This is an optimization exercise on Yosys and OpenROAD, whose aim is small area and a short achievable clock period, not a production implementation.
At most, simulation tests tie the RTL to the original design; equivalence was not proved.
The series may have gaps, and a smaller design here may also do less where the tests do not look.
No functional check of the RTL was part of run 2.

==> design.v <==
module full_adder_31 (
    input a,
    input b,
    input ci,
    output reg s,
    output reg co
  );
  reg i;
  reg j;
  reg k;
  always @* begin
    s = a ^ b ^ ci;
    i = a & b;
    j = a & ci;
    k = b & ci;
    co = i | j | k;
  end
endmodule
module thirtytwobit_rca_28 (
    input [31:0] a,
    input [31:0] b,
    input ci,
    output reg [31:0] s,
    output reg co
  );
  wire [(6'h20+0)-1:0] M_fa_s;
  wire [(6'h20+0)-1:0] M_fa_co;
  reg [(6'h20+0)-1:0] M_fa_a;
  reg [(6'h20+0)-1:0] M_fa_b;
  reg [(6'h20+0)-1:0] M_fa_ci;
  genvar GEN_fa0;
  generate
  for (GEN_fa0=0;GEN_fa0<6'h20;GEN_fa0=GEN_fa0+1) begin: fa_gen_0
    full_adder_31 fa (
      .a(M_fa_a[GEN_fa0*(1)+(1)-1-:(1)]),
      .b(M_fa_b[GEN_fa0*(1)+(1)-1-:(1)]),
      .ci(M_fa_ci[GEN_fa0*(1)+(1)-1-:(1)]),
      .s(M_fa_s[GEN_fa0*(1)+(1)-1-:(1)]),
      .co(M_fa_co[GEN_fa0*(1)+(1)-1-:(1)])
    );
  end
  endgenerate
  always @* begin
    M_fa_a = a;
    M_fa_b = b;
    M_fa_ci[0+0-:1] = ci;
    M_fa_ci[1+30-:31] = M_fa_co[0+30-:31];
    s = M_fa_s;
    co = M_fa_co[31+0-:1];
  end
endmodule
module mux_2_25 (
    input s0,
    input g0,
    input g1,
    output reg out
  );
  always @* begin
    case (s0)
      1'h0: begin
        out = g0;
      end
      1'h1: begin
        out = g1;
      end
      default: begin
        out = 1'h0;
      end
    endcase
  end
endmodule
module mux_4_26 (
    input s0,
    input s1,
    input [3:0] in,
    output reg out
  );
  always @* begin
    case ({s1, s0})
      2'h0: begin
        out = in[0+0-:1];
      end
      2'h1: begin
        out = in[1+0-:1];
      end
      2'h2: begin
        out = in[2+0-:1];
      end
      2'h3: begin
        out = in[3+0-:1];
      end
      default: begin
        out = 1'h0;
      end
    endcase
  end
endmodule
module adder_20 (
    input [31:0] a,
    input [31:0] b,
    input [5:0] alufn_signal,
    output reg [31:0] out,
    output reg z,
    output reg v,
    output reg n
  );
  wire [32-1:0] M_ttba_s;
  wire [1-1:0] M_ttba_co;
  reg [32-1:0] M_ttba_a;
  reg [32-1:0] M_ttba_b;
  reg [1-1:0] M_ttba_ci;
  thirtytwobit_rca_28 ttba (
    .a(M_ttba_a),
    .b(M_ttba_b),
    .ci(M_ttba_ci),
    .s(M_ttba_s),
    .co(M_ttba_co)
  );
  always @* begin
    M_ttba_a = a;
    M_ttba_b = b ^ {6'h20{alufn_signal[0+0-:1]}};
    M_ttba_ci = alufn_signal[0+0-:1];
    out = M_ttba_s;
    v = (a[31+0-:1] & ((b[31+0-:1] ^ alufn_signal[0+0-:1])) & ~M_ttba_s[31+0-:1]) | (~a[31+0-:1] & ~(b[31+0-:1] ^ alufn_signal[0+0-:1]) & M_ttba_s[31+0-:1]);
    z = ((~((|M_ttba_s))) == 1'h1) ? 1'h1 : 1'h0;
    n = (M_ttba_s[31+0-:1] == 1'h1) ? 1'h1 : 1'h0;
  end
endmodule
module boolean_21 (
    input [31:0] a,
    input [31:0] b,
    input [5:0] alufn_signal,
    output reg [31:0] bool
  );
  wire [(6'h20+0)-1:0] M_mux_4_32_out;
  reg [(6'h20+0)-1:0] M_mux_4_32_s0;
  reg [(6'h20+0)-1:0] M_mux_4_32_s1;
  reg [(6'h20+0)*4-1:0] M_mux_4_32_in;
  genvar GEN_mux_4_320;
  generate
  for (GEN_mux_4_320=0;GEN_mux_4_320<6'h20;GEN_mux_4_320=GEN_mux_4_320+1) begin: mux_4_32_gen_0
    mux_4_26 mux_4_32 (
      .s0(M_mux_4_32_s0[GEN_mux_4_320*(1)+(1)-1-:(1)]),
      .s1(M_mux_4_32_s1[GEN_mux_4_320*(1)+(1)-1-:(1)]),
      .in(M_mux_4_32_in[GEN_mux_4_320*(3'h4)+(3'h4)-1-:(3'h4)]),
      .out(M_mux_4_32_out[GEN_mux_4_320*(1)+(1)-1-:(1)])
    );
  end
  endgenerate
  always @* begin
    bool = 1'h0;
    M_mux_4_32_in = {6'h20{{alufn_signal[0+3-:4]}}};
    M_mux_4_32_s0 = a;
    M_mux_4_32_s1 = b;
    bool = M_mux_4_32_out;
  end
endmodule
module compare_23 (
    input z,
    input v,
    input n,
    input [5:0] alufn_signal,
    output reg cmp
  );
  wire [1-1:0] M_mux_4_out;
  reg [1-1:0] M_mux_4_s0;
  reg [1-1:0] M_mux_4_s1;
  reg [4-1:0] M_mux_4_in;
  mux_4_26 mux_4 (
    .s0(M_mux_4_s0),
    .s1(M_mux_4_s1),
    .in(M_mux_4_in),
    .out(M_mux_4_out)
  );
  always @* begin
    cmp = 1'h0;
    M_mux_4_s0 = alufn_signal[1+0-:1];
    M_mux_4_s1 = alufn_signal[2+0-:1];
    M_mux_4_in[0+0-:1] = 1'h0;
    M_mux_4_in[1+0-:1] = z;
    M_mux_4_in[2+0-:1] = n ^ v;
    M_mux_4_in[3+0-:1] = z | (n ^ v);
    cmp = M_mux_4_out;
  end
endmodule
module x_bit_shifter_29 (
    input [31:0] a,
    input [4:0] b,
    input [5:0] alufn_signal,
    output reg [31:0] out
  );
  wire [(6'h20+0)-1:0] M_mux_2_16_out;
  reg [(6'h20+0)-1:0] M_mux_2_16_s0;
  reg [(6'h20+0)-1:0] M_mux_2_16_g0;
  reg [(6'h20+0)-1:0] M_mux_2_16_g1;
  genvar GEN_mux_2_160;
  generate
  for (GEN_mux_2_160=0;GEN_mux_2_160<6'h20;GEN_mux_2_160=GEN_mux_2_160+1) begin: mux_2_16_gen_0
    mux_2_25 mux_2_16 (
      .s0(M_mux_2_16_s0[GEN_mux_2_160*(1)+(1)-1-:(1)]),
      .g0(M_mux_2_16_g0[GEN_mux_2_160*(1)+(1)-1-:(1)]),
      .g1(M_mux_2_16_g1[GEN_mux_2_160*(1)+(1)-1-:(1)]),
      .out(M_mux_2_16_out[GEN_mux_2_160*(1)+(1)-1-:(1)])
    );
  end
  endgenerate
  wire [(6'h20+0)-1:0] M_mux_2_8_out;
  reg [(6'h20+0)-1:0] M_mux_2_8_s0;
  reg [(6'h20+0)-1:0] M_mux_2_8_g0;
  reg [(6'h20+0)-1:0] M_mux_2_8_g1;
  genvar GEN_mux_2_80;
  generate
  for (GEN_mux_2_80=0;GEN_mux_2_80<6'h20;GEN_mux_2_80=GEN_mux_2_80+1) begin: mux_2_8_gen_0
    mux_2_25 mux_2_8 (
      .s0(M_mux_2_8_s0[GEN_mux_2_80*(1)+(1)-1-:(1)]),
      .g0(M_mux_2_8_g0[GEN_mux_2_80*(1)+(1)-1-:(1)]),
      .g1(M_mux_2_8_g1[GEN_mux_2_80*(1)+(1)-1-:(1)]),
      .out(M_mux_2_8_out[GEN_mux_2_80*(1)+(1)-1-:(1)])
    );
  end
  endgenerate
  wire [(6'h20+0)-1:0] M_mux_2_4_out;
  reg [(6'h20+0)-1:0] M_mux_2_4_s0;
  reg [(6'h20+0)-1:0] M_mux_2_4_g0;
  reg [(6'h20+0)-1:0] M_mux_2_4_g1;
  genvar GEN_mux_2_40;
  generate
  for (GEN_mux_2_40=0;GEN_mux_2_40<6'h20;GEN_mux_2_40=GEN_mux_2_40+1) begin: mux_2_4_gen_0
    mux_2_25 mux_2_4 (
      .s0(M_mux_2_4_s0[GEN_mux_2_40*(1)+(1)-1-:(1)]),
      .g0(M_mux_2_4_g0[GEN_mux_2_40*(1)+(1)-1-:(1)]),
      .g1(M_mux_2_4_g1[GEN_mux_2_40*(1)+(1)-1-:(1)]),
      .out(M_mux_2_4_out[GEN_mux_2_40*(1)+(1)-1-:(1)])
    );
  end
  endgenerate
  wire [(6'h20+0)-1:0] M_mux_2_2_out;
  reg [(6'h20+0)-1:0] M_mux_2_2_s0;
  reg [(6'h20+0)-1:0] M_mux_2_2_g0;
  reg [(6'h20+0)-1:0] M_mux_2_2_g1;
  genvar GEN_mux_2_20;
  generate
  for (GEN_mux_2_20=0;GEN_mux_2_20<6'h20;GEN_mux_2_20=GEN_mux_2_20+1) begin: mux_2_2_gen_0
    mux_2_25 mux_2_2 (
      .s0(M_mux_2_2_s0[GEN_mux_2_20*(1)+(1)-1-:(1)]),
      .g0(M_mux_2_2_g0[GEN_mux_2_20*(1)+(1)-1-:(1)]),
      .g1(M_mux_2_2_g1[GEN_mux_2_20*(1)+(1)-1-:(1)]),
      .out(M_mux_2_2_out[GEN_mux_2_20*(1)+(1)-1-:(1)])
    );
  end
  endgenerate
  wire [(6'h20+0)-1:0] M_mux_2_1_out;
  reg [(6'h20+0)-1:0] M_mux_2_1_s0;
  reg [(6'h20+0)-1:0] M_mux_2_1_g0;
  reg [(6'h20+0)-1:0] M_mux_2_1_g1;
  genvar GEN_mux_2_10;
  generate
  for (GEN_mux_2_10=0;GEN_mux_2_10<6'h20;GEN_mux_2_10=GEN_mux_2_10+1) begin: mux_2_1_gen_0
    mux_2_25 mux_2_1 (
      .s0(M_mux_2_1_s0[GEN_mux_2_10*(1)+(1)-1-:(1)]),
      .g0(M_mux_2_1_g0[GEN_mux_2_10*(1)+(1)-1-:(1)]),
      .g1(M_mux_2_1_g1[GEN_mux_2_10*(1)+(1)-1-:(1)]),
      .out(M_mux_2_1_out[GEN_mux_2_10*(1)+(1)-1-:(1)])
    );
  end
  endgenerate
  always @* begin
    M_mux_2_16_s0 = {6'h20{b[4+0-:1]}};
    M_mux_2_8_s0 = {6'h20{b[3+0-:1]}};
    M_mux_2_4_s0 = {6'h20{b[2+0-:1]}};
    M_mux_2_2_s0 = {6'h20{b[1+0-:1]}};
    M_mux_2_1_s0 = {6'h20{b[0+0-:1]}};
    M_mux_2_16_g0 = a;
    M_mux_2_8_g0 = M_mux_2_16_out;
    M_mux_2_4_g0 = M_mux_2_8_out;
    M_mux_2_2_g0 = M_mux_2_4_out;
    M_mux_2_1_g0 = M_mux_2_2_out;
    case ({alufn_signal[1+0-:1], alufn_signal[0+0-:1]})
      2'h0: begin
        M_mux_2_16_g1 = {a[0+15-:16], 16'h0000};
        M_mux_2_8_g1 = {M_mux_2_16_out[0+23-:24], 8'h00};
        M_mux_2_4_g1 = {M_mux_2_8_out[0+27-:28], 4'h0};
        M_mux_2_2_g1 = {M_mux_2_4_out[0+29-:30], 2'h0};
        M_mux_2_1_g1 = {M_mux_2_2_out[0+30-:31], 1'h0};
      end
      2'h1: begin
        M_mux_2_16_g1 = {16'h0000, a[16+15-:16]};
        M_mux_2_8_g1 = {8'h00, M_mux_2_16_out[8+23-:24]};
        M_mux_2_4_g1 = {4'h0, M_mux_2_8_out[4+27-:28]};
        M_mux_2_2_g1 = {2'h0, M_mux_2_4_out[2+29-:30]};
        M_mux_2_1_g1 = {1'h0, M_mux_2_2_out[1+30-:31]};
      end
      2'h3: begin
        M_mux_2_16_g1 = {{5'h10{a[31+0-:1]}}, a[16+15-:16]};
        M_mux_2_8_g1 = {{4'h8{a[31+0-:1]}}, M_mux_2_16_out[8+23-:24]};
        M_mux_2_4_g1 = {{3'h4{a[31+0-:1]}}, M_mux_2_8_out[4+27-:28]};
        M_mux_2_2_g1 = {{2'h2{a[31+0-:1]}}, M_mux_2_4_out[2+29-:30]};
        M_mux_2_1_g1 = {a[31+0-:1], M_mux_2_2_out[1+30-:31]};
      end
      default: begin
        M_mux_2_16_g1 = 32'h00000000;
        M_mux_2_8_g1 = 32'h00000000;
        M_mux_2_4_g1 = 32'h00000000;
        M_mux_2_2_g1 = 32'h00000000;
        M_mux_2_1_g1 = 32'h00000000;
      end
    endcase
    out = (alufn_signal[0+1-:2] == 4'ha) ? 32'h00000000 : M_mux_2_1_out;
  end
endmodule
module shifter_22 (
    input [31:0] a,
    input [4:0] b,
    input [5:0] alufn_signal,
    output reg [31:0] shift
  );
  wire [32-1:0] M_shifter_out;
  reg [32-1:0] M_shifter_a;
  reg [5-1:0] M_shifter_b;
  reg [6-1:0] M_shifter_alufn_signal;
  x_bit_shifter_29 shifter (
    .a(M_shifter_a),
    .b(M_shifter_b),
    .alufn_signal(M_shifter_alufn_signal),
    .out(M_shifter_out)
  );
  always @* begin
    shift = 1'h0;
    M_shifter_a = a;
    M_shifter_alufn_signal = alufn_signal;
    M_shifter_b = b;
    shift = M_shifter_out;
  end
endmodule
module rca_adderarray_30 (
    input [31:0] a,
    input [31:0] b,
    output reg [31:0] out
  );
  wire [(5'h1f+0)*32-1:0] M_adderarray_s;
  wire [(5'h1f+0)-1:0] M_adderarray_co;
  wire [(5'h1f+0)*32-1:0] M_adderarray_a;
  wire [(5'h1f+0)*32-1:0] M_adderarray_b;
  wire [(5'h1f+0)-1:0] M_adderarray_ci;
  genvar GEN_adderarray0;
  generate
  for (GEN_adderarray0=0;GEN_adderarray0<5'h1f;GEN_adderarray0=GEN_adderarray0+1) begin: adderarray_gen_0
    thirtytwobit_rca_28 adderarray (
      .a(M_adderarray_a[GEN_adderarray0*(6'h20)+(6'h20)-1-:(6'h20)]),
      .b(M_adderarray_b[GEN_adderarray0*(6'h20)+(6'h20)-1-:(6'h20)]),
      .ci(M_adderarray_ci[GEN_adderarray0*(1)+(1)-1-:(1)]),
      .s(M_adderarray_s[GEN_adderarray0*(6'h20)+(6'h20)-1-:(6'h20)]),
      .co(M_adderarray_co[GEN_adderarray0*(1)+(1)-1-:(1)])
    );
  end
  endgenerate
  genvar GEN_pp0;
  generate
  for (GEN_pp0=0;GEN_pp0<5'h1f;GEN_pp0=GEN_pp0+1) begin: pp_gen_0
    assign M_adderarray_a[GEN_pp0*32+31-:32] = (a << (GEN_pp0 + 1)) & {6'h20{b[GEN_pp0+1]}};
    assign M_adderarray_ci[GEN_pp0+0-:1] = 1'h0;
    if (GEN_pp0 == 0) begin: first
      assign M_adderarray_b[0+31-:32] = a & {6'h20{b[0+0-:1]}};
    end else begin: chain
      assign M_adderarray_b[GEN_pp0*32+31-:32] = M_adderarray_s[(GEN_pp0-1)*32+31-:32];
    end
  end
  endgenerate
  always @* begin
    out = M_adderarray_s[960+31-:32];
  end
endmodule
module multiplier_24 (
    input [31:0] a,
    input [31:0] b,
    output reg [31:0] mul
  );
  wire [32-1:0] M_adderarray_out;
  reg [32-1:0] M_adderarray_a;
  reg [32-1:0] M_adderarray_b;
  rca_adderarray_30 adderarray (
    .a(M_adderarray_a),
    .b(M_adderarray_b),
    .out(M_adderarray_out)
  );
  always @* begin
    mul = 1'h0;
    M_adderarray_a = a;
    M_adderarray_b = b;
    mul = M_adderarray_out;
  end
endmodule
module alu_15 (
    input [31:0] a,
    input [31:0] b,
    input [5:0] alufn_signal,
    output reg [31:0] out,
    output reg [2:0] zvn
  );
  wire [32-1:0] M_adder_out;
  wire [1-1:0] M_adder_z;
  wire [1-1:0] M_adder_v;
  wire [1-1:0] M_adder_n;
  reg [32-1:0] M_adder_a;
  reg [32-1:0] M_adder_b;
  reg [6-1:0] M_adder_alufn_signal;
  adder_20 adder (
    .a(M_adder_a),
    .b(M_adder_b),
    .alufn_signal(M_adder_alufn_signal),
    .out(M_adder_out),
    .z(M_adder_z),
    .v(M_adder_v),
    .n(M_adder_n)
  );
  wire [32-1:0] M_boolean_bool;
  reg [32-1:0] M_boolean_a;
  reg [32-1:0] M_boolean_b;
  reg [6-1:0] M_boolean_alufn_signal;
  boolean_21 boolean (
    .a(M_boolean_a),
    .b(M_boolean_b),
    .alufn_signal(M_boolean_alufn_signal),
    .bool(M_boolean_bool)
  );
  wire [32-1:0] M_shifter_shift;
  reg [32-1:0] M_shifter_a;
  reg [5-1:0] M_shifter_b;
  reg [6-1:0] M_shifter_alufn_signal;
  shifter_22 shifter (
    .a(M_shifter_a),
    .b(M_shifter_b),
    .alufn_signal(M_shifter_alufn_signal),
    .shift(M_shifter_shift)
  );
  wire [1-1:0] M_compare_cmp;
  reg [1-1:0] M_compare_z;
  reg [1-1:0] M_compare_v;
  reg [1-1:0] M_compare_n;
  reg [6-1:0] M_compare_alufn_signal;
  compare_23 compare (
    .z(M_compare_z),
    .v(M_compare_v),
    .n(M_compare_n),
    .alufn_signal(M_compare_alufn_signal),
    .cmp(M_compare_cmp)
  );
  wire [32-1:0] M_multiplier_mul;
  reg [32-1:0] M_multiplier_a;
  reg [32-1:0] M_multiplier_b;
  multiplier_24 multiplier (
    .a(M_multiplier_a),
    .b(M_multiplier_b),
    .mul(M_multiplier_mul)
  );
  wire [(6'h20+0)-1:0] M_mux_a_out;
  reg [(6'h20+0)-1:0] M_mux_a_s0;
  reg [(6'h20+0)-1:0] M_mux_a_g0;
  reg [(6'h20+0)-1:0] M_mux_a_g1;
  genvar GEN_mux_a0;
  generate
  for (GEN_mux_a0=0;GEN_mux_a0<6'h20;GEN_mux_a0=GEN_mux_a0+1) begin: mux_a_gen_0
    mux_2_25 mux_a (
      .s0(M_mux_a_s0[GEN_mux_a0*(1)+(1)-1-:(1)]),
      .g0(M_mux_a_g0[GEN_mux_a0*(1)+(1)-1-:(1)]),
      .g1(M_mux_a_g1[GEN_mux_a0*(1)+(1)-1-:(1)]),
      .out(M_mux_a_out[GEN_mux_a0*(1)+(1)-1-:(1)])
    );
  end
  endgenerate
  wire [(6'h20+0)-1:0] M_mux_b_out;
  reg [(6'h20+0)-1:0] M_mux_b_s0;
  reg [(6'h20+0)-1:0] M_mux_b_s1;
  reg [(6'h20+0)*4-1:0] M_mux_b_in;
  genvar GEN_mux_b0;
  generate
  for (GEN_mux_b0=0;GEN_mux_b0<6'h20;GEN_mux_b0=GEN_mux_b0+1) begin: mux_b_gen_0
    mux_4_26 mux_b (
      .s0(M_mux_b_s0[GEN_mux_b0*(1)+(1)-1-:(1)]),
      .s1(M_mux_b_s1[GEN_mux_b0*(1)+(1)-1-:(1)]),
      .in(M_mux_b_in[GEN_mux_b0*(3'h4)+(3'h4)-1-:(3'h4)]),
      .out(M_mux_b_out[GEN_mux_b0*(1)+(1)-1-:(1)])
    );
  end
  endgenerate
  integer i;
  always @* begin
    M_mux_b_in = 128'h00000000000000000000000000000000;
    M_adder_a = a;
    M_adder_b = b;
    M_adder_alufn_signal = alufn_signal;
    zvn[0+0-:1] = M_adder_z;
    zvn[1+0-:1] = M_adder_v;
    zvn[2+0-:1] = M_adder_n;
    out = M_adder_out;
    M_compare_z = M_adder_z;
    M_compare_v = M_adder_v;
    M_compare_n = M_adder_n;
    M_compare_alufn_signal = alufn_signal;
    M_boolean_a = a;
    M_boolean_b = b;
    M_boolean_alufn_signal = alufn_signal;
    M_shifter_a = a;
    M_shifter_b = b[0+4-:5];
    M_shifter_alufn_signal = alufn_signal;
    M_multiplier_a = a;
    M_multiplier_b = b;
    M_mux_a_g0 = M_adder_out;
    M_mux_a_g1 = M_multiplier_mul;
    M_mux_a_s0 = {6'h20{alufn_signal[1+0-:1]}};
    for (i = 1'h0; i < 6'h20; i = i + 1) begin
      M_mux_b_in[(i)*4+0+0-:1] = M_mux_a_out[(i)*1+0-:1];
      M_mux_b_in[(i)*4+1+0-:1] = M_boolean_bool[(i)*1+0-:1];
      M_mux_b_in[(i)*4+2+0-:1] = M_shifter_shift[(i)*1+0-:1];
      M_mux_b_in[(i)*4+3+0-:1] = (i == 1'h0) ? M_compare_cmp : 1'h0;
    end
    M_mux_b_s0 = {6'h20{alufn_signal[4+0-:1]}};
    M_mux_b_s1 = {6'h20{alufn_signal[5+0-:1]}};
    out = M_mux_b_out;
  end
endmodule
module control_unit_14 (
    input clk,
    input irq,
    input z,
    input rst,
    input [5:0] opcode,
    input slowclk,
    input ia31,
    output reg [2:0] pcsel,
    output reg wasel,
    output reg asel,
    output reg ra2sel,
    output reg bsel,
    output reg [5:0] alufn,
    output reg [1:0] wdsel,
    output reg werf,
    output reg wr
  );
  localparam CU_ROM = 1088'h7001018d80c2c06067001015980bcc0586700101dd80eac0736700101098082c04067001008d8042c020670010059803cc0186700100dd806ac0336700100098002c000608d5046882344e00248d1380081802040a700138009c004e002700138009c004e002700138009c004e002700138009c004e002700138009c004e002700138009c004e002;
  reg M_irq_sampler_d, M_irq_sampler_q;
  always @* begin
    M_irq_sampler_d = M_irq_sampler_q;
    if (~M_irq_sampler_q) begin
      M_irq_sampler_d = irq;
    end
    pcsel = CU_ROM[(opcode)*17+14+2-:3];
    wasel = CU_ROM[(opcode)*17+13+0-:1];
    asel = CU_ROM[(opcode)*17+12+0-:1];
    ra2sel = CU_ROM[(opcode)*17+11+0-:1];
    bsel = CU_ROM[(opcode)*17+10+0-:1];
    alufn = CU_ROM[(opcode)*17+4+5-:6];
    wdsel = CU_ROM[(opcode)*17+2+1-:2];
    werf = CU_ROM[(opcode)*17+1+0-:1];
    wr = CU_ROM[(opcode)*17+0+0-:1];
    case (opcode)
      6'h1d: begin
        case (z)
          1'h0: begin
            pcsel = 3'h0;
          end
          1'h1: begin
            pcsel = 3'h1;
          end
        endcase
      end
      6'h1e: begin
        case (z)
          1'h0: begin
            pcsel = 3'h1;
          end
          1'h1: begin
            pcsel = 3'h0;
          end
        endcase
      end
    endcase
    if (M_irq_sampler_q & slowclk & ~ia31) begin
      pcsel = 3'h4;
      wasel = 1'h1;
      werf = 1'h1;
      wdsel = 2'h0;
      wr = 1'h0;
      M_irq_sampler_d = 1'h0;
    end
    if (rst) begin
      wr = 1'h0;
    end
  end
  always @(posedge clk) begin
    if (rst == 1'b1) begin
      M_irq_sampler_q <= 1'h0;
    end else begin
      M_irq_sampler_q <= M_irq_sampler_d;
    end
  end
endmodule
module pc_unit_17 (
    input clk,
    input rst,
    input slowclk,
    input [15:0] id,
    input [2:0] pcsel,
    input [31:0] reg_data_1,
    output reg [31:0] pc_4,
    output reg [31:0] pc_4_sxtc,
    output reg [31:0] pcsel_out,
    output reg [31:0] ia
  );
  reg [31:0] M_pc_d, M_pc_q;
  reg [31:0] pcsel_out_sig;
  reg [31:0] pc_4_sxtc_32_sig;
  reg [31:0] pc_4_sxtc_sig;
  reg [31:0] pc_4_sig;
  always @* begin
    M_pc_d = M_pc_q;
    pc_4_sig = 1'h0;
    pc_4_sxtc_sig = 1'h0;
    pcsel_out_sig = 1'h0;
    pc_4_sig = {M_pc_q[31+0-:1], M_pc_q[0+30-:31] + 3'h4};
    pc_4_sxtc_32_sig = M_pc_q + 3'h4 + 3'h4 * {{5'h10{id[15+0-:1]}}, id};
    pc_4_sxtc_sig = {M_pc_q[31+0-:1], pc_4_sxtc_32_sig[0+30-:31]};
    case (pcsel)
      3'h0: begin
        pcsel_out_sig = {pc_4_sig[2+29-:30], 2'h0};
      end
      3'h1: begin
        pcsel_out_sig = {pc_4_sxtc_sig[2+29-:30], 2'h0};
      end
      3'h2: begin
        pcsel_out_sig = (M_pc_q[31+0-:1] == 1'h0) ? {1'h0, reg_data_1[2+28-:29], 2'h0} : {reg_data_1[2+29-:30], 2'h0};
      end
      3'h3: begin
        pcsel_out_sig = 32'h80000004;
      end
      3'h4: begin
        pcsel_out_sig = 32'h80000008;
      end
      3'h5: begin
        pcsel_out_sig = 32'h80000008;
      end
      3'h6: begin
        pcsel_out_sig = 32'h80000008;
      end
      3'h7: begin
        pcsel_out_sig = 32'h80000008;
      end
      default: begin
        pcsel_out_sig = M_pc_q;
      end
    endcase
    if (slowclk) begin
      M_pc_d = pcsel_out_sig;
    end
    case (rst)
      1'h1: begin
        M_pc_d = 32'h80000000;
      end
    endcase
    ia = M_pc_q;
    pc_4 = {pc_4_sig[2+29-:30], 2'h0};
    pc_4_sxtc = pc_4_sxtc_sig;
    pcsel_out = pcsel_out_sig;
  end
  always @(posedge clk) begin
    M_pc_q <= M_pc_d;
  end
endmodule
module regfile_memory_27 (
    input clk,
    input rst,
    input [4:0] read_address_1,
    input [4:0] read_address_2,
    output reg [31:0] reg_data_1,
    output reg [31:0] reg_data_2,
    input [4:0] write_address,
    input [31:0] write_data,
    input write_enable
  );
  reg [1023:0] M_registers_d, M_registers_q;
  always @* begin
    M_registers_d = M_registers_q;
    reg_data_1 = 1'h0;
    reg_data_2 = 1'h0;
    case (read_address_1)
      5'h00: begin
        reg_data_1 = M_registers_q[0+31-:32];
      end
      5'h01: begin
        reg_data_1 = M_registers_q[32+31-:32];
      end
      5'h02: begin
        reg_data_1 = M_registers_q[64+31-:32];
      end
      5'h03: begin
        reg_data_1 = M_registers_q[96+31-:32];
      end
      5'h04: begin
        reg_data_1 = M_registers_q[128+31-:32];
      end
      5'h05: begin
        reg_data_1 = M_registers_q[160+31-:32];
      end
      5'h06: begin
        reg_data_1 = M_registers_q[192+31-:32];
      end
      5'h07: begin
        reg_data_1 = M_registers_q[224+31-:32];
      end
      5'h08: begin
        reg_data_1 = M_registers_q[256+31-:32];
      end
      5'h09: begin
        reg_data_1 = M_registers_q[288+31-:32];
      end
      5'h0a: begin
        reg_data_1 = M_registers_q[320+31-:32];
      end
      5'h0b: begin
        reg_data_1 = M_registers_q[352+31-:32];
      end
      5'h0c: begin
        reg_data_1 = M_registers_q[384+31-:32];
      end
      5'h0d: begin
        reg_data_1 = M_registers_q[416+31-:32];
      end
      5'h0e: begin
        reg_data_1 = M_registers_q[448+31-:32];
      end
      5'h0f: begin
        reg_data_1 = M_registers_q[480+31-:32];
      end
      5'h10: begin
        reg_data_1 = M_registers_q[512+31-:32];
      end
      5'h11: begin
        reg_data_1 = M_registers_q[544+31-:32];
      end
      5'h12: begin
        reg_data_1 = M_registers_q[576+31-:32];
      end
      5'h13: begin
        reg_data_1 = M_registers_q[608+31-:32];
      end
      5'h14: begin
        reg_data_1 = M_registers_q[640+31-:32];
      end
      5'h15: begin
        reg_data_1 = M_registers_q[672+31-:32];
      end
      5'h16: begin
        reg_data_1 = M_registers_q[704+31-:32];
      end
      5'h17: begin
        reg_data_1 = M_registers_q[736+31-:32];
      end
      5'h18: begin
        reg_data_1 = M_registers_q[768+31-:32];
      end
      5'h19: begin
        reg_data_1 = M_registers_q[800+31-:32];
      end
      5'h1a: begin
        reg_data_1 = M_registers_q[832+31-:32];
      end
      5'h1b: begin
        reg_data_1 = M_registers_q[864+31-:32];
      end
      5'h1c: begin
        reg_data_1 = M_registers_q[896+31-:32];
      end
      5'h1d: begin
        reg_data_1 = M_registers_q[928+31-:32];
      end
      5'h1e: begin
        reg_data_1 = M_registers_q[960+31-:32];
      end
      5'h1f: begin
        reg_data_1 = 32'h00000000;
      end
    endcase
    case (read_address_2)
      5'h00: begin
        reg_data_2 = M_registers_q[0+31-:32];
      end
      5'h01: begin
        reg_data_2 = M_registers_q[32+31-:32];
      end
      5'h02: begin
        reg_data_2 = M_registers_q[64+31-:32];
      end
      5'h03: begin
        reg_data_2 = M_registers_q[96+31-:32];
      end
      5'h04: begin
        reg_data_2 = M_registers_q[128+31-:32];
      end
      5'h05: begin
        reg_data_2 = M_registers_q[160+31-:32];
      end
      5'h06: begin
        reg_data_2 = M_registers_q[192+31-:32];
      end
      5'h07: begin
        reg_data_2 = M_registers_q[224+31-:32];
      end
      5'h08: begin
        reg_data_2 = M_registers_q[256+31-:32];
      end
      5'h09: begin
        reg_data_2 = M_registers_q[288+31-:32];
      end
      5'h0a: begin
        reg_data_2 = M_registers_q[320+31-:32];
      end
      5'h0b: begin
        reg_data_2 = M_registers_q[352+31-:32];
      end
      5'h0c: begin
        reg_data_2 = M_registers_q[384+31-:32];
      end
      5'h0d: begin
        reg_data_2 = M_registers_q[416+31-:32];
      end
      5'h0e: begin
        reg_data_2 = M_registers_q[448+31-:32];
      end
      5'h0f: begin
        reg_data_2 = M_registers_q[480+31-:32];
      end
      5'h10: begin
        reg_data_2 = M_registers_q[512+31-:32];
      end
      5'h11: begin
        reg_data_2 = M_registers_q[544+31-:32];
      end
      5'h12: begin
        reg_data_2 = M_registers_q[576+31-:32];
      end
      5'h13: begin
        reg_data_2 = M_registers_q[608+31-:32];
      end
      5'h14: begin
        reg_data_2 = M_registers_q[640+31-:32];
      end
      5'h15: begin
        reg_data_2 = M_registers_q[672+31-:32];
      end
      5'h16: begin
        reg_data_2 = M_registers_q[704+31-:32];
      end
      5'h17: begin
        reg_data_2 = M_registers_q[736+31-:32];
      end
      5'h18: begin
        reg_data_2 = M_registers_q[768+31-:32];
      end
      5'h19: begin
        reg_data_2 = M_registers_q[800+31-:32];
      end
      5'h1a: begin
        reg_data_2 = M_registers_q[832+31-:32];
      end
      5'h1b: begin
        reg_data_2 = M_registers_q[864+31-:32];
      end
      5'h1c: begin
        reg_data_2 = M_registers_q[896+31-:32];
      end
      5'h1d: begin
        reg_data_2 = M_registers_q[928+31-:32];
      end
      5'h1e: begin
        reg_data_2 = M_registers_q[960+31-:32];
      end
      5'h1f: begin
        reg_data_2 = 32'h00000000;
      end
    endcase
    case (write_enable)
      1'h0: begin
        M_registers_d = M_registers_q;
      end
      1'h1: begin
        case (write_address)
          5'h1f: begin
            M_registers_d[992+31-:32] = M_registers_q[992+31-:32];
          end
          default: begin
            M_registers_d[(5'h10 * write_address[4+0-:1] + 4'h8 * write_address[3+0-:1] + 3'h4 * write_address[2+0-:1] + 2'h2 * write_address[1+0-:1] + 1'h1 * write_address[0+0-:1])*32+31-:32] = write_data;
          end
        endcase
      end
    endcase
  end
  always @(posedge clk) begin
    if (rst == 1'b1) begin
      M_registers_q <= 1024'h0000000000000000000000000000000000000000000000000000000000000000000000000000000000000000000000000000000000000000000000000000000000000000000000000000000000000000000000000000000000000000000000000000000000000000000000000000000000000000000000000000000000000000;
    end else begin
      M_registers_q <= M_registers_d;
    end
  end
endmodule
module regfile_unit_16 (
    input clk,
    input rst,
    input [4:0] ra,
    input [4:0] rb,
    input [4:0] rc,
    input wasel,
    input ra2sel,
    input werf,
    input [31:0] wdsel_out,
    input slowclk,
    output reg z,
    output reg [31:0] reg_data_1,
    output reg [31:0] reg_data_2,
    output reg [31:0] mwd
  );
  wire [32-1:0] M_regfile_reg_data_1;
  wire [32-1:0] M_regfile_reg_data_2;
  reg [5-1:0] M_regfile_read_address_1;
  reg [5-1:0] M_regfile_read_address_2;
  reg [5-1:0] M_regfile_write_address;
  reg [32-1:0] M_regfile_write_data;
  reg [1-1:0] M_regfile_write_enable;
  regfile_memory_27 regfile (
    .clk(clk),
    .rst(rst),
    .read_address_1(M_regfile_read_address_1),
    .read_address_2(M_regfile_read_address_2),
    .write_address(M_regfile_write_address),
    .write_data(M_regfile_write_data),
    .write_enable(M_regfile_write_enable),
    .reg_data_1(M_regfile_reg_data_1),
    .reg_data_2(M_regfile_reg_data_2)
  );
  reg [4:0] ra2sel_out;
  reg [4:0] wasel_out;
  always @* begin
    ra2sel_out = 1'h0;
    wasel_out = 1'h0;
    z = 1'h0;
    mwd = 1'h0;
    M_regfile_write_enable = 1'h0;
    if (slowclk) begin
      M_regfile_write_enable = werf;
    end
    case (ra2sel)
      1'h0: begin
        ra2sel_out = rb;
      end
      1'h1: begin
        ra2sel_out = rc;
      end
      default: begin
        ra2sel_out = rb;
      end
    endcase
    case (wasel)
      1'h0: begin
        wasel_out = rc;
      end
      1'h1: begin
        wasel_out = 5'h1e;
      end
      default: begin
        wasel_out = rc;
      end
    endcase
    M_regfile_read_address_2 = ra2sel_out;
    M_regfile_read_address_1 = ra;
    M_regfile_write_address = wasel_out;
    M_regfile_write_data = wdsel_out;
    z = ~(|M_regfile_reg_data_1);
    reg_data_1 = M_regfile_reg_data_1;
    reg_data_2 = M_regfile_reg_data_2;
    mwd = M_regfile_reg_data_2;
  end
endmodule
module beta_cpu_7 (
    input clk,
    input slowclk,
    input rst,
    input irq,
    input [31:0] instruction,
    input [31:0] mem_data_input,
    output reg [31:0] ia,
    output reg [31:0] mem_data_address,
    output reg [31:0] mem_data_output,
    output reg wr
  );
  wire [3-1:0] M_control_system_pcsel;
  wire [1-1:0] M_control_system_wasel;
  wire [1-1:0] M_control_system_asel;
  wire [1-1:0] M_control_system_ra2sel;
  wire [1-1:0] M_control_system_bsel;
  wire [6-1:0] M_control_system_alufn;
  wire [2-1:0] M_control_system_wdsel;
  wire [1-1:0] M_control_system_werf;
  wire [1-1:0] M_control_system_wr;
  reg [1-1:0] M_control_system_irq;
  reg [1-1:0] M_control_system_z;
  reg [6-1:0] M_control_system_opcode;
  reg [1-1:0] M_control_system_slowclk;
  reg [1-1:0] M_control_system_ia31;
  control_unit_14 control_system (
    .clk(clk),
    .rst(rst),
    .irq(M_control_system_irq),
    .z(M_control_system_z),
    .opcode(M_control_system_opcode),
    .slowclk(M_control_system_slowclk),
    .ia31(M_control_system_ia31),
    .pcsel(M_control_system_pcsel),
    .wasel(M_control_system_wasel),
    .asel(M_control_system_asel),
    .ra2sel(M_control_system_ra2sel),
    .bsel(M_control_system_bsel),
    .alufn(M_control_system_alufn),
    .wdsel(M_control_system_wdsel),
    .werf(M_control_system_werf),
    .wr(M_control_system_wr)
  );
  wire [32-1:0] M_alu_system_out;
  wire [3-1:0] M_alu_system_zvn;
  reg [32-1:0] M_alu_system_a;
  reg [32-1:0] M_alu_system_b;
  reg [6-1:0] M_alu_system_alufn_signal;
  alu_15 alu_system (
    .a(M_alu_system_a),
    .b(M_alu_system_b),
    .alufn_signal(M_alu_system_alufn_signal),
    .out(M_alu_system_out),
    .zvn(M_alu_system_zvn)
  );
  wire [1-1:0] M_regfile_system_z;
  wire [32-1:0] M_regfile_system_reg_data_1;
  wire [32-1:0] M_regfile_system_reg_data_2;
  wire [32-1:0] M_regfile_system_mwd;
  reg [5-1:0] M_regfile_system_ra;
  reg [5-1:0] M_regfile_system_rb;
  reg [5-1:0] M_regfile_system_rc;
  reg [1-1:0] M_regfile_system_wasel;
  reg [1-1:0] M_regfile_system_ra2sel;
  reg [1-1:0] M_regfile_system_werf;
  reg [32-1:0] M_regfile_system_wdsel_out;
  reg [1-1:0] M_regfile_system_slowclk;
  regfile_unit_16 regfile_system (
    .clk(clk),
    .rst(rst),
    .ra(M_regfile_system_ra),
    .rb(M_regfile_system_rb),
    .rc(M_regfile_system_rc),
    .wasel(M_regfile_system_wasel),
    .ra2sel(M_regfile_system_ra2sel),
    .werf(M_regfile_system_werf),
    .wdsel_out(M_regfile_system_wdsel_out),
    .slowclk(M_regfile_system_slowclk),
    .z(M_regfile_system_z),
    .reg_data_1(M_regfile_system_reg_data_1),
    .reg_data_2(M_regfile_system_reg_data_2),
    .mwd(M_regfile_system_mwd)
  );
  wire [32-1:0] M_pc_system_pc_4;
  wire [32-1:0] M_pc_system_pc_4_sxtc;
  wire [32-1:0] M_pc_system_pcsel_out;
  wire [32-1:0] M_pc_system_ia;
  reg [1-1:0] M_pc_system_slowclk;
  reg [16-1:0] M_pc_system_id;
  reg [3-1:0] M_pc_system_pcsel;
  reg [32-1:0] M_pc_system_reg_data_1;
  pc_unit_17 pc_system (
    .clk(clk),
    .rst(rst),
    .slowclk(M_pc_system_slowclk),
    .id(M_pc_system_id),
    .pcsel(M_pc_system_pcsel),
    .reg_data_1(M_pc_system_reg_data_1),
    .pc_4(M_pc_system_pc_4),
    .pc_4_sxtc(M_pc_system_pc_4_sxtc),
    .pcsel_out(M_pc_system_pcsel_out),
    .ia(M_pc_system_ia)
  );
  reg [31:0] asel_out;
  reg [31:0] bsel_out;
  reg [31:0] wdsel_out;
  always @* begin
    ia = 1'h0;
    mem_data_address = 1'h0;
    mem_data_output = 1'h0;
    wr = 1'h0;
    M_control_system_irq = 1'h0;
    M_control_system_slowclk = 1'h0;
    M_control_system_ia31 = 1'h0;
    M_control_system_opcode = 1'h0;
    M_control_system_z = 1'h0;
    M_regfile_system_ra2sel = 1'h0;
    M_regfile_system_wasel = 1'h0;
    M_regfile_system_ra = 1'h0;
    M_regfile_system_rb = 1'h0;
    M_regfile_system_rc = 1'h0;
    M_regfile_system_werf = 1'h0;
    M_regfile_system_slowclk = 1'h0;
    M_pc_system_slowclk = 1'h0;
    M_pc_system_id = 1'h0;
    M_pc_system_reg_data_1 = 1'h0;
    M_pc_system_pcsel = 1'h0;
    M_alu_system_alufn_signal = M_control_system_alufn;
    case (M_control_system_asel)
      1'h0: begin
        asel_out = M_regfile_system_reg_data_1;
      end
      1'h1: begin
        asel_out = {1'h0, M_pc_system_pc_4_sxtc[0+30-:31]};
      end
      default: begin
        asel_out = M_regfile_system_reg_data_1;
      end
    endcase
    case (M_control_system_bsel)
      1'h0: begin
        bsel_out = M_regfile_system_reg_data_2;
      end
      1'h1: begin
        bsel_out = {{5'h10{instruction[15+0-:1]}}, instruction[0+15-:16]};
      end
      default: begin
        bsel_out = M_regfile_system_reg_data_2;
      end
    endcase
    case (M_control_system_wdsel)
      2'h0: begin
        wdsel_out = M_pc_system_pc_4;
      end
      2'h1: begin
        wdsel_out = M_alu_system_out;
      end
      2'h2: begin
        wdsel_out = mem_data_input;
      end
      default: begin
        wdsel_out = M_alu_system_out;
      end
    endcase
    M_alu_system_a = asel_out;
    M_alu_system_b = bsel_out;
    M_regfile_system_wdsel_out = wdsel_out;
    ia = M_pc_system_ia;
    mem_data_address = M_alu_system_out;
    mem_data_output = M_regfile_system_reg_data_2;
    wr = M_control_system_wr;
    M_control_system_irq = irq;
    M_control_system_slowclk = slowclk;
    M_control_system_ia31 = M_pc_system_ia[31+0-:1];
    M_control_system_opcode = instruction[26+5-:6];
    M_control_system_z = M_regfile_system_z;
    M_pc_system_slowclk = slowclk;
    M_pc_system_id = instruction[0+15-:16];
    M_pc_system_reg_data_1 = M_regfile_system_reg_data_1;
    M_pc_system_pcsel = M_control_system_pcsel;
    M_regfile_system_ra2sel = M_control_system_ra2sel;
    M_regfile_system_wasel = M_control_system_wasel;
    M_regfile_system_ra = instruction[16+4-:5];
    M_regfile_system_rb = instruction[11+4-:5];
    M_regfile_system_rc = instruction[21+4-:5];
    M_regfile_system_werf = M_control_system_werf;
    M_regfile_system_slowclk = slowclk;
  end
endmodule
==> run.sh <==
#!/bin/bash
# synth_recipe.tcl (not shown) runs the flow's synth.tcl, then flattens the netlist and writes it again
# the make line also repeats each setting of config.mk as NAME=value (left out here)
make -C /OpenROAD-flow-scripts/flow DESIGN_CONFIG=/design/flow/config.mk WORK_HOME=/design/flow/orfs CLKGATE_MAP_FILE= SYNTH_SCRIPT=/design/flow/synth_recipe.tcl finish
==> config.mk <==
export PLATFORM = sky130hd
export DESIGN_NAME = beta_cpu_7
export DESIGN_NICKNAME = beta_cpu_7
export VERILOG_FILES = /design/flow/design.v
export SDC_FILE = /design/flow/constraint.sdc
export NUM_CORES = 8
export LEC_CHECK = 0
export CAP_MARGIN = 20
export CORE_MARGIN = 2
export CORE_UTILIZATION = 40
export PLACE_DENSITY = 0.6
export SLEW_MARGIN = 20
==> constraint.sdc <==
create_clock -name core_clock -period 66.0 [get_ports {clk}]
set_input_delay 13.2000 -clock core_clock [delete_from_list [all_inputs] [get_ports {clk}]]
set_output_delay 13.2000 -clock core_clock [all_outputs]
set_load 0.01 [all_outputs]
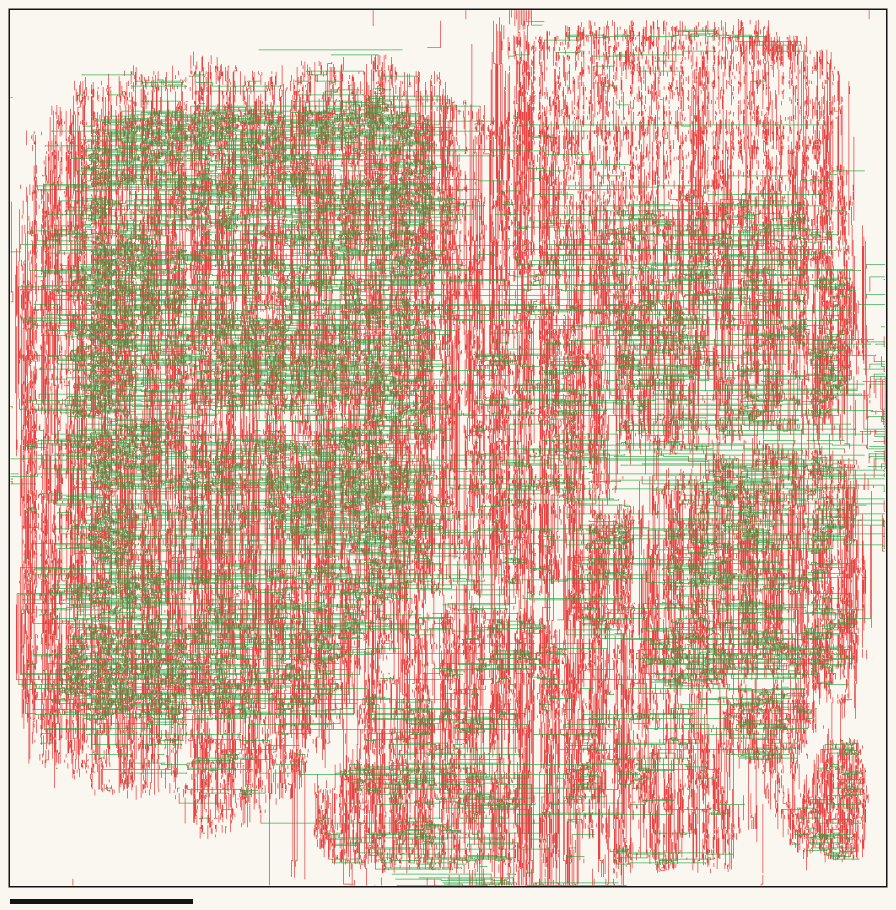
**Above:** run 1 (routed metal, one color a layer).
The bar under the picture is 100 um long. Two of the layers only.
Key: metal 3 = green [wire length 82.4 mm]; metal 2 = red [wire length 215 mm]

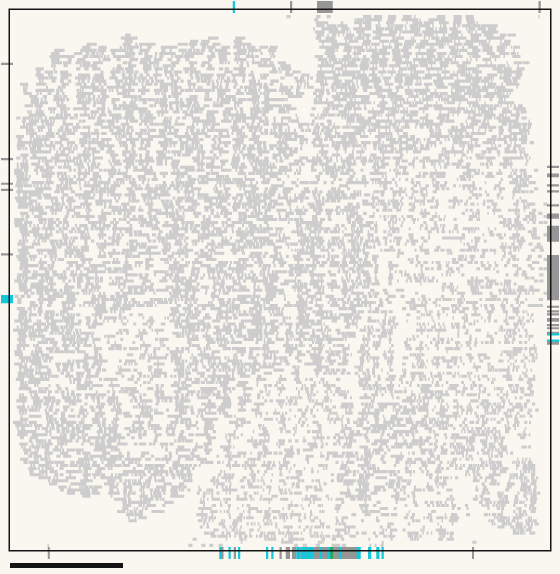
**Above:** run 1 (I/O pins on the die edge).
The bar under the picture is 100 um long. Pins as bars across the die edge, other pins in gray.
Key: `irq` = green [pins 1, direction input, edge bottom]; `instruction` = cyan [pins 32, direction input, edge 24 bottom, 5 left, 2 right, 1 top]

==> out/results.ini, run 1 <==
[route]
drtAntennaViolNets=0
wl_um=547000
drt-pass1-iter-count=15
drc=0
drt-initial-drc-count=21000
wl_per_cell_um=37.8
viasPerCell=7.37
vias=107000

[synthesis]
synth_common_cells=nand3_1, nor2_1, o21ai_0, clkbuf_1, dfxtp_1
async_flop_share_pct=0
yosysSeqAreaShare_pct=22.8
netlist.top_cell.by_area=dfxtp_1
synthTopCellsByArea=dfxtp_1, fa_1, nand3_1, o21ai_0, a22oi_1
synth_edf_count=0
ys_types=114
yosys.cell_count.top_type=nand3_1
synth_cells=11900
syn_area_per_cell_um2=7.52
ys_ff_latch=1023
yosys_warnings=17
synth_ff_type=dfxtp_1
synth_area_um2=89800
synth_top_area_share_pct=22.8

[timing]
final_max_slew_viol_count=0
rsz0062_at_grt=no
hold_viol=0
worst_slew_pin_slew_ps=1330
fmax_ghz=0.0155
setup_viol=0
finalCritPeriodShare_pct=97.7
fin_setup_tns_ps=0
slew_headroom_pct=11.6
finalClockSkew_ps=80.4

[clock_network]
post_cts_buffers=0
numCtsBuffers=103
clockBufferDepth=3
cts_tree=built
insertion_delay_ps=820
root_buffer=clkbuf_16
ctsHoldBuffers=0
path_clk_slew_ps=70
cts_resized=0
cts_sinks=1023
cts-htree-levels=3

[critical_path]
max_stage_delay_ps=970
slowest_stage=a311oi_4
crit_path_frequent_cell=fa_1
timing.critical_path.buf_inv=10
worstPathArrival_ps=51310
cp-end-kind=primary output
cp_top_family=adder cells
critPathLaunchType=input pin
critPathKind=in2out
worst-path-max-fanout=15
required_ps=52800

[floorplanning]
chipWidth_um=478
die_area_um2=228000
std_cell_rows=173
die_y_um=478
core_um2=223000
initial_utilization_pct=40.3
io_pins=165

[final_layout]
final_common_cell=nand3_1
regMostFlops=regfile_system.regfile.M_registers_q
drive_above_1_share_pct=9.66
area_growth_pct=9.98
final_net_count=12000
final_cell_mix=nand3_1, nor2_1, o21ai_0, dfxtp_1, nand2_1
largest_reg_flops=992
reg_top3=regfile_system.regfile.M_registers_q x992, pc_system.M_pc_q x30, control_system.M_irq_sampler_q x1
postLayoutCellArea_um2=98700

[global_route]
grt_pass1_wl_um=762000
first_global_vias=98400
grt_max_degree=207
antenna_found_initial=72
grt_overflow=0
track_usage_pct=45.8

[min_path]
hold_path_class=reg2reg

[placement]
globalplace.congestion=1.06
dp_hpwl_um=361000
placed_cell_area_um2=95200
numPortBuffers=162

[flow_run]
max_cap_viol_count=0

[outcome]
status=finished clean

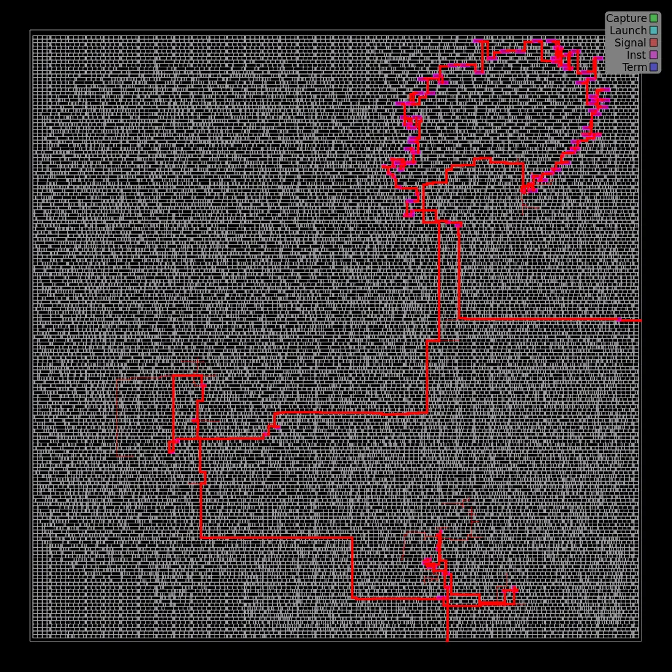
**Above:** run 1 (the worst timing path).
fin crit period: 64510 ps
Final Util: 44.3%
non-filler cells, final: 14500

[run 1: layout make-up]
class | instances | area [um2]
Antenna cell | 51 | 128
Timing Repair Buffer | 682 | 5550
Multi-Input combinational cell | 9426 | 65000
Clock buffer | 141 | 2880
Inverter | 131 | 499
Tap cell | 2975 | 3720
Sequential cell | 1023 | 20500
Clock inverter | 41 | 489
Fill cell | 22600 | 124000
[run 1: path summary, 6_finish.rpt]
| check | startpoint | end | slack (ps) | cells after the start |
|---|---|---|---|---|
| max | instruction[30] | mem_data_address[31] | 1490 | 97 |
| max reg2reg | regfile_system.regfile.M_registers_q[480]$_SDFFE_PP0P_ | regfile_system.regfile.M_registers_q[319]$_SDFFE_PP0P_ | 33520 | 86 |
| min | regfile_system.regfile.M_registers_q[879]$_SDFFE_PP0P_ | regfile_system.regfile.M_registers_q[879]$_SDFFE_PP0P_ | 480 | 2 |
| min reg2reg | regfile_system.regfile.M_registers_q[879]$_SDFFE_PP0P_ | regfile_system.regfile.M_registers_q[879]$_SDFFE_PP0P_ | 480 | 2 |
[run 1: worst reg2reg max path: cells and delay by family (launching register included)]
family | cells | cell delay (ps)
flip-flops | 1 | 370
buffers and inverters | 7 | 1130
AND/OR/NAND/NOR | 4 | 1020
AO/OA/AOI/OAI | 5 | 1830
XOR/XNOR | 10 | 1930
multiplexers | 2 | 280
adder cells (fa/ha/maj) | 58 | 25880
[run 1: routing by layer]
layer  global-route usage (%)  part of all wire, %  vias up  wire, um
li1                         -                    -    43100         -
met1                     55.6                   36    50900    194000
met2                     63.4                   39     9597    215000
met3                     18.9                   15     2953     82400
met4                     35.9                  9.9       49     54200
met5                     1.32                 0.13        -       725
[run 1: through the flow]
step	setup WS, ps	cells	hold WS [ps]	utilization (%)
after detailed placement	1810	14200	469	42.7
after global placement	2080	14200	462	42.7
after CTS	1760	14400	479	44.2
final	1490	14500	480	44.3
after global routing	487	14400	493	44.3
after floorplan	4830	11900	452	-
[run 1: cell families after synthesis]
| group | count (synthesis) | share of synthesized area (%) |
|---|---|---|
| compound gates | 4105 | 29.8 |
| mux | 377 | 5.00 |
| buf+inv | 1491 | 6.75 |
| flops | 1023 | 22.8 |
| fa+ha+maj | 590 | 12.1 |
| simple gates | 4104 | 21.0 |
| xor+xnor | 248 | 2.53 |
| other cells | 1 | 0.00418 |
**Run 1: nets reached from selected ports**

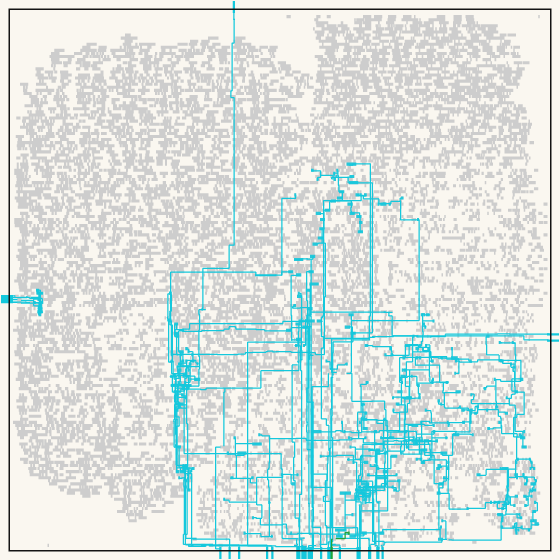

--- run 2: outline of the changes from run 1 ---
design.v: 1171 -> 1250 lines; modules unchanged: 0
  full_adder_31: edited, 18 -> 10 lines
  half_adder: new, 9 lines
  c_aoi222: new, 3 lines
  c_nand4: new, 3 lines
  c_nand3: new, 3 lines
  c_nand2: new, 3 lines
  c_or3: new, 3 lines
  c_or2: new, 3 lines
  c_xnor2: new, 3 lines
  rf_bit: new, 19 lines
  rf_port: new, 12 lines
  mux_4_26: edited, 26 -> 18 lines
  adder_20: edited, 31 -> 23 lines
  multiplier_24: edited, 20 -> 948 lines
  alu_15: edited, 129 -> 55 lines
  pc_unit_17: edited, 71 -> 61 lines
  regfile_memory_27: edited, 236 -> 18 lines
  regfile_unit_16: edited, 77 -> 18 lines
  beta_cpu_7: edited, 190 -> 38 lines
  removed: thirtytwobit_rca_28, mux_2_25, boolean_21, compare_23, x_bit_shifter_29, shifter_22, rca_adderarray_30, control_unit_14
==> module c_xnor2 as of run 2 <==
module c_xnor2 (input a, input b, output y);
  assign y = ~(a ^ b);
endmodule
==> module c_or3 as of run 2 <==
module c_or3 (input a, input b, input c, output y);
  assign y = a | b | c;
endmodule
==> module rf_bit as of run 2 <==
module rf_bit #(parameter LEGS = 32) (input [31:0] s, input [31:0] d, output y);
  wire [10:0] t;
  genvar g;
  generate
    for (g = 0; g < 10; g = g + 1) begin : a
      c_aoi222 u (.a0(s[3*g]), .b0(d[3*g]), .a1(s[3*g+1]), .b1(d[3*g+1]), .a2(s[3*g+2]), .b2(d[3*g+2]), .y(t[g]));
    end
    if (LEGS == 32) begin : l32
      c_aoi222 u (.a0(s[30]), .b0(d[30]), .a1(s[31]), .b1(d[31]), .a2(1'b0), .b2(1'b0), .y(t[10]));
    end else begin : l31
      c_nand2 u (.a(s[30]), .b(d[30]), .y(t[10]));
    end
  endgenerate
  wire n0, n1, n2;
  c_nand4 u0 (.a(t[0]), .b(t[1]), .c(t[2]), .d(t[3]), .y(n0));
  c_nand4 u1 (.a(t[4]), .b(t[5]), .c(t[6]), .d(t[7]), .y(n1));
  c_nand3 u2 (.a(t[8]), .b(t[9]), .c(t[10]), .y(n2));
  c_or3 u3 (.a(n0), .b(n1), .c(n2), .y(y));
endmodule
==> module c_or2 as of run 2 <==
module c_or2 (input a, input b, output y);
  assign y = a | b;
endmodule
==> module regfile_unit_16 as of run 2 <==
module regfile_unit_16 (
    input rst,
    input we,
    input [4:0] wa,
    input [31:0] wd,
    output [31:0] wdata,
    output [30:0] en,
    output [30:0] hold
  );
  assign wdata = wd & {32{~rst}};
  genvar i;
  generate
    for (i = 0; i < 31; i = i + 1) begin : w
      assign en[i] = rst | (we & (wa == i));
      assign hold[i] = ~en[i];
    end
  endgenerate
endmodule
==> module rf_port as of run 2 <==
module rf_port #(parameter LEGS = 32) (input [31:0] s, input [1023:0] q, output [31:0] y);
  genvar i, k;
  generate
    for (i = 0; i < 32; i = i + 1) begin : b
      wire [31:0] d;
      for (k = 0; k < 32; k = k + 1) begin : l
        assign d[k] = q[32*k+i];
      end
      rf_bit #(.LEGS(LEGS)) u (.s(s), .d(d), .y(y[i]));
    end
  endgenerate
endmodule
==> module alu_15 as of run 2 <==
module alu_15 (
    input [5:0] op,
    input [15:0] lit,
    input [31:0] a,
    input [31:0] rdb,
    input [31:0] pc4,
    input [31:0] mem,
    input sel_pc4,
    input sel_mem,
    input sel_alu,
    output [31:0] wd
  );
  wire [3:0] fn = op[3:0];
  wire [31:0] b = op[4] ? {{16{lit[15]}}, lit} : rdb;
  wire [31:0] out;
  wire sub = fn[0] | fn[2];
  wire [31:0] bx = b ^ {32{sub}};
  wire [32:0] s33 = {a, sub} + {bx, sub};
  wire [31:0] s = s33[32:1];
  wire z = ~|s;
  wire v = (a[31] & bx[31] & ~s[31]) | (~a[31] & ~bx[31] & s[31]);
  wire lt = s[31] ^ v;
  wire cmp = fn[1] ? (z | lt) : (fn[0] ? lt : z);
  wire [31:0] m;
  multiplier_24 mul (.a(a), .b(b), .mul(m));
  wire [31:0] bl = fn[1] ? (a ^ b) : (fn[0] ? (a | b) : (a & b));
  wire left = ~fn[1] & ~fn[0];
  wire fill = fn[1] & a[31];
  wire [31:0] x0;
  wire [31:0] y;
  genvar i;
  generate
    for (i = 0; i < 32; i = i + 1) begin : rev
      assign x0[i] = left ? a[31 - i] : a[i];
    end
  endgenerate
  wire [31:0] x1 = b[0] ? {fill, x0[31:1]} : x0;
  wire [31:0] x2 = b[1] ? {{2{fill}}, x1[31:2]} : x1;
  wire [31:0] x3 = b[2] ? {{4{fill}}, x2[31:4]} : x2;
  wire [31:0] x4 = b[3] ? {{8{fill}}, x3[31:8]} : x3;
  wire [31:0] x5 = b[4] ? {{16{fill}}, x4[31:16]} : x4;
  generate
    for (i = 0; i < 32; i = i + 1) begin : rev2
      assign y[i] = left ? x5[31 - i] : x5[i];
    end
  endgenerate
  wire sel_as  = ~fn[3] & ~fn[2] & ~fn[1];
  wire sel_mul = ~fn[3] & ~fn[2] & fn[1];
  wire sel_cmp = ~fn[3] & fn[2];
  wire sel_bl  = fn[3] & ~fn[2];
  wire sel_sh  = fn[3] & fn[2];
  assign out = (s & {32{sel_as}}) | (m & {32{sel_mul}}) | {31'b0, cmp & sel_cmp}
             | (bl & {32{sel_bl}}) | (y & {32{sel_sh}});
  assign wd = (pc4 & {32{sel_pc4}}) | (mem & {32{sel_mem}}) | (out & {32{sel_alu}});
endmodule
==> module full_adder_31 as of run 2 <==
module full_adder_31 (
    input a,
    input b,
    input ci,
    output s,
    output co
  );
  assign s = a ^ b ^ ci;
  assign co = (a & b) | (a & ci) | (b & ci);
endmodule
==> module c_aoi222 as of run 2 <==
module c_aoi222 (input a0, input b0, input a1, input b1, input a2, input b2, output y);
  assign y = ~((a0 & b0) | (a1 & b1) | (a2 & b2));
endmodule
==> module c_nand2 as of run 2 <==
module c_nand2 (input a, input b, output y);
  assign y = ~(a & b);
endmodule
==> module pc_unit_17 as of run 2 <==
module pc_unit_17 (
    input clk,
    input rst,
    input slowclk,
    input irq,
    input [31:0] instruction,
    input [31:0] rda,
    output [29:0] pc_q,
    output [31:0] pc4,
    output we,
    output [4:0] wa,
    output wr,
    output sel_pc4,
    output sel_mem,
    output sel_alu
  );
  wire [5:0] op = instruction[31:26];
  wire [4:0] rc = instruction[25:21];
  wire [15:0] lit = instruction[15:0];
  reg [29:0] pc;    
  reg irq_q;
  assign pc_q = pc;
  wire is_ld  = op == 6'h18;
  wire is_st  = op == 6'h19;
  wire is_jmp = op == 6'h1b;
  wire is_beq = op == 6'h1d;
  wire is_bne = op == 6'h1e;
  wire is_ldr = op == 6'h1f;
  wire is_alu = op[5] & ~(op[1] & op[0]);
  wire legal = is_alu | is_ld | is_st | is_jmp | is_beq | is_bne | is_ldr;
  wire irq_take = irq_q & slowclk & ~pc[29];
  wire xp = irq_take | ~legal;
  wire [28:0] pc_inc = pc[28:0] + 29'd1;
  wire [28:0] tgt = pc_inc + {{13{lit[15]}}, lit};
  assign pc4 = {pc[29], pc_inc, 2'b00};
  assign we = slowclk & (xp | ~is_st);
  assign wa = xp ? 5'd30 : rc;
  assign wr = is_st & ~rst & ~irq_take;
  assign sel_pc4 = xp | is_jmp | is_beq | is_bne;
  assign sel_mem = ~xp & (is_ld | is_ldr);
  assign sel_alu = ~xp & is_alu;
  wire z = ~|rda;
  wire taken = (is_beq & z) | (is_bne & ~z);
  reg [29:0] npc;
  always @* begin
    if (irq_take) npc = 30'h20000002;
    else if (~legal) npc = 30'h20000001;
    else if (is_jmp) npc = {rda[31] & pc[29], rda[30:2]};
    else if (taken) npc = {pc[29], tgt};
    else npc = {pc[29], pc_inc};
  end
  always @(posedge clk) begin
    if (rst) begin
      pc <= 30'h20000000;
      irq_q <= 1'b0;
    end else begin
      if (slowclk) pc <= npc;
      irq_q <= ~irq_take & (irq_q | irq);
    end
  end
endmodule
==> module c_nand3 as of run 2 <==
module c_nand3 (input a, input b, input c, output y);
  assign y = ~(a & b & c);
endmodule
==> module c_nand4 as of run 2 <==
module c_nand4 (input a, input b, input c, input d, output y);
  assign y = ~(a & b & c & d);
endmodule
==> module half_adder as of run 2 <==
module half_adder (
    input a,
    input b,
    output s,
    output co
  );
  assign s = a ^ b;
  assign co = a & b;
endmodule
==> module adder_20 as of run 2 <==
module adder_20 (
    input [5:0] op,
    input [4:0] ra,
    input [15:0] lit,
    input [31:0] alt,
    input [991:0] q,
    output [31:0] rda,
    output [31:0] mda
  );
  wire is_ldr = op == 6'h1f;
  wire [31:0] s;
  genvar k;
  generate
    for (k = 0; k < 31; k = k + 1) begin : dec
      assign s[k] = (ra == k) & ~is_ldr;
    end
  endgenerate
  assign s[31] = is_ldr;
  rf_port #(.LEGS(32)) port (.s(s), .q({alt, q}), .y(rda));
  wire [31:0] ab = is_ldr ? {{14{lit[15]}}, lit, 2'b00} : {{16{lit[15]}}, lit};
  wire [31:0] sum = rda + ab;
  assign mda = {sum[31] & ~is_ldr, sum[30:0]};
endmodule
==> module beta_cpu_7 as of run 2 <==
module beta_cpu_7 (
    input clk,
    input slowclk,
    input rst,
    input irq,
    input [31:0] instruction,
    input [31:0] mem_data_input,
    output [31:0] ia,
    output [31:0] mem_data_address,
    output [31:0] mem_data_output,
    output wr
  );
  wire [29:0] pc;
  wire [31:0] pc4, rda, rdb, wd, wdata;
  wire [991:0] q;
  wire [30:0] en, hold;
  wire [4:0] wa;
  wire we, sel_pc4, sel_mem, sel_alu;
  pc_unit_17 ctl (
    .clk(clk), .rst(rst), .slowclk(slowclk), .irq(irq), .instruction(instruction), .rda(rda),
    .pc_q(pc), .pc4(pc4), .we(we), .wa(wa), .wr(wr),
    .sel_pc4(sel_pc4), .sel_mem(sel_mem), .sel_alu(sel_alu)
  );
  assign ia = {pc, 2'b00};
  regfile_unit_16 wctl (.rst(rst), .we(we), .wa(wa), .wd(wd), .wdata(wdata), .en(en), .hold(hold));
  regfile_memory_27 regs (.clk(clk), .wdata(wdata), .en(en), .hold(hold), .q(q));
  adder_20 porta (
    .op(instruction[31:26]), .ra(instruction[20:16]), .lit(instruction[15:0]),
    .alt({1'b0, pc4[30:0]}), .q(q), .rda(rda), .mda(mem_data_address)
  );
  mux_4_26 portb (.op(instruction[31:26]), .rc(instruction[25:21]), .rb(instruction[15:11]), .q(q), .rdb(rdb));
  assign mem_data_output = rdb;
  alu_15 alu (
    .op(instruction[31:26]), .lit(instruction[15:0]), .a(rda), .rdb(rdb),
    .pc4(pc4), .mem(mem_data_input), .sel_pc4(sel_pc4), .sel_mem(sel_mem), .sel_alu(sel_alu),
    .wd(wd)
  );
endmodule
==> module regfile_memory_27 as of run 2 <==
module regfile_memory_27 (
    input clk,
    input [31:0] wdata,
    input [30:0] en,
    input [30:0] hold,
    output [991:0] q
  );
  genvar i;
  generate
    for (i = 0; i < 31; i = i + 1) begin : r
      reg [31:0] x;
      always @(posedge clk) begin
        x <= (wdata & {32{en[i]}}) | (x & {32{hold[i]}});
      end
      assign q[32*i+31:32*i] = x;
    end
  endgenerate
endmodule
==> module mux_4_26 as of run 2 <==
module mux_4_26 (
    input [5:0] op,
    input [4:0] rc,
    input [4:0] rb,
    input [991:0] q,
    output [31:0] rdb
  );
  wire [4:0] r = (op == 6'h19) ? rc : rb;
  wire [31:0] s;
  genvar k;
  generate
    for (k = 0; k < 31; k = k + 1) begin : dec
      assign s[k] = r == k;
    end
  endgenerate
  assign s[31] = 1'b0;
  rf_port #(.LEGS(31)) port (.s(s), .q({32'h0, q}), .y(rdb));
endmodule
--- a/config.mk
+++ b/config.mk
@@ -8,5 +8,6 @@
 export CAP_MARGIN = 20
 export CORE_MARGIN = 2
-export CORE_UTILIZATION = 40
-export PLACE_DENSITY = 0.6
+export CORE_UTILIZATION = 55
+export PLACE_DENSITY = 0.7
 export SLEW_MARGIN = 20
+export SYNTH_HIERARCHICAL = 1
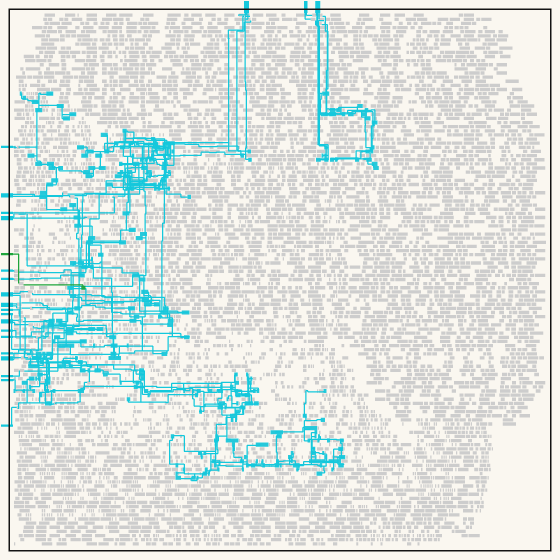
**Above:** run 2 (nets reached from selected ports).
Key: `irq` = green [bits 1, direction input, edge left, end cells 1, wire 65.9 um]; `instruction` = cyan [bits 32, direction input, edge 24 left, 8 top, end cells 337, wire 7780 um]
PortBufs: 162
IO Count: 165

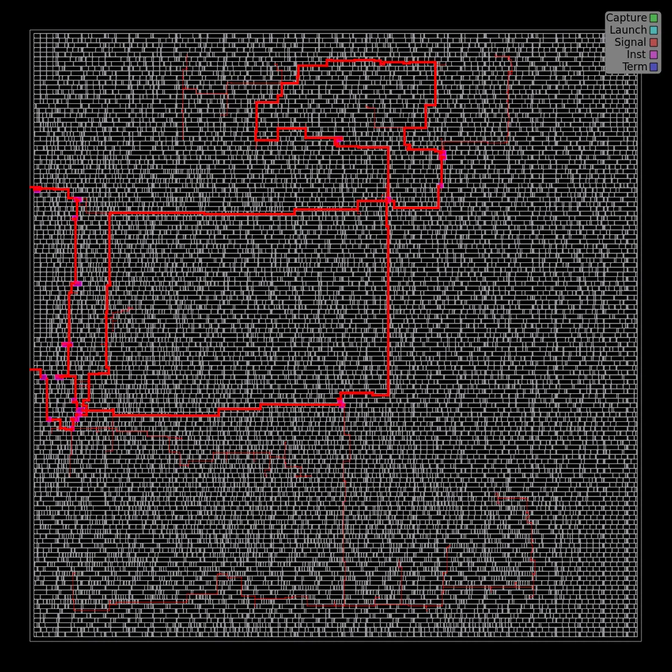
**Above:** run 2 (the worst timing path).
Final Util: 61.4%
fin crit period: 33590 ps
non-filler cells, final: 8642
setup tns final: 0 ps
Final WS setup: 32410 ps

==> run 2 against run 1 <==
Net effect:
- still clean
- global-route usage increased by 2.3 points
- via count decreased by 36%
- first-iteration DRC count decreased by 15%
- worst hold slack got worse by 13 ps
- non-clock buffer count decreased by 249
- core utilization increased by 17 points
- clock skew decreased by 8.4 ps
- flip-flop and latch count unchanged
- die area decreased by 45%
- highest routed layer unchanged
==> out/results.ini, run 2 <==
[final_layout]
final_net_count=7567  ; -37%
largest_reg_flops=992  ; unchanged
reg_top3=regs.r.x x992, ctl.pc x30, ctl.irq_q x1
drive_above_1_share_pct=11.1  ; +1.4 points
final_common_cell=dfxtp_1
final_cell_mix=dfxtp_1, a22o_1, nand2_1, a222oi_1, fa_1
regMostFlops=regs.r.x
area_growth_pct=11.1

[route]
vias=68500  ; -36%
drt-initial-drc-count=17900  ; -15%
wl_um=317000  ; -42%
drtAntennaViolNets=0  ; unchanged
drt-pass1-iter-count=22  ; +7
viasPerCell=7.93  ; +7.6%
drc=0  ; unchanged
wl_per_cell_um=36.7  ; -3.0%

[clock_network]
cts-htree-levels=3  ; unchanged
cts_tree=built
numCtsBuffers=97  ; -5.8%
insertion_delay_ps=760  ; -60 ps
ctsHoldBuffers=0  ; unchanged
cts_sinks=1023  ; unchanged
root_buffer=clkbuf_16
clockBufferDepth=3  ; unchanged
cts_resized=0  ; unchanged
post_cts_buffers=0  ; unchanged
path_clk_slew_ps=60  ; about the same

[critical_path]
required_ps=52800  ; about the same
worst-path-max-fanout=32  ; +17
critPathLaunchType=input pin
cp_top_family=buffers and inverters
critPathKind=in2out
crit_path_frequent_cell=buf_4
slowest_stage=or3_2
worstPathArrival_ps=20390  ; -30920 ps
max_stage_delay_ps=630  ; -340 ps
timing.critical_path.buf_inv=6  ; -4
cp-end-kind=primary output
path_cells=clkdlybuf4s50_1, buf_4, nand4_1, nor3b_2, buf_4, nand3b_1, or2_2, nor3_2, buf_4, a222oi_1, nand4_1, or3_2, buf_4, ha_1, a211oi_1, o211ai_2, a41oi_2, nor3b_2, o211ai_1, nand2_1, o31ai_1, clkdlybuf4s50_1

[flow_run]
max_cap_viol_count=0  ; unchanged

[floorplanning]
die_area_um2=126000  ; -45%
core_um2=123000  ; -45%
chipWidth_um=356  ; -26%
die_y_um=356  ; -26%
std_cell_rows=129  ; -25%
initial_utilization_pct=55.2  ; +15 points

[timing]
hold_viol=0  ; unchanged
worst_slew_pin_slew_ps=1330  ; +6.86 ps
final_max_slew_viol_count=0  ; unchanged
finalClockSkew_ps=72.0  ; -8.40 ps
fin_hold_ws_ps=467  ; -13.1 ps
setup_viol=0  ; unchanged
rsz0062_at_grt=no
slew_headroom_pct=10.9  ; -0.67 points
finalCritPeriodShare_pct=50.9  ; -47 points
fmax_ghz=0.0298  ; +92%

[global_route]
grt-busiest-layer=met1
grt_max_degree=69  ; -67%
met1_usage_pct=62.9  ; +7.4 points
first_global_vias=64400  ; -35%
antenna_found_initial=30  ; -58%
grt_pass1_wl_um=449000  ; -41%
grt_overflow=0  ; unchanged
track_usage_pct=48.1  ; +2.3 points
use_met2_pct=62.7  ; -0.65 points
gr-usage-met3_pct=23.0  ; +4.1 points

[placement]
globalplace.congestion=1.05  ; -0.99%
dp_hpwl_um=206000  ; -43%

[synthesis]
synth_area_um2=68000  ; -24%
synth_cells=6782  ; -43%
syn_area_per_cell_um2=10.0  ; +33%
yosys_warnings=8  ; -9

[outcome]
status=finished clean

[min_path]
hold_path_class=reg2reg

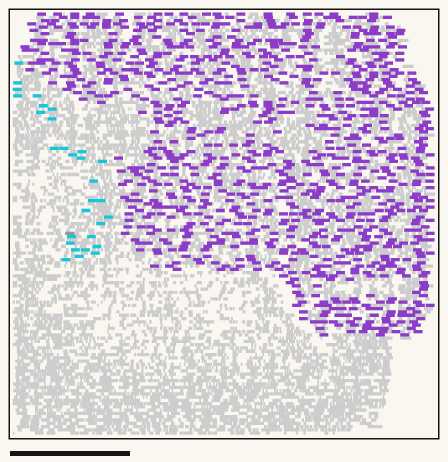
**Above:** run 2 (sequential cells grouped by signal name).
The bar under the picture is 100 um long. Other sequential cells in the stronger gray, the rest of the logic in the fainter gray.
Key: `ctl.pc` = cyan [flops 30]; `regs.r.x` = purple [flops 992]
Another 1 sequential cells are not colored.

-- run 2: cell count changes in the layout (fill, tap and decap cells not counted), moves of 332 or more --
cell / previous run / this run
a21oi_1: 545 / 213
a222oi_1: 35 / 686
a22o_1: 143 / 965
a22oi_1: 591 / 17
nand3_1: 1339 / 142
nor2_1: 1130 / 165
o21ai_0: 1124 / 125
-- run 2: path summary, 6_finish.rpt --
| check | startpoint | to | slack, ps | cells after the start |
|---|---|---|---|---|
| max | instruction[28] | mem_data_address[31] | 32410 | 22 |
| min | ctl.irq_q$_SDFF_PP0_ | ctl.irq_q$_SDFF_PP0_ | 470 | 1 |
| max reg2reg | regs.r[14].x[9]$_DFF_P_ | regs.r[29].x[31]$_DFF_P_ | 54930 | 30 |
| min reg2reg | ctl.irq_q$_SDFF_PP0_ | ctl.irq_q$_SDFF_PP0_ | 470 | 1 |
-- run 2: area by class of cell --
cell class | count | area (um2)
tap | 1637 | 2050
multi-input combinational | 5216 | 45300
inverter | 122 | 460
clock buffer | 127 | 2770
timing repair buffer | 433 | 3760
clock inverter | 54 | 673
fill | 10300 | 47600
antenna | 30 | 75.1
sequential | 1023 | 20500
-- run 2: layer usage --
| layer | routed length (um) | vias to the layer above | part of all wire [%] |
|---|---|---|---|
| met5 | 197 | - | 0.062 |
| li1 | - | 27200 | - |
| met2 | 119000 | 6819 | 37 |
| met1 | 114000 | 33000 | 36 |
| met3 | 58100 | 1512 | 18 |
| met4 | 25500 | 30 | 8.0 |
-- run 2: through the flow --
stage	instance area, um2	cells	worst slack, ps
2_1_floorplan	68100	6817	33550
3_3_place_gp	71900	8423	32740
3_5_place_dp	72000	8430	32670
4_1_cts	75500	8611	32640
5_1_grt	75500	8625	32190
6_report	75600	8642	32410
-- run 2: worst register-to-register path, delay by kind of cell, from the launching register on --
family	cells	cell delay, ps
compound gates	11	2220
xor+xnor	1	410
fa+ha+maj	8	3550
buf+inv	2	1410
flops	1	330
mux	1	960
simple gates	7	2080

==> port drivers added, routing unchanged <==
No port has a modelled driver above. Below, the same layouts with a new extraction and two added sets of constraints.
Step 1, drivers: a clkbuf_16 drives clk and a buf_2 each remaining input, both assumed.
Step 2 adds t to the input delays and takes it off the output delays; t is the mean of the earliest and latest rising clock arrival at the registers after step 1. Input paths then give back, and output paths get back, about the clock's delay inside the block.
Three values: ideal, step 1, step 2; two values: the first two.
run | t (ns) | setup WS [ns] | worst setup path at the end
run 1 | 0.856 | 1.487 / 1.445 / 1.445 | input to output
run 2 | 0.798 | 32.413 / 32.386 / 32.386 | input to output
After both steps setup and hold are still met in every run listed. The setup slack of run 1, which loses most, moves by -0.042 ns with the drivers and by -0.042 ns with both steps.
